From an optimization exercise on the open Yosys and OpenROAD flow, aimed at small area and a short achievable clock period; shortcuts taken in it are not production practice. RTL that was checked went through simulation tests only; none was proved equivalent to the original. The series may have gaps, and a smaller design here may also do less where the tests do not look. For runs 7 to 9, only the layout was checked, not whether the RTL still works. Power is estimated from default activity; no workload was simulated.

### Congestion heat map, run 1

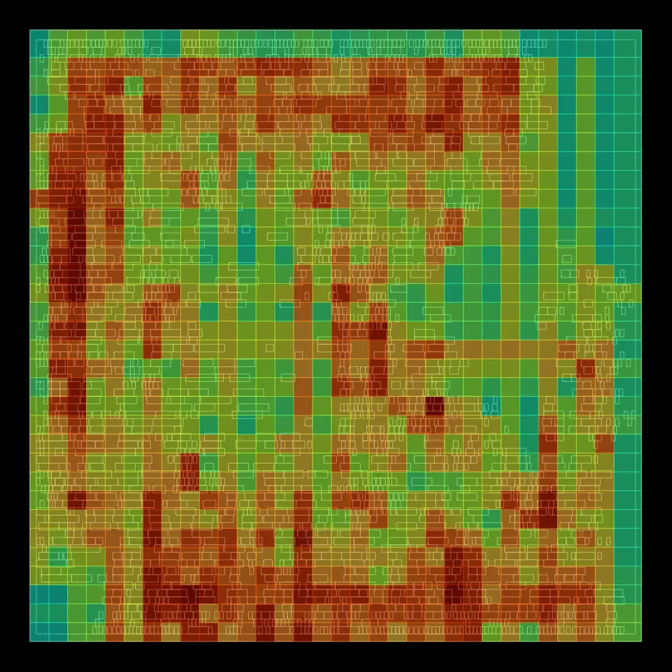
### Pin map, run 1

Bar = 50 um. Pins as bars across the die edge, other pins in grey.
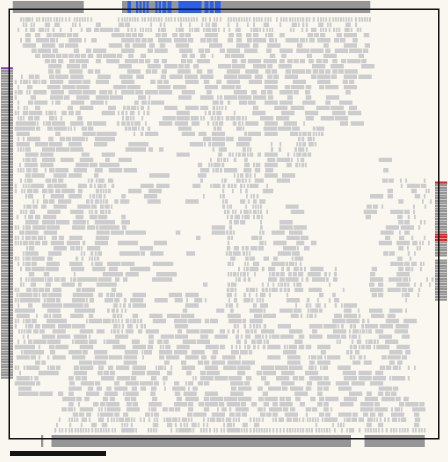
### Signal routing as the flow saved it, run 1

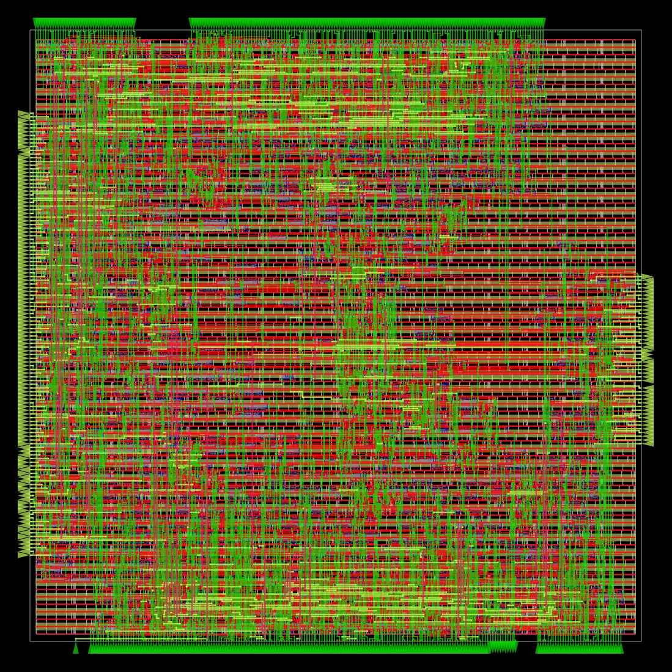
## flow/design.v in outline (module list and top-level ports)
// module correlation_32: 1452 lines
// module pair_min: 24 lines
// module argmin_16: 220 lines
// module fa_cell: 6 lines
// module xor_cell: 5 lines
// module ha_cell: 6 lines
// module RFCorrelator: 28 lines
module RFCorrelator(bit_stream, clk, reset, Target_Num,
num_1, num_2, num_3, num_4, num_5, num_6, num_7, num_8, num_9, num_10, num_11, num_12, num_13, num_14, num_15, num_16, Out_str);
  // ...
==> flow/flow/run.sh <==
#!/bin/bash
# The standard layout (standard.sh) with two changes:
#  - synthesis maps the logic with ABC scripts of our own (flow/abc_*.script):
#    the pair_min module with flow/abc_pair.script, the argmin_16 module with
#    flow/abc_argmin.script, the rest with flow/abc_main.script. Everything
#    else in synthesis is the standard flow's script
#    (synth_recipe.tcl), so the registers are the standard synthesis's.
#  - the port buffers are the smallest buffer (buf_1).
# Each tool's output goes to the ORFS logs under orfs/logs; make's own
# output goes to flow_make.log.
set -euo pipefail
W=$PWD
export MY_ABC_SCRIPT=$W/flow/abc_main.script
export MY_ABC_SEL_SCRIPT=$W/flow/abc_argmin.script
export MY_ABC_PAIR_SCRIPT=$W/flow/abc_pair.script
export BUFFER_PORTS_ARGS="-buffer_cell sky130_fd_sc_hd__buf_1"
cat > $W/my_synth.tcl <<EOF
proc abc {args} {
  set i [lsearch -exact \$args -script]
  if { \$i >= 0 } {
    set a1 \$args
    lset a1 [expr {\$i + 1}] \$::env(MY_ABC_SCRIPT)
    set a2 \$args
    lset a2 [expr {\$i + 1}] \$::env(MY_ABC_SEL_SCRIPT)
    set a3 \$args
    lset a3 [expr {\$i + 1}] \$::env(MY_ABC_PAIR_SCRIPT)
    yosys abc {*}\$a3 pair_min
    yosys abc {*}\$a2 argmin_16
    yosys abc {*}\$a1
    return
  }
  yosys abc {*}\$args
}
source $W/synth_recipe.tcl
EOF
grep -q 'SYNTH_SCRIPT=[^ ]*synth_recipe.tcl' standard.sh
sed "s#SYNTH_SCRIPT=[^ ]*synth_recipe.tcl#SYNTH_SCRIPT=$W/my_synth.tcl#" standard.sh > my_standard.sh
bash my_standard.sh > flow_make.log 2>&1
==> flow/flow/abc_argmin.script <==
strash; dch; map -a; topo; buffer -c; upsize -c; dnsize -c; stime -c
==> flow/flow/abc_main.script <==
strash; dch; map -a; topo; stime -c
==> flow/flow/abc_pair.script <==
strash; dch; map -a; topo; buffer -c; upsize -c; dnsize -c; stime -c
==> flow/standard.sh <==
#!/bin/bash
# synth_recipe.tcl (not shown) runs the flow's synth.tcl, then flattens the netlist and writes it again
# the make line also repeats each setting of config.mk as NAME=value (left out here)
make -C /OpenROAD-flow-scripts/flow DESIGN_CONFIG=/design/flow/config.mk WORK_HOME=/design/flow/orfs CLKGATE_MAP_FILE= SYNTH_SCRIPT=/design/flow/synth_recipe.tcl "${@:-finish}"
==> flow/config.mk <==
export PLATFORM = sky130hd
export DESIGN_NAME = RFCorrelator
export DESIGN_NICKNAME = RFCorrelator
export VERILOG_FILES = /design/flow/design.v
export SDC_FILE = /design/flow/constraint.sdc
export NUM_CORES = 4
export LEC_CHECK = 0
export ABC_AREA = 1
export CAP_MARGIN = 20
export CORE_MARGIN = 2
export CORE_UTILIZATION = 40
export CTS_BUF_LIST = sky130_fd_sc_hd__clkbuf_8
export PLACE_DENSITY = 0.6
export SLEW_MARGIN = 20
export SYNTH_HIERARCHICAL = 1
==> flow/constraint.sdc <==
create_clock -name core_clock -period 55.0 [get_ports {clk}]
set_input_delay 11.0000 -clock core_clock [delete_from_list [all_inputs] [get_ports {clk}]]
set_output_delay 11.0000 -clock core_clock [all_outputs]
set_load 0.01 [all_outputs]
==> results.txt, run 1 <==
- Most area-consuming cells after synthesis: fa_1, xor2_1, dfxtp_1, edfxtp_1, ha_1
- Area of the multi-input gates: about 16000 um2
- Clk sinks: 126
- Slew HR: 0.166
- Asr flop ratio synth: 0
- Mapped Area: between 15000 and 20000 um2
- YS warnings: 7
- Final min period: approximately 15 ns
- Clock root buffer master: clkbuf_8
- Max-slew violations: 0
- Post-CTS Setup Bufs: 0
- Max cap viols: 0
- Req. time, crit path: 44.00 ns
- Number of global-route vias before repair: 16.8k
- Compound-Gate Fraction of Synth Area: 0.0742
- Outcome: timing/DRC/antenna clean
- Clock Pin Slew Worst Setup and Hold Paths: ~0.080 ns
- Final Setup Violations: 0
- Synthesized instance count: about 1.7k
- Clock network fraction of total power: 0.049
- Critical path peak fanout: 5
- Register share of total power: 0.098
- CTS tree: yes
- CP endpoint kind: primary output
- Buffer depth of the longest clock path: 2
- Crit-path cells: ha_1 > ha_1 > a221oi_1 > o22ai_2 > o21ai_0 > nand3_1 > o21ai_0 > o21ai_0 > o221ai_1 > o221ai_1 > a31oi_1 > inv_1 > nor3_2 > inv_2 > o221ai_1 > buf_1
- H-Tree Depth: 4
- Post-synth EDFFs: 32
- Slowest-stage cell, CP: o21ai_0
- Starting Density: 0.405
- # resized after CTS: 0
- Routed via count: 15.1k
- Post-synth top area share: 0.430
- Max VDD drop: around 48 uV
- Worst Path Class, Setup: reg -> out
- Int Pwr: around 0.67 mW
- Max FFs per register: 56
- Switching portion of total power: 0.562
- Unrepaired setup endpoints after global routing: false
- Crit share post-route: 0.276
- First-pass GRT wire length: between 100000 and 150000 um
- Reg2reg path depth: 15
- Largest net degree at the start of global routing: 33
- Die area: about 50000 um2
- Setup slack, reg-to-reg: ~50 ns
- Synth Area in Adders: 0.475
- Setup crit start kind: register
- Hold-fix buffers at CTS: 0
- Residual DRC: 0
- Buf+Inv Stages, Crit Path: 3
- Reg area: approximately 2800 um2
- GPL Wtd Cong: between 0.9 and 1
- Grt ovf: 0
- Stages on worst setup path: 16
- Mux cell area share after synthesis: 0
- Sw Pwr: 0.864 mW
- P per Cell Area: roughly 68 nW/um2
- Hold path cells: 0
- Max Freq: ~66 MHz
- Met2 WL: between 30000 and 40000 um
- Mapped Nets: ~2.7k
- Count leader, synth: xor2_1
- Final hold vios: 0
- Slew @ Worst Pin: ~1.3 ns
- Core Box Area: 47700 um2
- Logic gate share of total power: 0.853
- Arrival time worst endpoint: between 4 and 5 ns
- Post-synth top cells: xor2_1, fa_1, inv_1
- Syn Area/Cell: ~12 um2
-- 'Congestion heat map' (at the start) --
gr busiest metal: met2
Total Routing Usage GR: 0.284
DR WL/cell: 24.4 um
M1 GR Usage: 0.362

-- 'Pin map' (at the start) --
colour	port	pins	direction	edge
purple	bit_stream	1	input	left
red	Out_str	4	output	right
blue	num_9	32	input	top
all pins by edge	205 bottom, 181 top, 120 left, 45 right
# port buffers: 550
die width: 224 um
DIE HEIGHT: 224 um

-- 'Signal routing as the flow saved it' (at the start) --
wire length on met3: 6140 um
uppermost layer routed: met4
WL final: 70200 um
DRT met1 WL: 27900 um

-- run 1: final cells by class --
type,count,share of cell area
clock inverter,14,0.00480
inverter,123,0.0203
multi-input combinational,1403,0.703
timing repair buffer,584,0.102
clock buffer,18,0.0109
sequential,126,0.125
tap,615,0.0339
-- run 1: through the flow --
| stage | utilization | setup slack, ns | area, um2 | hold WS (ns) | instances |
|---|---|---|---|---|---|
| finish | 0.475 | 39.82 | 22700 | 0.352 | 2883 |
| detailed placement | 0.468 | 39.46 | 22300 | 0.337 | 2851 |
| global route | 0.475 | 39.49 | 22700 | 0.357 | 2883 |
| CTS | 0.475 | 39.83 | 22700 | 0.353 | 2883 |
| global placement | 0.468 | 39.51 | 22300 | 0.332 | 2851 |
| floorplan | - | 39.99 | 19300 | 0.327 | 1661 |
-- run 1: logic make-up after synthesis --
family / Yosys count
AO/OA/AOI/OAI: 223
XOR/XNOR: 512
adder cells (fa/ha/maj): 485
buffers and inverters: 132
flip-flops: 126
AND/OR/NAND/NOR: 183
-- run 1: worst reg2reg max path, stage by stage, from the launching register on --
cell,delay [ns]
edfxtp_1,0.97
buf_4,0.50
xor2_1,0.28
fa_1,0.45
fa_1,0.54
fa_1,0.43
ha_1,0.21
fa_1,0.38
fa_1,0.40
fa_1,0.58
o21ai_0,0.13
a22oi_1,0.23
o2111ai_1,0.17
nand2_2,0.23
nor2_1,0.07
a21oi_1,0.13
-- run 1: cell usage in the layout, fill, tap and decap left out, drive strengths merged --
cell type	n
a211oi	9
a21oi	56
a221oi	3
a22oi	21
a31oi	6
and2	1
buf	584
clkbuf	18
clkinv	9
clkinvlp	3
dfxtp	94
edfxtp	32
fa	416
ha	65
inv	125
maj3	4
nand2	77
nand3	13
nor2	55
nor3	29
nor3b	1
o2111ai	8
o211ai	1
o21a	2
o21ai	69
o221ai	8
o22ai	39
o311ai	1
or2	7
xor2	512
-- run 1: routing by layer --
| metal | up-vias | track usage |
|---|---|---|
| met2 | 728 | 0.467 |
| met4 | 0 | 0.103 |
| met5 | - | 0 |
| li1 | 6567 | - |
| met1 | 7677 | 0.362 |
| met3 | 141 | 0.0759 |
-- run 1: power by group through the flow --
| stage | Combinational, mW | Sequential (mW) | Clock, mW |
|---|---|---|---|
| 2_1_floorplan | 1.04 | 0.147 | 0 |
| 3_3_place_gp | 1.26 | 0.153 | 0 |
| 3_5_place_dp | 1.30 | 0.153 | 0 |
| 4_1_cts | 1.30 | 0.151 | 0.0780 |
| 5_1_grt | 1.49 | 0.153 | 0.0819 |
| 6_report | 1.31 | 0.151 | 0.0757 |
==> run 2: changes to the inputs <==
==> flow/flow/abc_pair.script (replaced) <==
strash; dch; map -a; topo; stime -c
--- a/flow/config.mk
+++ b/flow/config.mk
@@ -12,2 +12,4 @@
 export CTS_BUF_LIST = sky130_fd_sc_hd__clkbuf_8
+export CTS_CLUSTER_DIAMETER = 80
+export CTS_CLUSTER_SIZE = 30
 export PLACE_DENSITY = 0.6
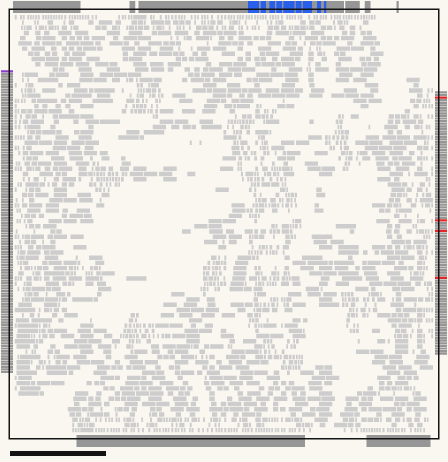
*Pin map, run 2*
Bar = 50 um. Pins as bars across the die edge, other pins in grey.
DIE HEIGHT: 223 um
die width: 223 um

==> run 2 against run 1 <==
Total power shrank 4.1%; count of clock-buffer cells in the layout shrank 1; utilization grew 0.093 points; synthesized cell count shrank 0.48%; maximum frequency shrank 0.11%; highest routed layer unchanged; critical path depth shrank 1; clock power grew 5.5%; non-clock buffer count shrank 1; clock skew shrank 0.0051 ns.
==> results.txt, run 2 <==
- Outcome: timing/DRC/antenna clean
- H-Tree Depth: 4 (unchanged)
- Synthesized instance count: 1653 (-0.48%)
- CTS tree: yes
- Slew HR: 0.242 (+0.0763)
- First-pass GRT wire length: 99800 um (-2.3%)
- Post-CTS Setup Bufs: 0 (unchanged)
- Placed Area: 22200 um2 (-0.57%)
- Stages on worst setup path: 15 (-1)
- P per Cell Area: 65.3 nW/um2 (-3.6%)
- Count leader, synth: xor2_1
- # resized after CTS: 0 (unchanged)
- Post-synth top area share: 0.435 (+0.00473)
- Reg area: 2840 um2 (unchanged)
- Most frequent cells in the layout: buf_1, xor2_1, fa_1
- Critical path peak fanout: 13 (+8)
- Mapped Area: 19100 um2 (-1.1%)
- Pre-CTS setup slack: 39.36 ns (-0.0962 ns)
- Clock root buffer master: clkbuf_8
- Die area: 49600 um2 (-1.1%)
- DRT Pass-1 Iters: 6
- Slew @ Worst Pin: 1.14 ns (-0.114 ns)
- Grt ovf: 0 (unchanged)
- Sw Pwr: 0.815 mW (-5.6%)
- Core Box Area: 47400 um2 (-0.63%)
- Hold WS: 0.345 ns (-0.00767 ns)
- Max VDD drop: 42.6 uV (-11%)
- Min setup slack post-route: 39.80 ns (-0.0163 ns)
- Slowest-stage cell, CP: fa_1
- Residual DRC: 0 (unchanged)
- DR WL/cell: 23.8 um (-2.3%)
- Leading area contributor after synthesis: fa_1
- Reg2reg path depth: 14 (-1)
- Area of the multi-input gates: 15800 um2 (-0.75%)
- Placed Cells: 2850 (-0.035%)
- Logic gate share of total power: 0.842 (-0.011)
- Clock Latency Late Sink: approximately 0.47 ns
- Setup crit start kind: input pin
- Largest net degree at the start of global routing: 21 (-36%)
- Post-synth top cells: xor2_1, fa_1, dfxtp_1
- Clk sinks: 126 (unchanged)
- Setup slack, reg-to-reg: 49.15 ns (-0.06 ns)
- Synth Register Bits: 126
- Delay-heaviest family, CP: adder cells
- Register share of total power: 0.104 (+0.006)
- YS warnings: 7 (unchanged)
- Most common cell after layout, fill and taps aside: buf_1
- Final hold vios: 0 (unchanged)
- Mapped Nets: 2649 (-0.30%)
- Non-Filler Instances: 2883 (unchanged)
- Max Freq: 65.8 MHz (-0.11%)
- Max-slew violations: 0 (unchanged)
- Final min period: 15.20 ns (+0.0163 ns)
- Layout Utilization: 0.476 (+0.000925)
- Max FFs per register: 56 (unchanged)
- Buf+Inv Stages, Crit Path: 2 (-1)
- Post-synth EDFFs: 32 (unchanged)
- Total Routing Usage GR: 0.281 (-0.00379)
- Hold path cells: 0 (unchanged)
- Asr flop ratio synth: 0 (unchanged)
- Number of global-route vias before repair: 16.5k (-1.9%)
- GPL Wtd Cong: 0.924 (-3.6%)
- Worst Path Class, Setup: in -> reg
- Post-layout instance area: 22600 um2 (-0.44%)
- Req. time, crit path: 55.35 ns (+11.35 ns)
- CP endpoint kind: register
- Max cap viols: 0 (unchanged)
- Crit share post-route: 0.276 (+0.000296)
- Clock Pin Slew Worst Setup and Hold Paths: 0.09 ns (about the same)
- Switching portion of total power: 0.553 (-0.00901)
- Hold-fix buffers at CTS: 0 (unchanged)
- Most area-consuming cells after synthesis: fa_1, xor2_1, dfxtp_1, edfxtp_1, ha_1
- Syn Area/Cell: 11.6 um2 (-0.61%)
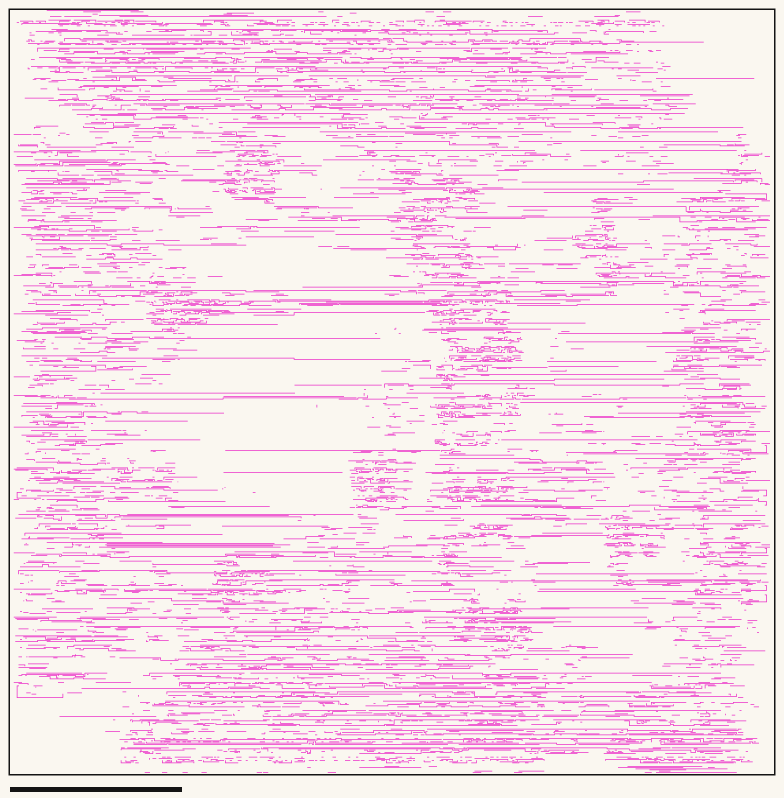
*The metal 1 layer, run 2*
Bar = 50 um.
share of all routed wire	40%
longest straight run	87.4 um
wire length on this layer	27.7 mm
nets with wire on the layer	2918
routed via count: 14.9k
M1 GR Usage: 0.359
WL final: 68600 um

run 2: changes by cell type after synthesis, moves of 16 or more:
cell and change:
clkinv_1 +64, o21ai_0 +24, inv_1 -64, o21ai_1 -16
run 2: area by class of cell:
| class | instances | share of cell area |
|---|---|---|
| Multi-Input combinational cell | 1403 | 0.700 |
| Timing Repair Buffer | 583 | 0.102 |
| Tap cell | 615 | 0.0341 |
| Inverter | 123 | 0.0204 |
| Clock buffer | 17 | 0.0104 |
| Antenna cell | 1 | 0.000111 |
| Clock inverter | 15 | 0.00659 |
| Sequential cell | 126 | 0.126 |
run 2: kinds of logic after synthesis:
| group | synth area share |
|---|---|
| compound gates | 0.0719 |
| xor+xnor | 0.234 |
| fa+ha+maj | 0.480 |
| buf+inv | 0.0247 |
| flops | 0.149 |
| simple gates | 0.0406 |
run 2: metal layers:
layer	vias to the layer above	share of wire	global-route usage
li1	6560	-	-
met1	7469	0.40	0.359
met2	748	0.48	0.464
met3	144	0.077	0.0625
met4	0	0.039	0.108
met5	-	0	0
run 2: power groups by stage:
stage	sequential [mW]	clock (mW)	combinational (mW)
6_report	0.153	0.0799	1.24
5_1_grt	0.155	0.0854	1.42
4_1_cts	0.153	0.0818	1.24
3_5_place_dp	0.154	0	1.23
3_3_place_gp	0.155	0	1.21
2_1_floorplan	0.147	0	0.926
==> run 3: changes to the inputs <==
--- a/flow/config.mk
+++ b/flow/config.mk
@@ -12,5 +12,3 @@
 export CTS_BUF_LIST = sky130_fd_sc_hd__clkbuf_8
-export CTS_CLUSTER_DIAMETER = 80
-export CTS_CLUSTER_SIZE = 30
-export PLACE_DENSITY = 0.6
+export PLACE_DENSITY = 0.75
 export SLEW_MARGIN = 20
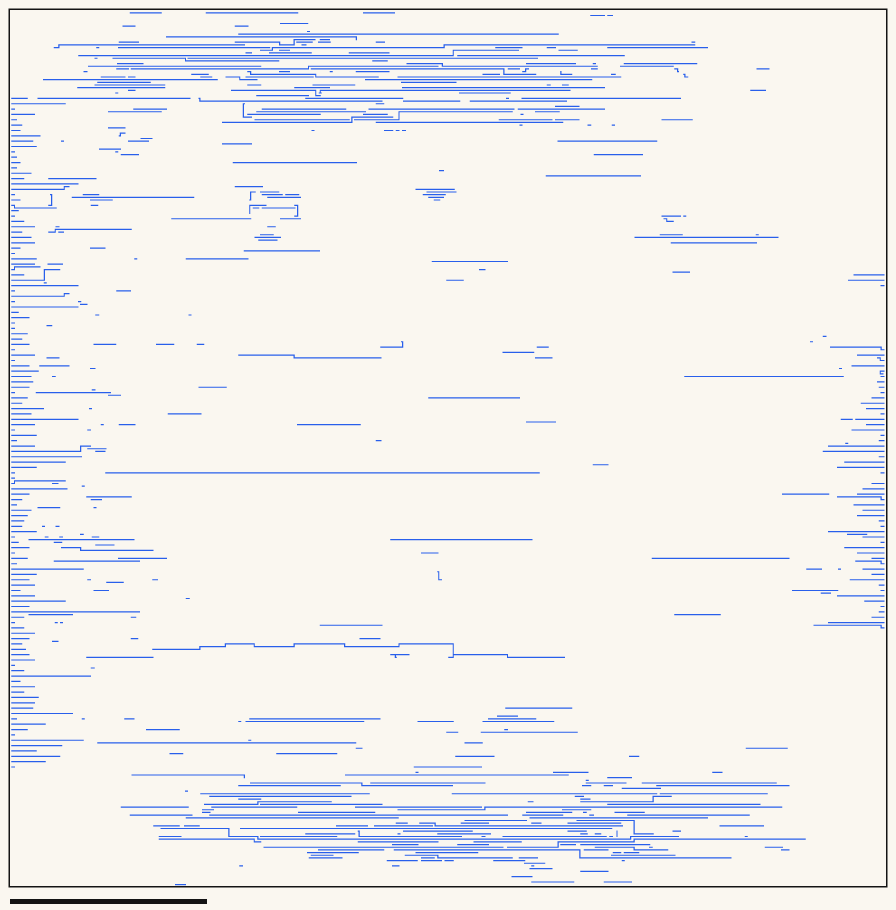
*M3 wires, run 3*
Bar = 50 um.
main direction	horizontal
longest straight run	110 um
share of all routed wire	9.6%
wire length on this layer	6820 um
WL final: 71000 um
routed via count: 15.3k

==> run 3 against run 2 <==
Still clean; synthesized area stayed put; register-to-register slack better by 0.30 ns; critical path depth is 7 higher; clock power is 7.0% lower; cell count hardly changed; routed wire length is 3.5% higher; total power hardly changed; die area stayed put; largest cell class unchanged; largest power group unchanged.
==> results.txt, run 3 <==
- Clock root buffer master: clkbuf_8
- P_leak: between 8 and 9 nW
- Clock Pin Slew Worst Setup and Hold Paths: 0.09 ns (about the same)
- First-pass GRT wire length: 103000 um (+2.7%)
- Arrival time worst endpoint: around 4.2 ns
- Starting Density: 0.403
- Initial antenna violation count: 0
- Die width: 223 um (unchanged)
- Non-Filler Instances: 2882 (-0.035%)
- Post-synth top area share: 0.435 (unchanged)
- Post-layout instance area: 22600 um2 (-0.13%)
- Site row count: 80
- Slew @ Worst Pin: 0.727 ns (-0.410 ns)
- Clock Latency Late Sink: 0.48 ns (about the same)
- Mapped Nets: 2649 (unchanged)
- Critical path peak fanout: 10 (-3)
- CTS tree: yes
- Post-synthesis sequential area ratio: 0.149
- Num CTS Buffers: 17
- Unrepaired setup endpoints after global routing: false
- DP HPWL: between 50000 and 60000 um
- Max VDD drop: 44.0 uV (+3.2%)
- Largest net degree at the start of global routing: 21 (unchanged)
- YS warnings: 7 (unchanged)
- Outcome: timing/DRC/antenna clean
- Max Freq: 65.6 MHz (-0.25%)
- Number of routed nets with antenna violations: 0
- Worst Path Class, Setup: reg -> out
- P per Cell Area: 65.4 nW/um2 (+0.21%)
- GPL Wtd Cong: 0.939 (+1.7%)
- CP dominant cell by count: o21ai_0
- Residual DRC: 0 (unchanged)
- H-Tree Depth: 4 (unchanged)
- Fill count: ~4.4k
- Asr flop ratio synth: 0 (unchanged)
- Hold WS: 0.348 ns (+0.00290 ns)
- Synth Register Bits: 126 (unchanged)
- Post-CTS Setup Bufs: 0 (unchanged)
- Grt ovf: 0 (unchanged)
- DIE HEIGHT: 223 um (unchanged)
- Die area: 49600 um2 (unchanged)
- Most frequent cells in the layout: buf_1, xor2_1, fa_1
- Post-synth EDFFs: 32 (unchanged)
- Slowest-stage cell, CP: dfxtp_1
- Layout Area Growth over Synthesis: 17.9%
- Post-synth top cells: xor2_1, fa_1, dfxtp_1
- Top_reg_cell synth: dfxtp_1
- Setup slack, reg-to-reg: 49.45 ns (+0.30 ns)
- # IOs: between 500 and 600
- Post-layout nets: about 3.3k
- Min-delay worst type: reg -> reg
- Reg2reg path depth: 16 (+2)
- Buffer depth of the longest clock path: 2
- Most common cell after layout, fill and taps aside: buf_1
- Leading area contributor after synthesis: fa_1
- Delay of the slowest critical-path stage: 0.31 ns
- Hold-fix buffers at CTS: 0 (unchanged)
- CP endpoint kind: primary output
- Max-slew violations: 0 (unchanged)
- Setup crit start kind: register
- Most area-consuming cells after synthesis: fa_1, xor2_1, dfxtp_1, edfxtp_1, ha_1
- # port buffers: 550
- Max cap viols: 0 (unchanged)
- DRT Pass-1 Iters: 5 (-1)
- Slew HR: 0.515 (+0.273)
- Placed Area: 22200 um2 (unchanged)
- Layout cells sized above 1: 0.0428
- Crit share post-route: 0.277 (+0.000689)
- Final hold vios: 0 (unchanged)
- Syn Area/Cell: 11.6 um2 (unchanged)
- Final min period: 15.24 ns (+0.0379 ns)
- Crit-path cells: ha_1 > ha_1 > inv_1 > a22oi_1 > a21oi_1 > nor2_4 > inv_2 > or2_1 > o21ai_0 > inv_1 > nand2_1 > nand3_1 > o21ai_0 > o21ai_0 > o221ai_1 > o221ai_1 > a31oi_1 > nand2_1 > nor2_1 > o211ai_1 > o311ai_2 > buf_1
- Final Setup Violations: 0
- # resized after CTS: 0 (unchanged)
- Core Box Area: 47400 um2 (unchanged)
- Via density: between 5 and 6
- Req. time, crit path: 44.00 ns (-11.35 ns)
- Count leader, synth: xor2_1
- Setup Skew: just over 0.02 ns
- Synthesized instance count: 1653 (unchanged)
- TNS Setup: 0 ns
- Synth unique cells: 38
- DRT iter0 DRCs: around 1.2k
- Hold path cells: 0 (unchanged)
- Placed Cells: 2850 (unchanged)
- Max FFs per register: 56 (unchanged)
- Number of global-route vias before repair: 17.1k (+3.8%)
- ANT cells: 0 (-1)
- Mapped Area: 19100 um2 (unchanged)
- Clk sinks: 126 (unchanged)
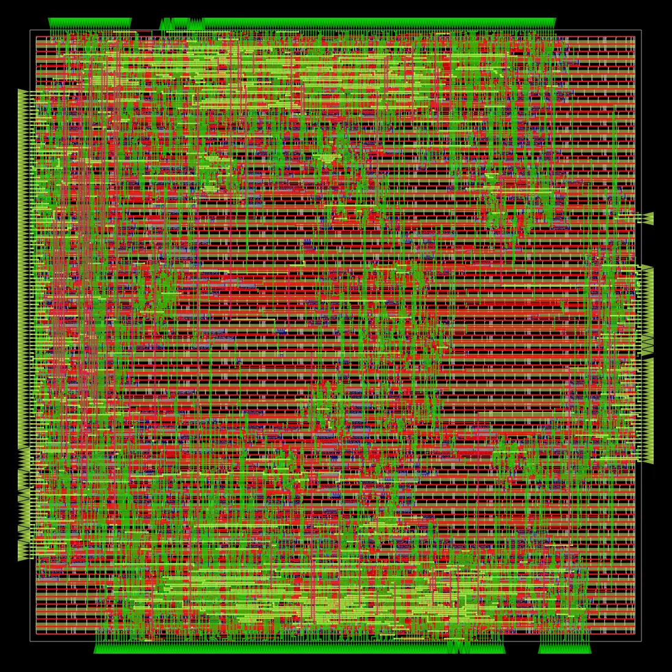
*Signal routing as the flow saved it, run 3*
DR WL/cell: 24.6 um
Total Routing Usage GR: 0.288
wire length on met3: 6820 um

run 3: cell counts after synthesis:
Identical to the previous run, type by type.
run 3: worst max-delay path, delay by kind of cell (launching register included):
kind | cells | cell delay, ns
fa+ha+maj | 2 | 0.46
flops | 1 | 0.31
simple gates | 6 | 0.93
buf+inv | 4 | 0.58
compound gates | 10 | 1.49
run 3: cells by family after synthesis:
| logic type | Yosys count | share of synthesized area |
|---|---|---|
| XOR/XNOR | 512 | 0.234 |
| adder cells (fa/ha/maj) | 485 | 0.480 |
| AO/OA/AOI/OAI | 223 | 0.0719 |
| AND/OR/NAND/NOR | 183 | 0.0406 |
| flip-flops | 126 | 0.149 |
| buffers and inverters | 124 | 0.0247 |
run 3: cell type report:
class	instances	area [um2]	area share
clock buffer	18	248	0.0110
clock inverter	14	108	0.00477
inverter	123	462	0.0205
multi-input combinational	1403	15800	0.701
sequential	126	2840	0.126
tap	615	769	0.0341
timing repair buffer	583	2310	0.102
run 3: routing by layer:
layer,global-route usage,vias to the layer above,part of all wire
met2,0.471,901,0.48
met5,0,-,0
met1,0.356,7695,0.38
met3,0.0856,177,0.096
met4,0.121,0,0.045
li1,-,6553,-
run 3: where the power goes:
part	internal (mW)	leakage (nW)	switching, mW
Clock	0.0331	0.184	0.0412
Sequential	0.139	1.08	0.0139
Combinational	0.483	7.60	0.765
run 3: stage by stage:
step / total power [mW] / util / setup slack (ns)
detailed placement: 1.39 / 0.468 / 39.32
CTS: 1.47 / 0.476 / 39.75
global placement: 1.35 / 0.468 / 39.43
floorplan: 1.07 / - / 39.90
global route: 1.66 / 0.476 / 39.40
finish: 1.48 / 0.476 / 39.76
==> run 4: changes to the inputs <==
--- a/flow/config.mk
+++ b/flow/config.mk
@@ -10,5 +10,5 @@
 export CORE_MARGIN = 2
-export CORE_UTILIZATION = 40
+export CORE_UTILIZATION = 45
 export CTS_BUF_LIST = sky130_fd_sc_hd__clkbuf_8
-export PLACE_DENSITY = 0.75
+export PLACE_DENSITY = 0.5
 export SLEW_MARGIN = 20
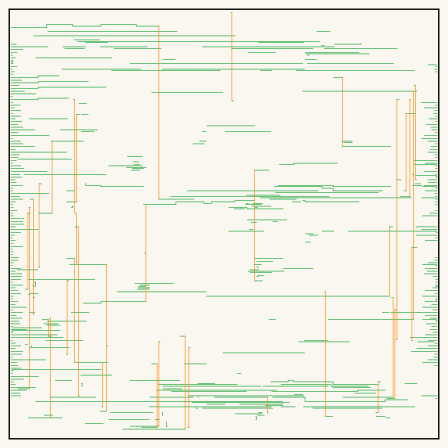
*Routed metal, one colour a layer, run 4*
Only two layers are drawn.
colour	layer	wire length
green	M3	5370 um
orange	M4	1740 um
DR WL/cell: 24.4 um
routed via count: 14.7k
Total Routing Usage GR: 0.315

==> run 4 against run 3 <==
Still clean on timing, DRC and antenna; critical path depth shrank 6; die area shrank 11%; clock skew grew 0.00065 ns; sequential power is essentially flat; flip-flop and latch count is the same; critical path type is now in -> reg; largest cell class unchanged.
==> results.txt, run 4 <==
- Req. time, crit path: 55.32 ns (+11.32 ns)
- Number of routed nets with antenna violations: 0 (unchanged)
- Top_reg_cell synth: dfxtp_1
- Outcome: timing/DRC/antenna clean
- Post-synth top area share: 0.435 (unchanged)
- Setup crit start kind: input pin
- DRT iter0 DRCs: 980 (-17%)
- Count leader, synth: xor2_1
- Delay-heaviest family, CP: adder cells
- Leading area contributor after synthesis: fa_1
- Final hold vios: 0 (unchanged)
- Clock Latency Late Sink: 0.46 ns (-0.02 ns)
- Largest net degree at the start of global routing: 20 (-4.8%)
- CTS tree: yes
- Layout cells sized above 1: 0.0428 (about the same)
- DP HPWL: 54000 um (-4.6%)
- WL final: 68400 um (-3.7%)
- CP dominant cell by count: fa_1
- Delay of the slowest critical-path stage: 0.60 ns (+0.29 ns)
- Most frequent cells in the layout: buf_1, xor2_1, fa_1
- Synth unique cells: 38 (unchanged)
- Max Freq: 65.7 MHz (+0.14%)
- Placed Cells: 2774 (-2.7%)
- Setup slack, reg-to-reg: 49.25 ns (-0.20 ns)
- Num CTS Buffers: 17 (unchanged)
- Via density: 5.23 (-1.7%)
- Most common cell after layout, fill and taps aside: buf_1
- Crit share post-route: 0.277 (-0.000384)
- Max VDD drop: 39.1 uV (-11%)
- Max FFs per register: 56 (unchanged)
- Max-slew violations: 0 (unchanged)
- CP endpoint kind: register
- Die area: 44200 um2 (-11%)
- Residual DRC: 0 (unchanged)
- Slew @ Worst Pin: 0.644 ns (-0.0820 ns)
- Final min period: 15.22 ns (-0.0211 ns)
- P_leak: 8.85 nW (about the same)
- Arrival time worst endpoint: 15.53 ns (+11.29 ns)
- Unrepaired setup endpoints after global routing: false
- Post-synthesis sequential area ratio: 0.149 (unchanged)
- Clock root buffer master: clkbuf_8
- Syn Area/Cell: 11.6 um2 (unchanged)
- Placed Area: 22100 um2 (-0.43%)
- Min-delay worst type: reg -> reg
- Core Box Area: 41900 um2 (-12%)
- Crit-path cells: buf_1 > xor2_1 > fa_1 > fa_1 > fa_1 > ha_1 > fa_1 > fa_1 > fa_1 > clkinv_1 > nor3_1 > a22oi_1 > o2111ai_1 > nand2_1 > nor2_1 > a21oi_1
- P per Cell Area: 65.3 nW/um2 (-0.16%)
- Simple-gate share of the synthesized area: 0.0406 (unchanged)
- Slowest-stage cell, CP: fa_1
- GPL Wtd Cong: 0.921 (-2.0%)
- Buf+Inv Stages, Crit Path: 2 (-2)
- Grt ovf: 0 (unchanged)
- Worst Path Class, Setup: in -> reg
- Setup Skew: 0.0212 ns (+0.000648 ns)
- Critical path peak fanout: 13 (+3)
- Largest family of logic cells by synthesized area: adder cells
- Number of global-route vias before repair: 16.2k (-5.0%)
- Mapped Area: 19100 um2 (unchanged)
- Post-CTS Setup Bufs: 0 (unchanged)
- Non-Filler Instances: 2807 (-2.6%)
- Slew HR: 0.570 (+0.0552)
- Stages on worst setup path: 16 (-27%)
- Mapped Nets: 2649 (unchanged)
- Reg2reg path depth: 16 (unchanged)
- Mux cell area share after synthesis: 0 (unchanged)
- Hold-fix buffers at CTS: 0 (unchanged)
- Post-synthesis xor/xnor area fraction: 0.234 (unchanged)
- Buffer depth of the longest clock path: 2 (unchanged)
- Post-layout nets: 3251 (+0.031%)
- Hold path cells: 0 (unchanged)
- Fill count: 3841 (-12%)
- Synth Register Bits: 126 (unchanged)
- First-pass GRT wire length: 98800 um (-3.6%)
- YS warnings: 7 (unchanged)
- Post-synth top cells: xor2_1, fa_1, dfxtp_1
- Starting Density: 0.456 (+0.0529)
- Post-synth EDFFs: 32 (unchanged)
- Max cap viols: 0 (unchanged)
- # port buffers: 550 (unchanged)
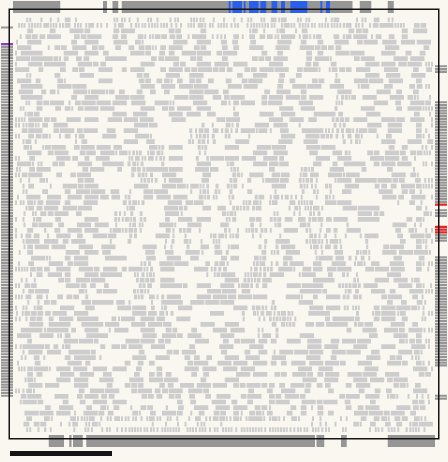
*Pin map, run 4*
Bar = 50 um. Pins as bars across the die edge, other pins in grey.
colour	port	pins	direction	edge
blue	num_9	32	input	top
red	Out_str	4	output	right
purple	bit_stream	1	input	left
all pins by edge	168 bottom, 162 top, 129 left, 92 right
die width: 210 um
DIE HEIGHT: 210 um

run 4: final cells by class:
cell class	instances	area (um2)	area share
flip-flops and latches	126	2840	0.126
clock inverters	15	148	0.00656
well taps	539	674	0.0300
inverters	123	462	0.0205
clock buffers	17	234	0.0104
multi-input cells	1403	15800	0.703
repair buffers	584	2320	0.103
run 4: report_power, final:
group	switching [mW]	leakage, nW	internal [mW]
Clock	0.0397	0.171	0.0398
Combinational	0.756	7.60	0.483
Sequential	0.0123	1.08	0.139
Total	0.808	8.85	0.662
run 4: stage by stage:
step	worst slack [ns]	hold slack [ns]	power, mW	util
finish	39.78	0.348	1.47	0.537
global route	39.50	0.351	1.65	0.537
CTS	39.85	0.345	1.47	0.536
detailed placement	39.34	0.334	1.38	0.527
global placement	39.41	0.333	1.37	0.527
floorplan	39.90	0.327	1.07	-
run 4: per-layer routing:
| layer | up-vias | routed length (um) | track usage |
|---|---|---|---|
| li1 | 6559 | - | - |
| met1 | 7367 | 28500 | 0.418 |
| met2 | 659 | 32800 | 0.520 |
| met3 | 82 | 5370 | 0.0745 |
| met4 | 0 | 1740 | 0.0861 |
| met5 | - | 0 | 0 |
run 4: cell families (layout without fill, tap and decap cells):
| family | after synthesis | after routing |
|---|---|---|
| xor+xnor | 512 | 512 |
| fa+ha+maj | 485 | 485 |
| compound gates | 223 | 223 |
| simple gates | 183 | 183 |
| flops | 126 | 126 |
| buf+inv | 124 | 739 |
==> run 5: changes to the inputs <==
--- a/flow/config.mk
+++ b/flow/config.mk
@@ -10,5 +10,5 @@
 export CORE_MARGIN = 2
-export CORE_UTILIZATION = 45
+export CORE_UTILIZATION = 40
 export CTS_BUF_LIST = sky130_fd_sc_hd__clkbuf_8
-export PLACE_DENSITY = 0.5
+export PLACE_DENSITY = 0.6
 export SLEW_MARGIN = 20
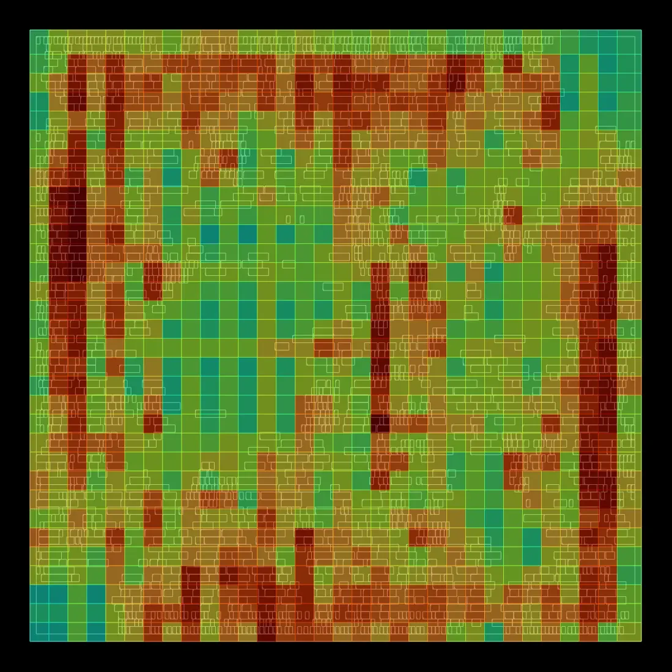
*Congestion heat map, run 5*
M3 GR Usage: 0.0625
met2 Usage GRT: 0.464
DR WL/cell: 23.8 um

==> run 5 against run 4 <==
Routed wire length increased by 0.29%; first-iteration DRC count is 5.6% lower; clock power increased by 0.5%; worst hold slack worse by 0.0038 ns; critical endpoint is now hpair_reg[0]$_DFF_P_; synthesized cell count unchanged; die area is 12% higher; cell count up 2.7%; highest routed layer unchanged; total power grew 0.34%; still clean on timing, DRC and antenna; utilization down 6.0 points; sequential power about the same; synthesized area is the same.
==> results.txt, run 5 <==
- Setup crit start kind: input pin
- Die area: 49600 um2 (+12%)
- Clk sinks: 126
- Slowest-stage cell, CP: fa_1
- # port buffers: 550 (unchanged)
- Largest net degree at the start of global routing: 21 (+5.0%)
- Unrepaired setup endpoints after global routing: false
- Core Box Area: 47400 um2 (+13%)
- Synth unique cells: 38 (unchanged)
- Mapped Nets: 2649 (unchanged)
- Logic gate share of total power: 0.842 (about the same)
- Max FFs per register: 56 (unchanged)
- Setup slack, reg-to-reg: 49.15 ns (-0.10 ns)
- Starting Density: 0.403 (-0.0529)
- DRT iter0 DRCs: 925 (-5.6%)
- YS warnings: 7 (unchanged)
- Slew HR: 0.242 (-0.328)
- Delay-heaviest family, CP: adder cells
- Req. time, crit path: 55.35 ns (+0.03 ns)
- Initial antenna violation count: 2
- Count leader, synth: xor2_1
- Leading area contributor after synthesis: fa_1
- Top_reg_cell synth: dfxtp_1
- Placed Cells: 2850 (+2.7%)
- Clock network fraction of total power: 0.054 (about the same)
- Met2 WL: 32900 um (+0.22%)
- DP HPWL: 53300 um (-1.3%)
- Final Setup Violations: 0
- Number of global-route vias before repair: 16.5k (+1.5%)
- Arrival time worst endpoint: 15.55 ns (+0.02 ns)
- Post-layout instance area: ~23000 um2
- Int Pwr: 0.659 mW (-0.42%)
- Synth Register Bits: 126 (unchanged)
- Placed Area: 22200 um2 (+0.43%)
- Clock Pin Slew Worst Setup and Hold Paths: 0.09 ns
- Switching portion of total power: 0.553 (+0.00338)
- H-Tree Depth: 4
- # resized after CTS: 0
- Slew @ Worst Pin: 1.14 ns (+0.493 ns)
- Post-synthesis sequential area ratio: 0.149 (unchanged)
- DRT met1 WL: 27700 um (-2.7%)
- # IOs: between 500 and 600
- Uppermost layer routed: met4
- Final min period: 15.20 ns (-0.0168 ns)
- Post-layout nets: 3250 (-0.031%)
- Max Freq: 65.8 MHz (+0.11%)
- Crit share post-route: 0.276 (-0.000305)
- Hold-fix buffers at CTS: 0 (unchanged)
- Most area-consuming cells after synthesis: fa_1, xor2_1, dfxtp_1, edfxtp_1, ha_1
- Max-slew violations: 0 (unchanged)
- Hold WS: 0.345 ns (-0.00375 ns)
- Site row count: 80
- DIE HEIGHT: 223 um (+6.0%)
- Max VDD drop: 42.6 uV (+8.9%)
- First-pass GRT wire length: 99800 um (+1.0%)
- Mapped Area: 19100 um2 (unchanged)
- Register share of total power: 0.104 (about the same)
- Delay of the slowest critical-path stage: 0.58 ns (-0.02 ns)
- Post-synth EDFFs: 32 (unchanged)
- Outcome: timing/DRC/antenna clean
- Critical path peak fanout: 13 (unchanged)
- Crit-path cells: buf_1 > xor2_1 > fa_1 > fa_1 > fa_1 > ha_1 > fa_1 > fa_1 > fa_1 > clkinv_1 > nor3_1 > a22oi_1 > o2111ai_1 > nand2_1 > o21ai_0
- Post-synth top cells: xor2_1, fa_1, dfxtp_1
- CP endpoint kind: register
- CTS tree: yes
- Most common cell after layout, fill and taps aside: buf_1
- Via density: 5.18 (-0.95%)
- Hold path cells: 0 (unchanged)
- Fill count: 4424 (+15%)
- Asr flop ratio synth: 0
- Power Total: 1.47 mW (+0.34%)
- Clock root buffer master: clkbuf_8
- Number of routed nets with antenna violations: 0 (unchanged)
- TNS Setup: 0 ns
- P_leak: 8.85 nW (about the same)
- Post-CTS Setup Bufs: 0 (unchanged)
- Post-synth top area share: 0.435 (unchanged)
- Residual DRC: 0 (unchanged)
- CP dominant cell by count: fa_1
- Num CTS Buffers: 17 (unchanged)
- Layout cells sized above 1: 0.0419 (-0.000863)
- P per Cell Area: 65.3 nW/um2 (about the same)
- Buffer depth of the longest clock path: 2 (unchanged)
- Sw Pwr: 0.815 mW (+0.96%)
- Max cap viols: 0 (unchanged)
- Layout Area Growth over Synthesis: 18.1%
- Non-Filler Instances: 2883 (+2.7%)
- GPL Wtd Cong: 0.924 (+0.33%)
- Synthesized instance count: ~1.7k
- Min-delay worst type: reg -> reg
- Stages on worst setup path: 15 (-1)
- Syn Area/Cell: 11.6 um2 (unchanged)
- Reg2reg path depth: 14 (-2)
- Total Routing Usage GR: 0.281 (-0.0346)
- Grt ovf: 0 (unchanged)
- DRT Pass-1 Iters: 6
- Die width: 223 um (+6.0%)
- Final hold vios: 0 (unchanged)
- Setup Skew: 0.0201 ns (-0.00105 ns)
- Clock Latency Late Sink: 0.47 ns (about the same)
- Wire length on met3: 5300 um (-1.3%)
- Buf+Inv Stages, Crit Path: 2 (unchanged)
- Most frequent cells in the layout: buf_1, xor2_1, fa_1
- Worst Path Class, Setup: in -> reg
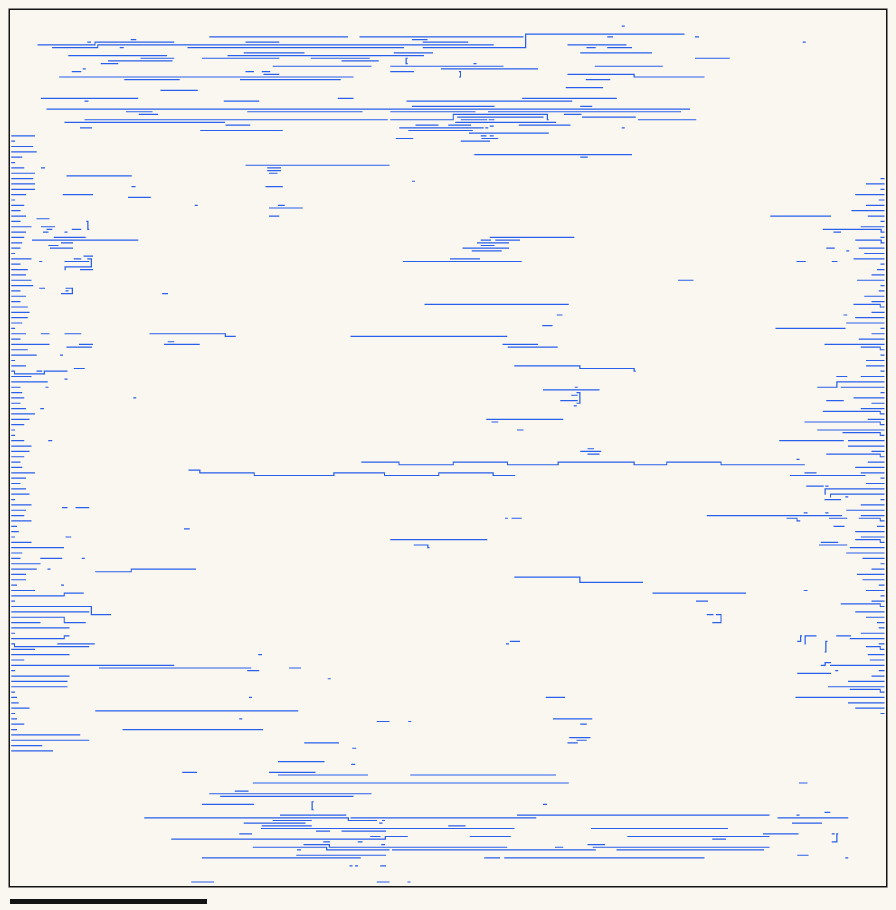
*M3 wires, run 5*
Bar = 50 um.
WL final: 68600 um
routed via count: 14.9k

-- run 5: layout make-up --
cell class	count	area, um2	area share
Clock inverter	15	149	0.00659
Sequential cell	126	2840	0.126
Inverter	123	462	0.0204
Tap cell	615	769	0.0341
Multi-Input combinational cell	1403	15800	0.700
Antenna cell	1	2.50	0.000111
Timing Repair Buffer	583	2310	0.102
Clock buffer	17	234	0.0104
-- run 5: metrics by stage --
| step | setup slack, ns | util |
|---|---|---|
| 6_report | 39.80 | 0.476 |
| 3_5_place_dp | 39.36 | 0.468 |
| 3_3_place_gp | 39.48 | 0.468 |
| 2_1_floorplan | 39.90 | - |
| 5_1_grt | 39.55 | 0.476 |
| 4_1_cts | 39.83 | 0.476 |
-- run 5: cells by family (layout without fill, tap and decap cells) --
kind of cell    Yosys count  in the layout  synth area share
compound gates          223            223            0.0719
xor+xnor                512            512             0.234
fa+ha+maj               485            485             0.480
buf+inv                 124            738            0.0247
flops                   126            126             0.149
other cells               0              1                 0
simple gates            183            183            0.0406
-- run 5: layer usage --
layer,up-vias,GRT usage
met3,144,0.0625
li1,6560,-
met2,748,0.464
met4,0,0.108
met5,-,0
met1,7469,0.359
-- run 5: power groups by stage --
stage               clock (mW)  sequential [mW]  combinational, mW
floorplan                    0            0.147              0.926
global placement             0            0.155               1.21
detailed placement           0            0.154               1.23
CTS                     0.0818            0.153               1.24
global route            0.0854            0.155               1.42
finish                  0.0799            0.153               1.24
==> run 6: changes to the inputs <==
--- a/flow/config.mk
+++ b/flow/config.mk
@@ -11,3 +11,3 @@
 export CORE_UTILIZATION = 40
-export CTS_BUF_LIST = sky130_fd_sc_hd__clkbuf_8
+export CTS_BUF_LIST = sky130_fd_sc_hd__clkbuf_4 sky130_fd_sc_hd__clkbuf_8
 export PLACE_DENSITY = 0.6
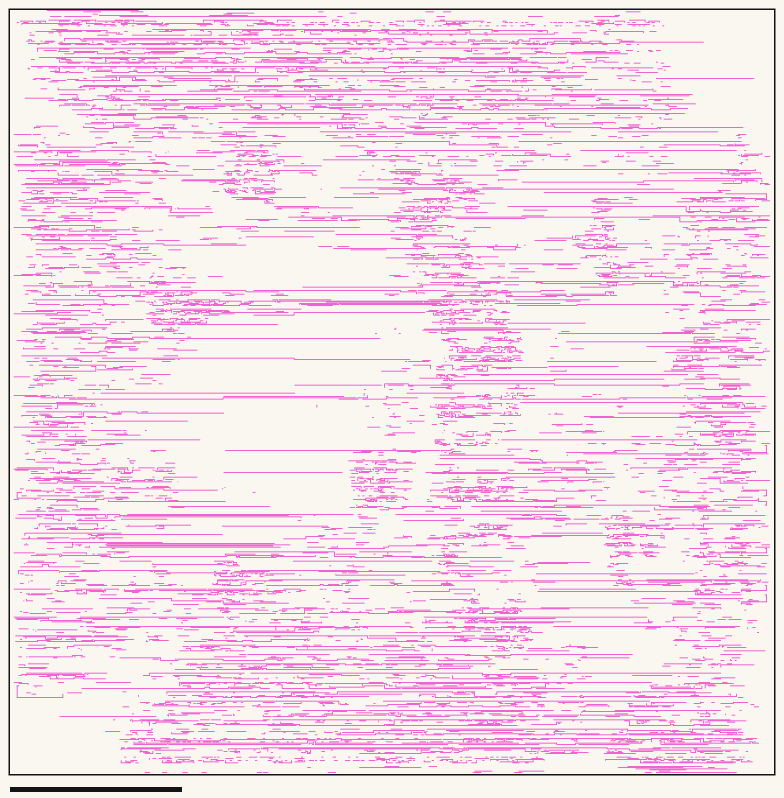
*The metal 1 layer, run 6*
Bar = 50 um.
share of all routed wire	40%
main direction	horizontal
routed via count: 14.9k
WL final: 68600 um

==> run 6 against run 5 <==
Still clean; global-route usage stayed put; utilization is essentially flat; worst hold slack about the same; largest power group unchanged.
==> results.txt, run 6 <==
- GPL Wtd Cong: 0.924 (unchanged)
- Final min period: 15.22 ns (+0.0198 ns)
- Via density: 5.17 (about the same)
- Hold path cells: 0 (unchanged)
- Post-CTS Setup Bufs: 0 (unchanged)
- H-Tree Depth: 4 (unchanged)
- TNS Setup: 0 ns (unchanged)
- Num CTS Buffers: 17 (unchanged)
- P per Cell Area: 65.3 nW/um2 (about the same)
- Reg2reg path depth: 14 (unchanged)
- Starting Density: 0.403 (unchanged)
- Die width: 223 um (unchanged)
- Setup Skew: 0.0201 ns (-0.0000117 ns)
- Max FFs per register: 56 (unchanged)
- Reg area: 2840 um2 (unchanged)
- Delay of the slowest critical-path stage: 0.58 ns (about the same)
- Final Setup Violations: 0 (unchanged)
- Post-synthesis sequential area ratio: 0.149 (unchanged)
- Synthesized instance count: 1653 (unchanged)
- Slew HR: 0.242 (unchanged)
- Max VDD drop: 42.6 uV (unchanged)
- Post-synth EDFFs: 32 (unchanged)
- Post-layout nets: 3250 (unchanged)
- Final hold vios: 0 (unchanged)
- Core Box Area: 47400 um2 (unchanged)
- Clock network fraction of total power: 0.055 (about the same)
- Outcome: timing/DRC/antenna clean
- Number of global-route vias before repair: 16.5k (unchanged)
- Clock Pin Slew Worst Setup and Hold Paths: 0.09 ns (about the same)
- Layout Area Growth over Synthesis: 18.1% (about the same)
- Residual DRC: 0 (unchanged)
- Site row count: 80 (unchanged)
- Clk sinks: 126 (unchanged)
- Largest net degree at the start of global routing: 21 (unchanged)
- Logic gate share of total power: 0.842 (about the same)
- Delay-heaviest family, CP: adder cells
- Buf+Inv Stages, Crit Path: 2 (unchanged)
- Initial antenna violation count: 2 (unchanged)
- Fill count: 4422 (-0.045%)
- Req. time, crit path: 55.35 ns (about the same)
- Slowest-stage cell, CP: fa_1
- Sw Pwr: 0.815 mW (about the same)
- Post-synth top cells: xor2_1, fa_1, dfxtp_1
- Worst Path Class, Setup: in -> reg
- Asr flop ratio synth: 0 (unchanged)
- P_leak: 8.85 nW (about the same)
- CP dominant cell by count: fa_1
- Mapped Nets: 2649 (unchanged)
- Clock root buffer master: clkbuf_8
- Mapped Area: 19100 um2 (unchanged)
- Crit-path cells: buf_1 > xor2_1 > fa_1 > fa_1 > fa_1 > ha_1 > fa_1 > fa_1 > fa_1 > clkinv_1 > nor3_1 > a22oi_1 > o2111ai_1 > nand2_1 > o21ai_0
- Critical path peak fanout: 13 (unchanged)
- Most frequent cells in the layout: buf_1, xor2_1, fa_1
- Setup crit start kind: input pin
- Syn Area/Cell: 11.6 um2 (unchanged)
- Count leader, synth: xor2_1
- Arrival time worst endpoint: 15.57 ns (+0.02 ns)
- Unrepaired setup endpoints after global routing: false
- Leading area contributor after synthesis: fa_1
- Grt ovf: 0 (unchanged)
- Top_reg_cell synth: dfxtp_1
- Number of routed nets with antenna violations: 0 (unchanged)
- Slew @ Worst Pin: 1.14 ns (unchanged)
- Most area-consuming cells after synthesis: fa_1, xor2_1, dfxtp_1, edfxtp_1, ha_1
- Min-delay worst type: reg -> reg
- Synth unique cells: 38 (unchanged)
- Max cap viols: 0 (unchanged)
- DIE HEIGHT: 223 um (unchanged)
- CTS tree: yes
- Synth Register Bits: 126 (unchanged)
- Buffer depth of the longest clock path: 2 (unchanged)
- Post-synth top area share: 0.435 (unchanged)
- # port buffers: 550 (unchanged)
- Hold-fix buffers at CTS: 0 (unchanged)
- CP endpoint kind: register
- Int Pwr: 0.660 mW (+0.10%)
- Area of the multi-input gates: 15800 um2 (unchanged)
- # resized after CTS: 0 (unchanged)
- Clock Latency Late Sink: 0.47 ns (about the same)
- Max Freq: 65.7 MHz (-0.13%)
- Crit share post-route: 0.277 (+0.000360)
- Stages on worst setup path: 15 (unchanged)
- Non-Filler Instances: 2883 (unchanged)
- Max-slew violations: 0 (unchanged)
- Switching portion of total power: 0.553 (about the same)
- Hold WS: 0.345 ns (+0.0000150 ns)
- DRT iter0 DRCs: 925 (unchanged)
- Layout cells sized above 1: 0.0423 (+0.000441)
- Die area: 49600 um2 (unchanged)
- # IOs: 551 (unchanged)
- DRT Pass-1 Iters: 6 (unchanged)
- YS warnings: 7 (unchanged)
- Setup slack, reg-to-reg: 49.15 ns (about the same)
- DP HPWL: 53300 um (unchanged)
- Register share of total power: 0.104 (about the same)
- Placed Cells: 2850 (unchanged)
- First-pass GRT wire length: 99800 um (unchanged)
- Most common cell after layout, fill and taps aside: buf_1
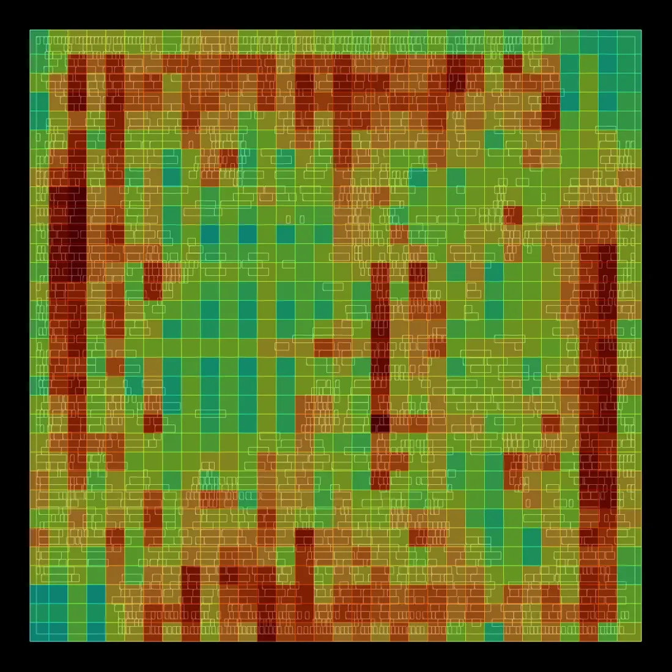
*Congestion heat map, run 6*
Layout Utilization: 0.476
Total Routing Usage GR: 0.281
DR WL/cell: 23.8 um

## run 6: cell counts after synthesis
Identical to the previous run, type by type.
## run 6: worst reg2reg max path: cells and delay by family, from the launching register on
kind                       cells  cell delay (ns)
adders and majority gates      6             2.88
DFF                            1             1.11
AOI/OAI and AO/OA              4             0.79
buffers and inverters          1             0.38
and+or+nand+nor                2             0.37
xor gates and xnor gates       1             0.23
## run 6: final cells by class
cell class / instances / area share
tap: 615 / 0.0340
sequential: 126 / 0.126
inverter: 123 / 0.0204
timing repair buffer: 583 / 0.102
clock inverter: 14 / 0.00642
antenna: 1 / 0.000111
clock buffer: 18 / 0.0107
multi-input combinational: 1403 / 0.700
## run 6: metal layers
layer	up-vias	wire (um)	global-route usage
li1	6558	-	-
met1	7468	27700	0.359
met2	745	32900	0.464
met3	144	5310	0.0625
met4	0	2700	0.108
met5	-	0	0
## run 6: kinds of logic after synthesis
| group | share of synthesized area |
|---|---|
| buffers and inverters | 0.0247 |
| DFF | 0.149 |
| xor gates and xnor gates | 0.234 |
| AOI/OAI and AO/OA | 0.0719 |
| adders and majority gates | 0.480 |
| and+or+nand+nor | 0.0406 |
## run 6: metrics by stage
step	total power, mW	setup slack [ns]	area, um2
6_report	1.48	39.78	22600
5_1_grt	1.67	39.55	22600
4_1_cts	1.48	39.83	22600
3_5_place_dp	1.39	39.36	22200
3_3_place_gp	1.36	39.48	22200
2_1_floorplan	1.07	39.90	19100
## run 6: power by group through the flow
| stage | registers (mW) | logic, mW | clock network (mW) |
|---|---|---|---|
| finish | 0.153 | 1.24 | 0.0806 |
| global route | 0.155 | 1.42 | 0.0861 |
| CTS | 0.153 | 1.24 | 0.0825 |
| detailed placement | 0.154 | 1.23 | 0 |
| global placement | 0.155 | 1.21 | 0 |
| floorplan | 0.147 | 0.926 | 0 |
==> run 7: changes to the inputs <==
--- a/flow/design.v
+++ b/flow/design.v
@@ -1644,53 +1644,32 @@
   wire l1g0_L01 = l1g0_L01_c[6];
-  wire [6:0] l1g0_L02_c;
-  assign l1g0_L02_c[0] = 1'b0;
-  assign l1g0_L02_c[1] = (~l0g2_v[0] & l0g0_v[0]) | (l1g0_L02_c[0] & (~l0g2_v[0] | l0g0_v[0]));
-  assign l1g0_L02_c[2] = (~l0g2_v[1] & l0g0_v[1]) | (l1g0_L02_c[1] & (~l0g2_v[1] | l0g0_v[1]));
-  assign l1g0_L02_c[3] = (~l0g2_v[2] & l0g0_v[2]) | (l1g0_L02_c[2] & (~l0g2_v[2] | l0g0_v[2]));
-  assign l1g0_L02_c[4] = (~l0g2_v[3] & l0g0_v[3]) | (l1g0_L02_c[3] & (~l0g2_v[3] | l0g0_v[3]));
-  assign l1g0_L02_c[5] = (~l0g2_v[4] & l0g0_v[4]) | (l1g0_L02_c[4] & (~l0g2_v[4] | l0g0_v[4]));
-  assign l1g0_L02_c[6] = (~l0g2_v[5] & l0g0_v[5]) | (l1g0_L02_c[5] & (~l0g2_v[5] | l0g0_v[5]));
-  wire l1g0_L02 = l1g0_L02_c[6];
-  wire [6:0] l1g0_L03_c;
-  assign l1g0_L03_c[0] = 1'b0;
-  assign l1g0_L03_c[1] = (~l0g3_v[0] & l0g0_v[0]) | (l1g0_L03_c[0] & (~l0g3_v[0] | l0g0_v[0]));
-  assign l1g0_L03_c[2] = (~l0g3_v[1] & l0g0_v[1]) | (l1g0_L03_c[1] & (~l0g3_v[1] | l0g0_v[1]));
-  assign l1g0_L03_c[3] = (~l0g3_v[2] & l0g0_v[2]) | (l1g0_L03_c[2] & (~l0g3_v[2] | l0g0_v[2]));
-  assign l1g0_L03_c[4] = (~l0g3_v[3] & l0g0_v[3]) | (l1g0_L03_c[3] & (~l0g3_v[3] | l0g0_v[3]));
-  assign l1g0_L03_c[5] = (~l0g3_v[4] & l0g0_v[4]) | (l1g0_L03_c[4] & (~l0g3_v[4] | l0g0_v[4]));
-  assign l1g0_L03_c[6] = (~l0g3_v[5] & l0g0_v[5]) | (l1g0_L03_c[5] & (~l0g3_v[5] | l0g0_v[5]));
-  wire l1g0_L03 = l1g0_L03_c[6];
-  wire [6:0] l1g0_L12_c;
-  assign l1g0_L12_c[0] = 1'b0;
-  assign l1g0_L12_c[1] = (~l0g2_v[0] & l0g1_v[0]) | (l1g0_L12_c[0] & (~l0g2_v[0] | l0g1_v[0]));
-  assign l1g0_L12_c[2] = (~l0g2_v[1] & l0g1_v[1]) | (l1g0_L12_c[1] & (~l0g2_v[1] | l0g1_v[1]));
-  assign l1g0_L12_c[3] = (~l0g2_v[2] & l0g1_v[2]) | (l1g0_L12_c[2] & (~l0g2_v[2] | l0g1_v[2]));
-  assign l1g0_L12_c[4] = (~l0g2_v[3] & l0g1_v[3]) | (l1g0_L12_c[3] & (~l0g2_v[3] | l0g1_v[3]));
-  assign l1g0_L12_c[5] = (~l0g2_v[4] & l0g1_v[4]) | (l1g0_L12_c[4] & (~l0g2_v[4] | l0g1_v[4]));
-  assign l1g0_L12_c[6] = (~l0g2_v[5] & l0g1_v[5]) | (l1g0_L12_c[5] & (~l0g2_v[5] | l0g1_v[5]));
-  wire l1g0_L12 = l1g0_L12_c[6];
-  wire [6:0] l1g0_L13_c;
-  assign l1g0_L13_c[0] = 1'b0;
-  assign l1g0_L13_c[1] = (~l0g3_v[0] & l0g1_v[0]) | (l1g0_L13_c[0] & (~l0g3_v[0] | l0g1_v[0]));
-  assign l1g0_L13_c[2] = (~l0g3_v[1] & l0g1_v[1]) | (l1g0_L13_c[1] & (~l0g3_v[1] | l0g1_v[1]));
-  assign l1g0_L13_c[3] = (~l0g3_v[2] & l0g1_v[2]) | (l1g0_L13_c[2] & (~l0g3_v[2] | l0g1_v[2]));
-  assign l1g0_L13_c[4] = (~l0g3_v[3] & l0g1_v[3]) | (l1g0_L13_c[3] & (~l0g3_v[3] | l0g1_v[3]));
-  assign l1g0_L13_c[5] = (~l0g3_v[4] & l0g1_v[4]) | (l1g0_L13_c[4] & (~l0g3_v[4] | l0g1_v[4]));
-  assign l1g0_L13_c[6] = (~l0g3_v[5] & l0g1_v[5]) | (l1g0_L13_c[5] & (~l0g3_v[5] | l0g1_v[5]));
-  wire l1g0_L13 = l1g0_L13_c[6];
-  wire [6:0] l1g0_L23_c;
-  assign l1g0_L23_c[0] = 1'b0;
-  assign l1g0_L23_c[1] = (~l0g3_v[0] & l0g2_v[0]) | (l1g0_L23_c[0] & (~l0g3_v[0] | l0g2_v[0]));
-  assign l1g0_L23_c[2] = (~l0g3_v[1] & l0g2_v[1]) | (l1g0_L23_c[1] & (~l0g3_v[1] | l0g2_v[1]));
-  assign l1g0_L23_c[3] = (~l0g3_v[2] & l0g2_v[2]) | (l1g0_L23_c[2] & (~l0g3_v[2] | l0g2_v[2]));
-  assign l1g0_L23_c[4] = (~l0g3_v[3] & l0g2_v[3]) | (l1g0_L23_c[3] & (~l0g3_v[3] | l0g2_v[3]));
-  assign l1g0_L23_c[5] = (~l0g3_v[4] & l0g2_v[4]) | (l1g0_L23_c[4] & (~l0g3_v[4] | l0g2_v[4]));
-  assign l1g0_L23_c[6] = (~l0g3_v[5] & l0g2_v[5]) | (l1g0_L23_c[5] & (~l0g3_v[5] | l0g2_v[5]));
-  wire l1g0_L23 = l1g0_L23_c[6];
-  wire l1g0_w0 = ~l1g0_L01 & ~l1g0_L02 & ~l1g0_L03;
-  wire l1g0_w1 = l1g0_L01 & ~l1g0_L12 & ~l1g0_L13;
-  wire l1g0_w2 = l1g0_L02 & l1g0_L12 & ~l1g0_L23;
-  wire l1g0_w3 = l1g0_L03 & l1g0_L13 & l1g0_L23;
-  wire [3:0] l1g0_i = {(l1g0_w2 | l1g0_w3), (l1g0_w1 | l1g0_w3), (({2{l1g0_w0}} & l0g0_i) | ({2{l1g0_w1}} & l0g1_i) | ({2{l1g0_w2}} & l0g2_i) | ({2{l1g0_w3}} & l0g3_i))};
-  assign best = l1g0_i;
+  wire l1g0_w0 = ~l1g0_L01;
+  wire l1g0_w1 = l1g0_L01;
+  wire [5:0] l1g0_v = ({6{l1g0_w0}} & l0g0_v) | ({6{l1g0_w1}} & l0g1_v);
+  wire [2:0] l1g0_i = {(l1g0_w1), (({2{l1g0_w0}} & l0g0_i) | ({2{l1g0_w1}} & l0g1_i))};
+  wire [6:0] l1g1_L01_c;
+  assign l1g1_L01_c[0] = 1'b0;
+  assign l1g1_L01_c[1] = (~l0g3_v[0] & l0g2_v[0]) | (l1g1_L01_c[0] & (~l0g3_v[0] | l0g2_v[0]));
+  assign l1g1_L01_c[2] = (~l0g3_v[1] & l0g2_v[1]) | (l1g1_L01_c[1] & (~l0g3_v[1] | l0g2_v[1]));
+  assign l1g1_L01_c[3] = (~l0g3_v[2] & l0g2_v[2]) | (l1g1_L01_c[2] & (~l0g3_v[2] | l0g2_v[2]));
+  assign l1g1_L01_c[4] = (~l0g3_v[3] & l0g2_v[3]) | (l1g1_L01_c[3] & (~l0g3_v[3] | l0g2_v[3]));
+  assign l1g1_L01_c[5] = (~l0g3_v[4] & l0g2_v[4]) | (l1g1_L01_c[4] & (~l0g3_v[4] | l0g2_v[4]));
+  assign l1g1_L01_c[6] = (~l0g3_v[5] & l0g2_v[5]) | (l1g1_L01_c[5] & (~l0g3_v[5] | l0g2_v[5]));
+  wire l1g1_L01 = l1g1_L01_c[6];
+  wire l1g1_w0 = ~l1g1_L01;
+  wire l1g1_w1 = l1g1_L01;
+  wire [5:0] l1g1_v = ({6{l1g1_w0}} & l0g2_v) | ({6{l1g1_w1}} & l0g3_v);
+  wire [2:0] l1g1_i = {(l1g1_w1), (({2{l1g1_w0}} & l0g2_i) | ({2{l1g1_w1}} & l0g3_i))};
+  wire [6:0] l2g0_L01_c;
+  assign l2g0_L01_c[0] = 1'b0;
+  assign l2g0_L01_c[1] = (~l1g1_v[0] & l1g0_v[0]) | (l2g0_L01_c[0] & (~l1g1_v[0] | l1g0_v[0]));
+  assign l2g0_L01_c[2] = (~l1g1_v[1] & l1g0_v[1]) | (l2g0_L01_c[1] & (~l1g1_v[1] | l1g0_v[1]));
+  assign l2g0_L01_c[3] = (~l1g1_v[2] & l1g0_v[2]) | (l2g0_L01_c[2] & (~l1g1_v[2] | l1g0_v[2]));
+  assign l2g0_L01_c[4] = (~l1g1_v[3] & l1g0_v[3]) | (l2g0_L01_c[3] & (~l1g1_v[3] | l1g0_v[3]));
+  assign l2g0_L01_c[5] = (~l1g1_v[4] & l1g0_v[4]) | (l2g0_L01_c[4] & (~l1g1_v[4] | l1g0_v[4]));
+  assign l2g0_L01_c[6] = (~l1g1_v[5] & l1g0_v[5]) | (l2g0_L01_c[5] & (~l1g1_v[5] | l1g0_v[5]));
+  wire l2g0_L01 = l2g0_L01_c[6];
+  wire l2g0_w0 = ~l2g0_L01;
+  wire l2g0_w1 = l2g0_L01;
+  wire [3:0] l2g0_i = {(l2g0_w1), (({3{l2g0_w0}} & l1g0_i) | ({3{l2g0_w1}} & l1g1_i))};
+  assign best = l2g0_i;
 endmodule
--- a/flow/config.mk
+++ b/flow/config.mk
@@ -11,3 +11,3 @@
 export CORE_UTILIZATION = 40
-export CTS_BUF_LIST = sky130_fd_sc_hd__clkbuf_4 sky130_fd_sc_hd__clkbuf_8
+export CTS_BUF_LIST = sky130_fd_sc_hd__clkbuf_8
 export PLACE_DENSITY = 0.6
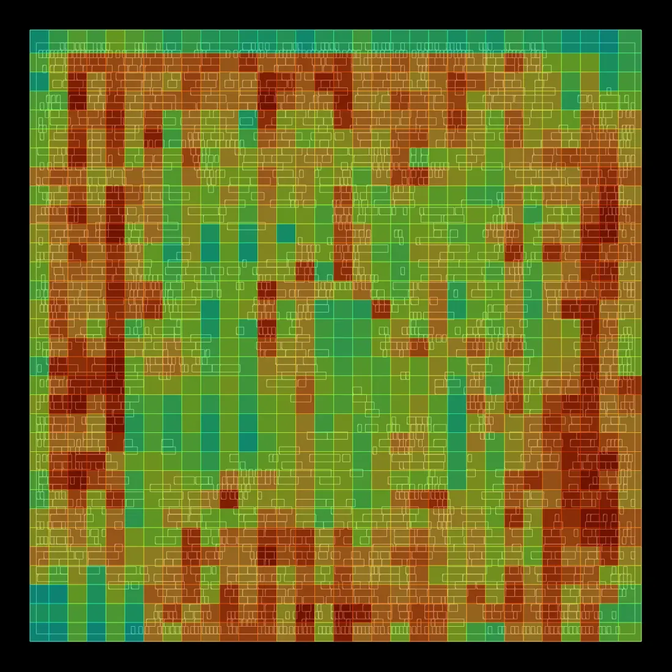
*Congestion heat map, run 7*
Total Routing Usage GR: 0.286
met2 Usage GRT: 0.484
DR WL/cell: 24.3 um

==> run 7 against run 6 <==
Still clean; sequential share of layout area is 0.052 points higher; via count down 0.54%; critical path depth up 5; register-to-register slack worse by 0.03 ns; worst setup slack worse by 0.89 ns; synthesized area decreased by 0.42%; clock skew fell by 0.0046 ns; count of clock-buffer cells in the layout down 1; clock power up about 10%; final area shrank 0.41%; largest power group unchanged.
==> results.txt, run 7 <==
- Outcome: timing/DRC/antenna clean
- Number of routed nets with antenna violations: 0 (unchanged)
- Power Total: 1.53 mW (+3.9%)
- YS warnings: 7 (unchanged)
- Min-delay worst type: reg -> reg
- Initial antenna violation count: 0 (-2)
- Unrepaired setup endpoints after global routing: false
- CP endpoint kind: primary output
- Critical path peak fanout: 12 (-1)
- Syn Area/Cell: 11.6 um2 (+0.43%)
- Buffer depth of the longest clock path: 2 (unchanged)
- P_leak: 8.83 nW (-0.22%)
- H-Tree Depth: 4 (unchanged)
- Fill count: 4390 (-0.72%)
- DP HPWL: 54300 um (+1.8%)
- Crit share post-route: 0.293 (+0.0162)
- Max Freq: 62.1 MHz (-5.5%)
- Slew @ Worst Pin: 0.900 ns (-0.237 ns)
- Layout Area Growth over Synthesis: 18.1% (about the same)
- Hold path cells: 0 (unchanged)
- Max cap viols: 0 (unchanged)
- Clock root buffer master: clkbuf_8
- Die width: 222 um (-0.21%)
- Die area: 49400 um2 (-0.42%)
- Site row count: 79 (-1.3%)
- Most common cell after layout, fill and taps aside: buf_1
- Worst Path Class, Setup: reg -> out
- Reg area: 2840 um2 (unchanged)
- Post-synth top cells: xor2_1, fa_1, dfxtp_1
- # IOs: 551 (unchanged)
- Reg2reg path depth: 15 (+1)
- Post-CTS Setup Bufs: 0 (unchanged)
- GPL Wtd Cong: 0.909 (-1.6%)
- First-pass GRT wire length: 102000 um (+2.6%)
- Setup Skew: 0.0155 ns (-0.00464 ns)
- Req. time, crit path: 44.00 ns (-11.35 ns)
- Leading area contributor after synthesis: fa_1
- DRT iter0 DRCs: 1105 (+19%)
- TNS Setup: 0 ns (unchanged)
- # resized after CTS: 0 (unchanged)
- # port buffers: 550 (unchanged)
- Final min period: 16.11 ns (+0.893 ns)
- Residual DRC: 0 (unchanged)
- Synth unique cells: 38 (unchanged)
- Arrival time worst endpoint: 5.11 ns (-10.46 ns)
- Synthesized instance count: 1639 (-0.85%)
- Setup crit start kind: register
- Max FFs per register: 56 (unchanged)
- Area of the multi-input gates: 15800 um2 (-0.36%)
- Post-synthesis sequential area ratio: 0.149 (+0.000634)
- Count leader, synth: xor2_1
- Largest net degree at the start of global routing: 18 (-14%)
- CTS tree: yes
- Post-synth top area share: 0.437 (+0.00186)
- Clk sinks: 126 (unchanged)
- Asr flop ratio synth: 0 (unchanged)
- Starting Density: 0.408 (+0.00423)
- Mapped Nets: 2635 (-0.53%)
- Core Box Area: 46800 um2 (-1.5%)
- Min setup slack post-route: 38.89 ns (-0.893 ns)
- Mapped Area: 19100 um2 (-0.42%)
- Number of global-route vias before repair: 16.6k (+0.56%)
- Grt ovf: 0 (unchanged)
- Final Setup Violations: 0 (unchanged)
- Top_reg_cell synth: dfxtp_1
- Final hold vios: 0 (unchanged)
- Max-slew violations: 0 (unchanged)
- Clock Pin Slew Worst Setup and Hold Paths: 0.09 ns (about the same)
- Pre-CTS setup slack: 39.30 ns (-0.0561 ns)
- DIE HEIGHT: 222 um (-0.21%)
- Via density: 5.20 (+0.43%)
- Setup slack, reg-to-reg: 49.12 ns (-0.03 ns)
- DRT Pass-1 Iters: 5 (-1)
- Post-synth EDFFs: 32 (unchanged)
- Num CTS Buffers: 17 (unchanged)
- Synth Register Bits: 126 (unchanged)
- Clock Latency Late Sink: 0.45 ns (-0.02 ns)
- Max VDD drop: 57.2 uV (+34%)
- Slew HR: 0.400 (+0.158)
- Hold WS: 0.351 ns (+0.00613 ns)
- Layout cells sized above 1: 0.0396 (-0.00276)
- P per Cell Area: 68.1 nW/um2 (+4.3%)
- Hold-fix buffers at CTS: 0 (unchanged)
- Most frequent cells in the layout: buf_1, xor2_1, fa_1
- ANT cells: 0 (-1)
- Most area-consuming cells after synthesis: fa_1, xor2_1, dfxtp_1, edfxtp_1, ha_1
- Post-layout nets: 3231 (-0.58%)
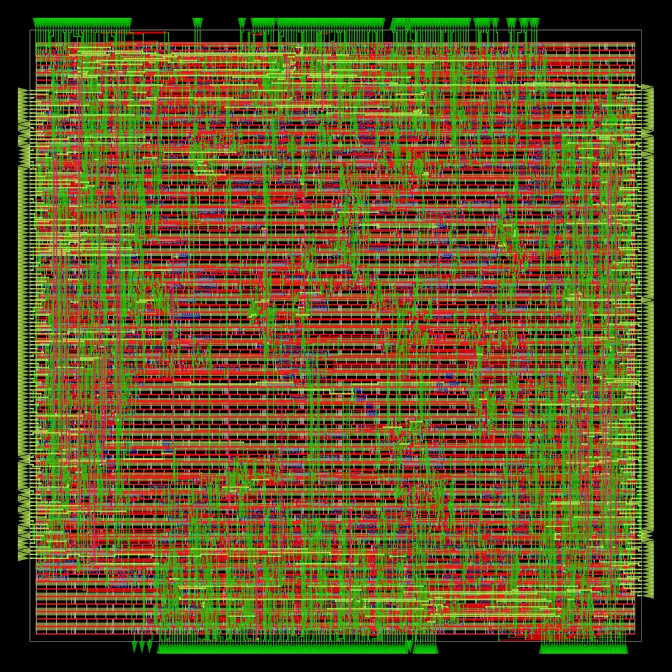
*Signal routing as the flow saved it, run 7*
WL final: 69500 um
routed via count: 14.8k

[run 7: changes by cell type after synthesis, moves of 3 or more]
cell and change:
nor2_1 +5, clkinv_1 +3, o22ai_2 -3, a221oi_2 +3, o21ai_1 -5, nand2_1 +4
a21oi_1 +16, a31oi_1 -6, inv_2 -8, buf_4 +3, inv_1 -13, o221ai_1 -7
[run 7: area by class of cell]
class                           instances  share of cell area
Clock inverter                         15             0.00828
Sequential cell                       126               0.126
Timing Repair Buffer                  584               0.103
Clock buffer                           17              0.0104
Inverter                              105              0.0175
Multi-Input combinational cell       1401               0.701
Tap cell                              607              0.0337
[run 7: cells by family after synthesis]
group	count (synthesis)	synth area share
AO/OA/AOI/OAI	217	0.0685
multiplexers	2	0.00105
buffers and inverters	112	0.0236
XOR/XNOR	512	0.235
AND/OR/NAND/NOR	186	0.0408
adder cells (fa/ha/maj)	484	0.481
flip-flops	126	0.149
[run 7: per-stage QoR]
step | std cells | util | cell area (um2)
4_1_cts | 2855 | 0.481 | 22500
2_1_floorplan | 1639 | - | 19100
3_3_place_gp | 2822 | 0.472 | 22100
3_5_place_dp | 2823 | 0.472 | 22100
5_1_grt | 2855 | 0.481 | 22500
6_report | 2855 | 0.481 | 22500
[run 7: metal layers]
layer  vias up  track usage  wire length, um
met5         -            0                0
met4         0       0.0887             2290
met3       111       0.0496             4810
met2       708        0.484            33600
met1      7521        0.374            28800
li1       6494            -                -
[run 7: report_power, final]
part           switching [mW]  leakage, nW  internal [mW]
clock                  0.0434        0.211         0.0456
combinational           0.802         7.54          0.491
sequential             0.0108         1.08          0.139
[run 7: worst max-delay path: stages (launching register included)]
cell	delay, ns
dfxtp_1	0.32
ha_1	0.20
ha_1	0.32
a22o_1	0.24
o22ai_1	0.68
inv_1	0.16
o21ai_0	0.37
maj3_2	0.28
a21oi_1	0.04
o22ai_1	0.16
a221oi_2	0.08
nor2_1	0.51
o21ai_0	0.26
a22oi_1	0.23
a21oi_1	0.10
o21ai_2	0.16
nand2_4	0.08
inv_2	0.07
nand2_1	0.05
nand2_1	0.06
buf_1	0.29
--- run 8: outline of the changes from run 7 ---
flow/design.v: 1720 -> 1762 lines; modules unchanged: 6
  argmin_16: edited, 199 -> 241 lines
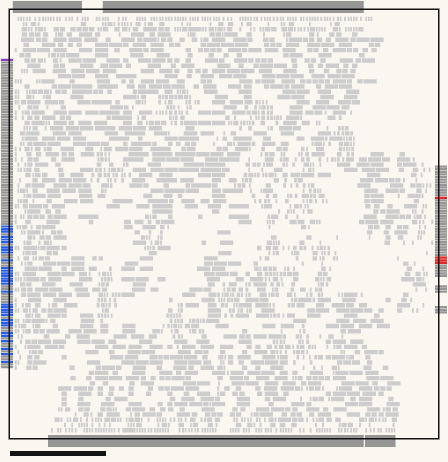
*Pin map, run 8*
Bar = 50 um. Pins as bars across the die edge, other pins in grey.
colour	port	pins	direction	edge
blue	num_9	32	input	left
red	Out_str	4	output	right
purple	bit_stream	1	input	left
all pins by edge	196 bottom, 187 top, 119 left, 49 right
DIE HEIGHT: 224 um
die width: 224 um

==> run 8 against run 7 <==
Final area rose by 1.5%; synthesized cell count rose by 1.9%; clock power fell by 0.6%; first-iteration DRC count rose by 16%; clock skew rose by 0.0067 ns; utilization fell by 0.22 points; cell count rose by 1.7%; sequential share of layout area fell by 0.18 points; synthesized area rose by 1.2%; register-to-register slack got worse by 0.11 ns; worst setup slack improved by 0.40 ns; largest power group unchanged.
==> results.txt, run 8 <==
- Register share of total power: 0.108 (+0.010)
- Clk sinks: 126 (unchanged)
- H-Tree Depth: 4 (unchanged)
- Hold WS: 0.346 ns (-0.00507 ns)
- Total Routing Usage GR: 0.300 (+0.0140)
- DRT Pass-1 Iters: 5 (unchanged)
- P per Cell Area: 64.7 nW/um2 (-5.0%)
- Slowest-stage cell, CP: nor3_1
- Layout cells sized above 1: 0.0398 (+0.000217)
- YS warnings: 7 (unchanged)
- Post-layout instance area: 22800 um2 (+1.5%)
- Unrepaired setup endpoints after global routing: false
- Max cap viols: 0 (unchanged)
- Setup slack, reg-to-reg: 49.01 ns (-0.11 ns)
- Clock root buffer master: clkbuf_8
- P_leak: 8.95 nW (+1.3%)
- Residual DRC: 0 (unchanged)
- # port buffers: 550 (unchanged)
- Most frequent cells in the layout: buf_1, xor2_1, fa_1
- Number of routed nets with antenna violations: 0 (unchanged)
- Top_reg_cell synth: dfxtp_1
- Core Box Area: 47600 um2 (+1.9%)
- First-pass GRT wire length: 107000 um (+4.6%)
- # resized after CTS: 0 (unchanged)
- Clock Latency Late Sink: 0.45 ns (about the same)
- Delay of the slowest critical-path stage: 0.44 ns (-0.24 ns)
- # IOs: 551 (unchanged)
- CP endpoint kind: primary output
- Final hold vios: 0 (unchanged)
- Min setup slack post-route: 39.29 ns (+0.400 ns)
- Min-delay worst type: reg -> reg
- Leading area contributor after synthesis: fa_1
- Crit share post-route: 0.286 (-0.00727)
- Clock Pin Slew Worst Setup and Hold Paths: 0.09 ns (about the same)
- CTS tree: yes
- Setup crit start kind: register
- Most common cell after layout, fill and taps aside: buf_1
- Grt ovf: 0 (unchanged)
- Critical path peak fanout: 6 (-6)
- Post-CTS Setup Bufs: 0 (unchanged)
- Clock network fraction of total power: 0.060 (+0.002)
- Max-slew violations: 0 (unchanged)
- Switching portion of total power: 0.552 (-0.00653)
- Max Freq: 63.6 MHz (+2.5%)
- Hold path cells: 0 (unchanged)
- Post-layout nets: 3269 (+1.2%)
- Final min period: 15.71 ns (-0.400 ns)
- Outcome: timing/DRC/antenna clean
- Pre-CTS setup slack: 39.33 ns (+0.0280 ns)
- Initial antenna violation count: 2 (+2)
- Die area: 50000 um2 (+1.2%)
- Post-synth top cells: xor2_1, fa_1, dfxtp_1
- Mapped Nets: 2666 (+1.2%)
- Buf+Inv Stages, Crit Path: 3 (unchanged)
- DP HPWL: 59900 um (+10%)
- Synth Register Bits: 126 (unchanged)
- Layout Area Growth over Synthesis: 18.4%
- Asr flop ratio synth: 0 (unchanged)
- Starting Density: 0.405 (-0.00275)
- Hold-fix buffers at CTS: 0 (unchanged)
- Setup Skew: 0.0221 ns (+0.00666 ns)
- Post-synthesis sequential area ratio: 0.147 (-0.00180)
- Logic gate share of total power: 0.832 (-0.012)
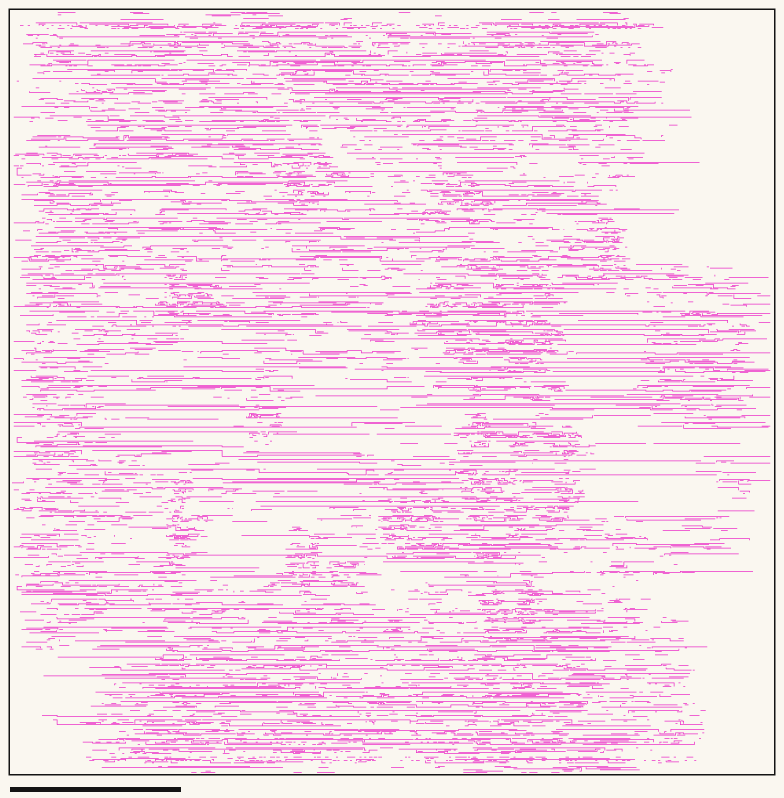
*The metal 1 layer, run 8*
Bar = 50 um.
wire length on this layer	30.7 mm
nets with wire on the layer	2940
share of all routed wire	41%
M1 GR Usage: 0.406
WL final: 74200 um

==> run 8: changes by cell type after synthesis, sizes merged, moves of 7 or more <==
cell	change
nand2	-23
a21oi	-7
o21ai	-7
a221oi	+8
o22ai	+20
inv	+26
==> run 8: power groups by stage <==
stage,sequential [mW],clock (mW),combinational (mW)
global placement,0.161,0,1.19
CTS,0.159,0.0903,1.22
global route,0.161,0.0947,1.40
floorplan,0.150,0,0.904
finish,0.159,0.0885,1.23
detailed placement,0.161,0,1.21
==> run 8: cell type report <==
class	instances	area [um2]	area share
Antenna cell	2	5.00	0.000219
Clock buffer	17	234	0.0102
Clock inverter	15	194	0.00849
Inverter	130	488	0.0214
Multi-Input combinational cell	1413	16000	0.699
Sequential cell	126	2840	0.125
Tap cell	615	769	0.0337
Timing Repair Buffer	585	2350	0.103
==> run 8: kinds of logic (layout without fill, tap and decap cells) <==
kind of cell    Yosys count  in the layout  synth area share
compound gates          252            252            0.0824
xor+xnor                512            512             0.232
fa+ha+maj               485            485             0.476
buf+inv                 131            747            0.0257
flops                   126            126             0.147
other cells               0              2                 0
simple gates            164            164            0.0358
==> run 8: stage by stage <==
stage | cells | utilization
5_1_grt | 2903 | 0.479
3_3_place_gp | 2868 | 0.470
2_1_floorplan | 1670 | -
4_1_cts | 2901 | 0.479
6_report | 2903 | 0.479
3_5_place_dp | 2869 | 0.470
==> run 8: layer usage <==
layer  GRT usage  part of all wire
met5           0                 0
met2       0.502              0.49
met3      0.0470             0.071
met1       0.406              0.41
met4      0.0839             0.028
--- run 9: outline of the changes from run 8 ---
flow/design.v: 1762 -> 1741 lines; modules unchanged: 5
  correlation_32: edited, 1452 -> 1452 lines
  argmin_16: edited, 241 -> 220 lines
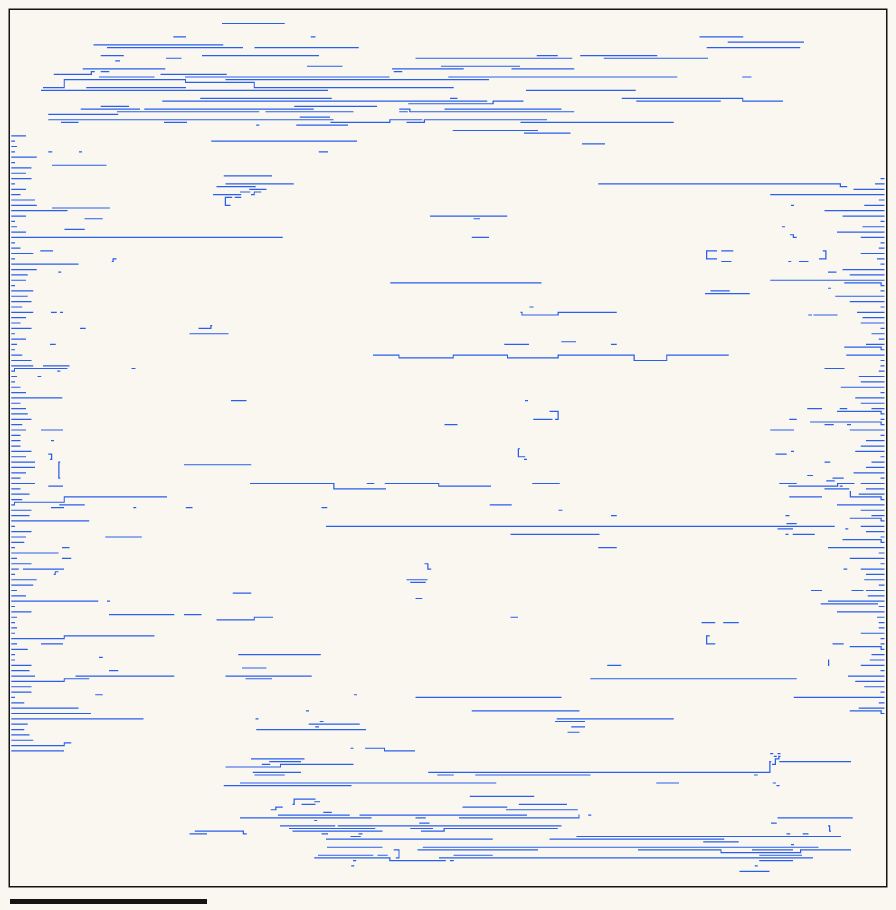
*M3 wires, run 9*
Bar = 50 um.
share of all routed wire	7.8%
main direction	horizontal
wire length on this layer	5360 um
routed via count: 15.0k
M3 GR Usage: 0.0663

==> run 9 against run 8 <==
Worst setup slack gained 0.35 ns; largest cell class unchanged; final area fell by 1.0%; clock power decreased by 6.8%; sequential share of layout area up 0.13 points; flip-flop and latch count is the same; via count down 3.4%; largest power group unchanged; highest routed layer unchanged; critical path type is now in -> reg.
==> results.txt, run 9 <==
- Outcome: timing/DRC/antenna clean
- Crit-path cells: buf_1 > xor2_1 > fa_1 > fa_1 > fa_1 > ha_1 > fa_1 > fa_1 > fa_1 > clkinv_1 > nor3_1 > a22oi_1 > o2111ai_1 > nand2_1 > a21oi_1
- Slowest-stage cell, CP: fa_1
- Synth Register Bits: 126 (unchanged)
- Clock Latency Late Sink: 0.47 ns (+0.02 ns)
- Mapped Area: between 15000 and 20000 um2
- Via density: just over 5
- Post-synth top cells: xor2_1, fa_1, dfxtp_1
- YS warnings: 7 (unchanged)
- DRT iter0 DRCs: 1106
- Count leader, synth: xor2_1
- TNS Setup: 0 ns
- Most common cell after layout, fill and taps aside: buf_1
- Min setup slack post-route: 39.63 ns (+0.346 ns)
- WL final: 68700 um (-7.4%)
- Worst Path Class, Setup: in -> reg
- Layout Area Growth over Synthesis: 18.1%
- Critical path peak fanout: 13 (+7)
- Buffer depth of the longest clock path: 2
- Placed Cells: 2850 (-0.66%)
- Max-slew violations: 0 (unchanged)
- Reg area: 2840 um2 (unchanged)
- Max FFs per register: 56
- CTS tree: yes
- P_leak: 8.86 nW (-0.96%)
- Num CTS Buffers: 17
- H-Tree Depth: 4 (unchanged)
- Pre-CTS setup slack: 39.26 ns (-0.0748 ns)
- Asr flop ratio synth: 0 (unchanged)
- Number of global-route vias before repair: approximately 16k
- Synthesized instance count: ~1.7k
- Largest net degree at the start of global routing: 23
- Die width: 223 um (-0.39%)
- Clock Pin Slew Worst Setup and Hold Paths: 0.08 ns (about the same)
- Slew HR: 0.473
- Unrepaired setup endpoints after global routing: false
- Post-synthesis sequential area ratio: 0.149 (+0.00117)
- P per Cell Area: 65.7 nW/um2 (+1.7%)
- Hold path cells: 0 (unchanged)
- Final Setup Violations: 0
- Clock root buffer master: clkbuf_8
- Syn Area/Cell: 11.6 um2
- # port buffers: 550 (unchanged)
- DR WL/cell: 23.8 um
- Core Box Area: 47400 um2 (-0.42%)
- Fill count: 4521
- Layout cells sized above 1: 0.0423 (+0.00254)
- Initial antenna violation count: 1 (-1)
- Setup slack, reg-to-reg: 49.27 ns (+0.26 ns)
- Max cap viols: 0 (unchanged)
- Starting Density: 0.403 (-0.00148)
- Number of routed nets with antenna violations: 0 (unchanged)
- Residual DRC: 0 (unchanged)
- # resized after CTS: 0 (unchanged)
- Reg2reg path depth: 15
- Setup Skew: 0.0281 ns (+0.00601 ns)
- Setup crit start kind: input pin
- DIE HEIGHT: 223 um (-0.39%)
- Clk sinks: 126 (unchanged)
- Most area-consuming cells after synthesis: fa_1, xor2_1, dfxtp_1, edfxtp_1, ha_1
- CP dominant cell by count: fa_1
- Synth unique cells: 38
- DP HPWL: 53500 um (-11%)
- Post-synth EDFFs: 32
- Arrival time worst endpoint: about 16 ns
- Slew @ Worst Pin: just under 0.8 ns
- Post-layout nets: 3250 (-0.58%)
- Min-delay worst type: reg -> reg
- First-pass GRT wire length: 100000 um (-6.6%)
- Final min period: 15.37 ns (-0.346 ns)
- CP endpoint kind: register
- Crit share post-route: 0.279 (-0.00629)
- Mapped Nets: 2649 (-0.64%)
- Site row count: 80
- Delay of the slowest critical-path stage: 0.62 ns (+0.18 ns)
- Non-Filler Instances: 2883 (-0.69%)
- Hold-fix buffers at CTS: 0 (unchanged)
- Max Freq: 65.1 MHz (+2.3%)
- Max VDD drop: ~45 uV
- Top_reg_cell synth: dfxtp_1
- Leading area contributor after synthesis: fa_1
- DRT Pass-1 Iters: 5 (unchanged)
- Die area: 49600 um2 (-0.77%)
- Post-CTS Setup Bufs: 0 (unchanged)
- Post-synth top area share: 0.435
- GPL Wtd Cong: about 0.88
- Req. time, crit path: approximately 55 ns
- Area of the multi-input gates: 15800 um2 (-0.81%)
- Final hold vios: 0 (unchanged)
- Grt ovf: 0 (unchanged)
- Most frequent cells in the layout: buf_1, xor2_1, fa_1
- # IOs: 551 (unchanged)
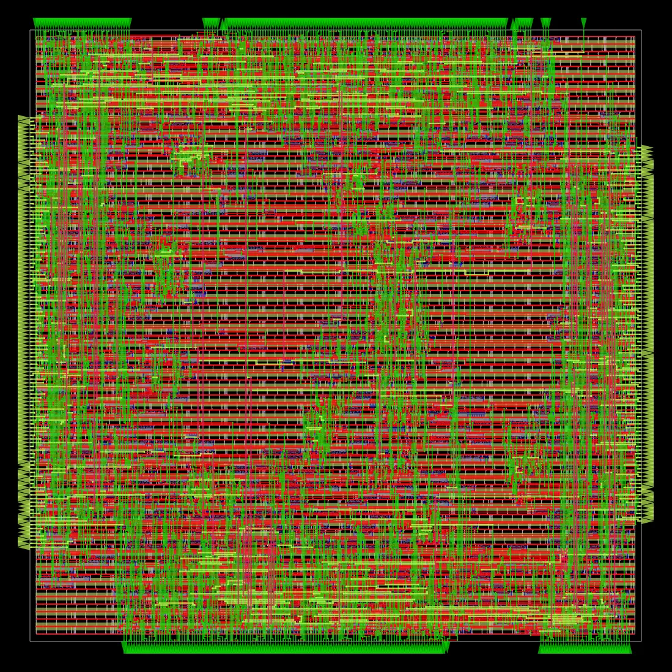
*Signal routing as the flow saved it, run 9*
Total Routing Usage GR: 0.281
DRT met1 WL: 27800 um
wire length on met3: 5360 um
met2 WL: 32500 um

==> run 9: cell count changes in the layout (fill, tap and decap cells not counted), sizes merged, moves of 3 or more <==
cell and change:
nand2 +18, o22ai -15, o21ai +13, inv -12
a221oi -9, a21oi -8, a2111oi -4, clkinvlp +4
a22oi -3, or2 +3
==> run 9: where the power goes <==
group | total (mW) | leakage [nW] | internal (mW) | switching (mW)
registers | 0.153 | 1.08 | 0.139 | 0.0144
logic | 1.25 | 7.59 | 0.481 | 0.769
clock network | 0.0825 | 0.191 | 0.0414 | 0.0411
==> run 9: cells by family after synthesis <==
group           after synthesis  synth area share
fa+ha+maj                   485             0.480
buf+inv                     124            0.0247
simple gates                183            0.0406
compound gates              223            0.0719
xor+xnor                    512             0.234
flops                       126             0.149
==> run 9: metal layers <==
metal / up-vias / GRT usage / wire length [um] / part of all wire
met3: 133 / 0.0663 / 5360 / 0.078
met1: 7574 / 0.357 / 27800 / 0.40
met2: 721 / 0.458 / 32500 / 0.47
met4: 0 / 0.121 / 3030 / 0.044
li1: 6558 / - / - / -
met5: - / 0 / 0 / 0
==> run 9: per-stage QoR <==
stage	area, um2	util	hold WS, ns	power, mW
finish	22600	0.476	0.344	1.49
CTS	22600	0.476	0.345	1.49
global placement	22200	0.468	0.330	1.36
detailed placement	22200	0.468	0.337	1.39
global route	22600	0.476	0.353	1.67
floorplan	19100	-	0.327	1.08
==> run 9: final cells by class <==
class	instances	share of cell area
diodes	1	0.000111
clock buffers	18	0.0110
clock inverters	14	0.00631
inverters	123	0.0204
multi-input cells	1403	0.700
flip-flops and latches	126	0.126
well taps	615	0.0340
repair buffers	583	0.102
==> run 9: worst max-delay path: cells and delay by family <==
family                   cells  cell delay, ns
XOR/XNOR                     1            0.24
AO/OA/AOI/OAI                3            0.54
buffers and inverters        2            0.20
AND/OR/NAND/NOR              2            0.56
adder cells (fa/ha/maj)      7            3.17

==> port drivers added, routing unchanged <==
Ports are ideal in the flow. The routed layouts listed here were re-timed in OpenROAD.
Step 1, drivers: a clkbuf_16 drives clk and a buf_2 each remaining input, both assumed.
Step 2 also shifts input and output timing later by t, the mid clock arrival at the registers, as if the neighbouring blocks saw the same clock.
Three values: ideal, step 1, step 2; two values: the first two.
run | t, ns | slack for setup (ns) | slew at the worst register clock pin (ns)
run 1 | 0.495 | 39.816 / 39.769 / 39.403 | 0.09 / 0.09
run 2 | 0.519 | 39.799 / 39.810 / 39.310 | 0.09 / 0.09
run 3 | 0.512 | 39.762 / 39.717 / 39.300 | 0.09 / 0.09
run 4 | 0.499 | 39.783 / 39.808 / 39.309 | 0.09 / 0.09
run 5 | 0.519 | 39.799 / 39.810 / 39.310 | 0.09 / 0.09
run 6 | 0.519 | 39.780 / 39.809 / 39.290 | 0.09 / 0.09
run 7 | 0.490 | 38.887 / 38.840 / 39.250 | 0.09 / 0.09
run 8 | 0.486 | 39.287 / 39.237 / 39.296 | 0.10 / 0.10
run 9 | 0.514 | 39.633 / 39.669 / 39.155 | 0.10 / 0.10
After both steps setup and hold are still met in every run listed. For run 6, which loses most, drivers alone change the setup slack by +0.029 ns; drivers and shift together by -0.490 ns.
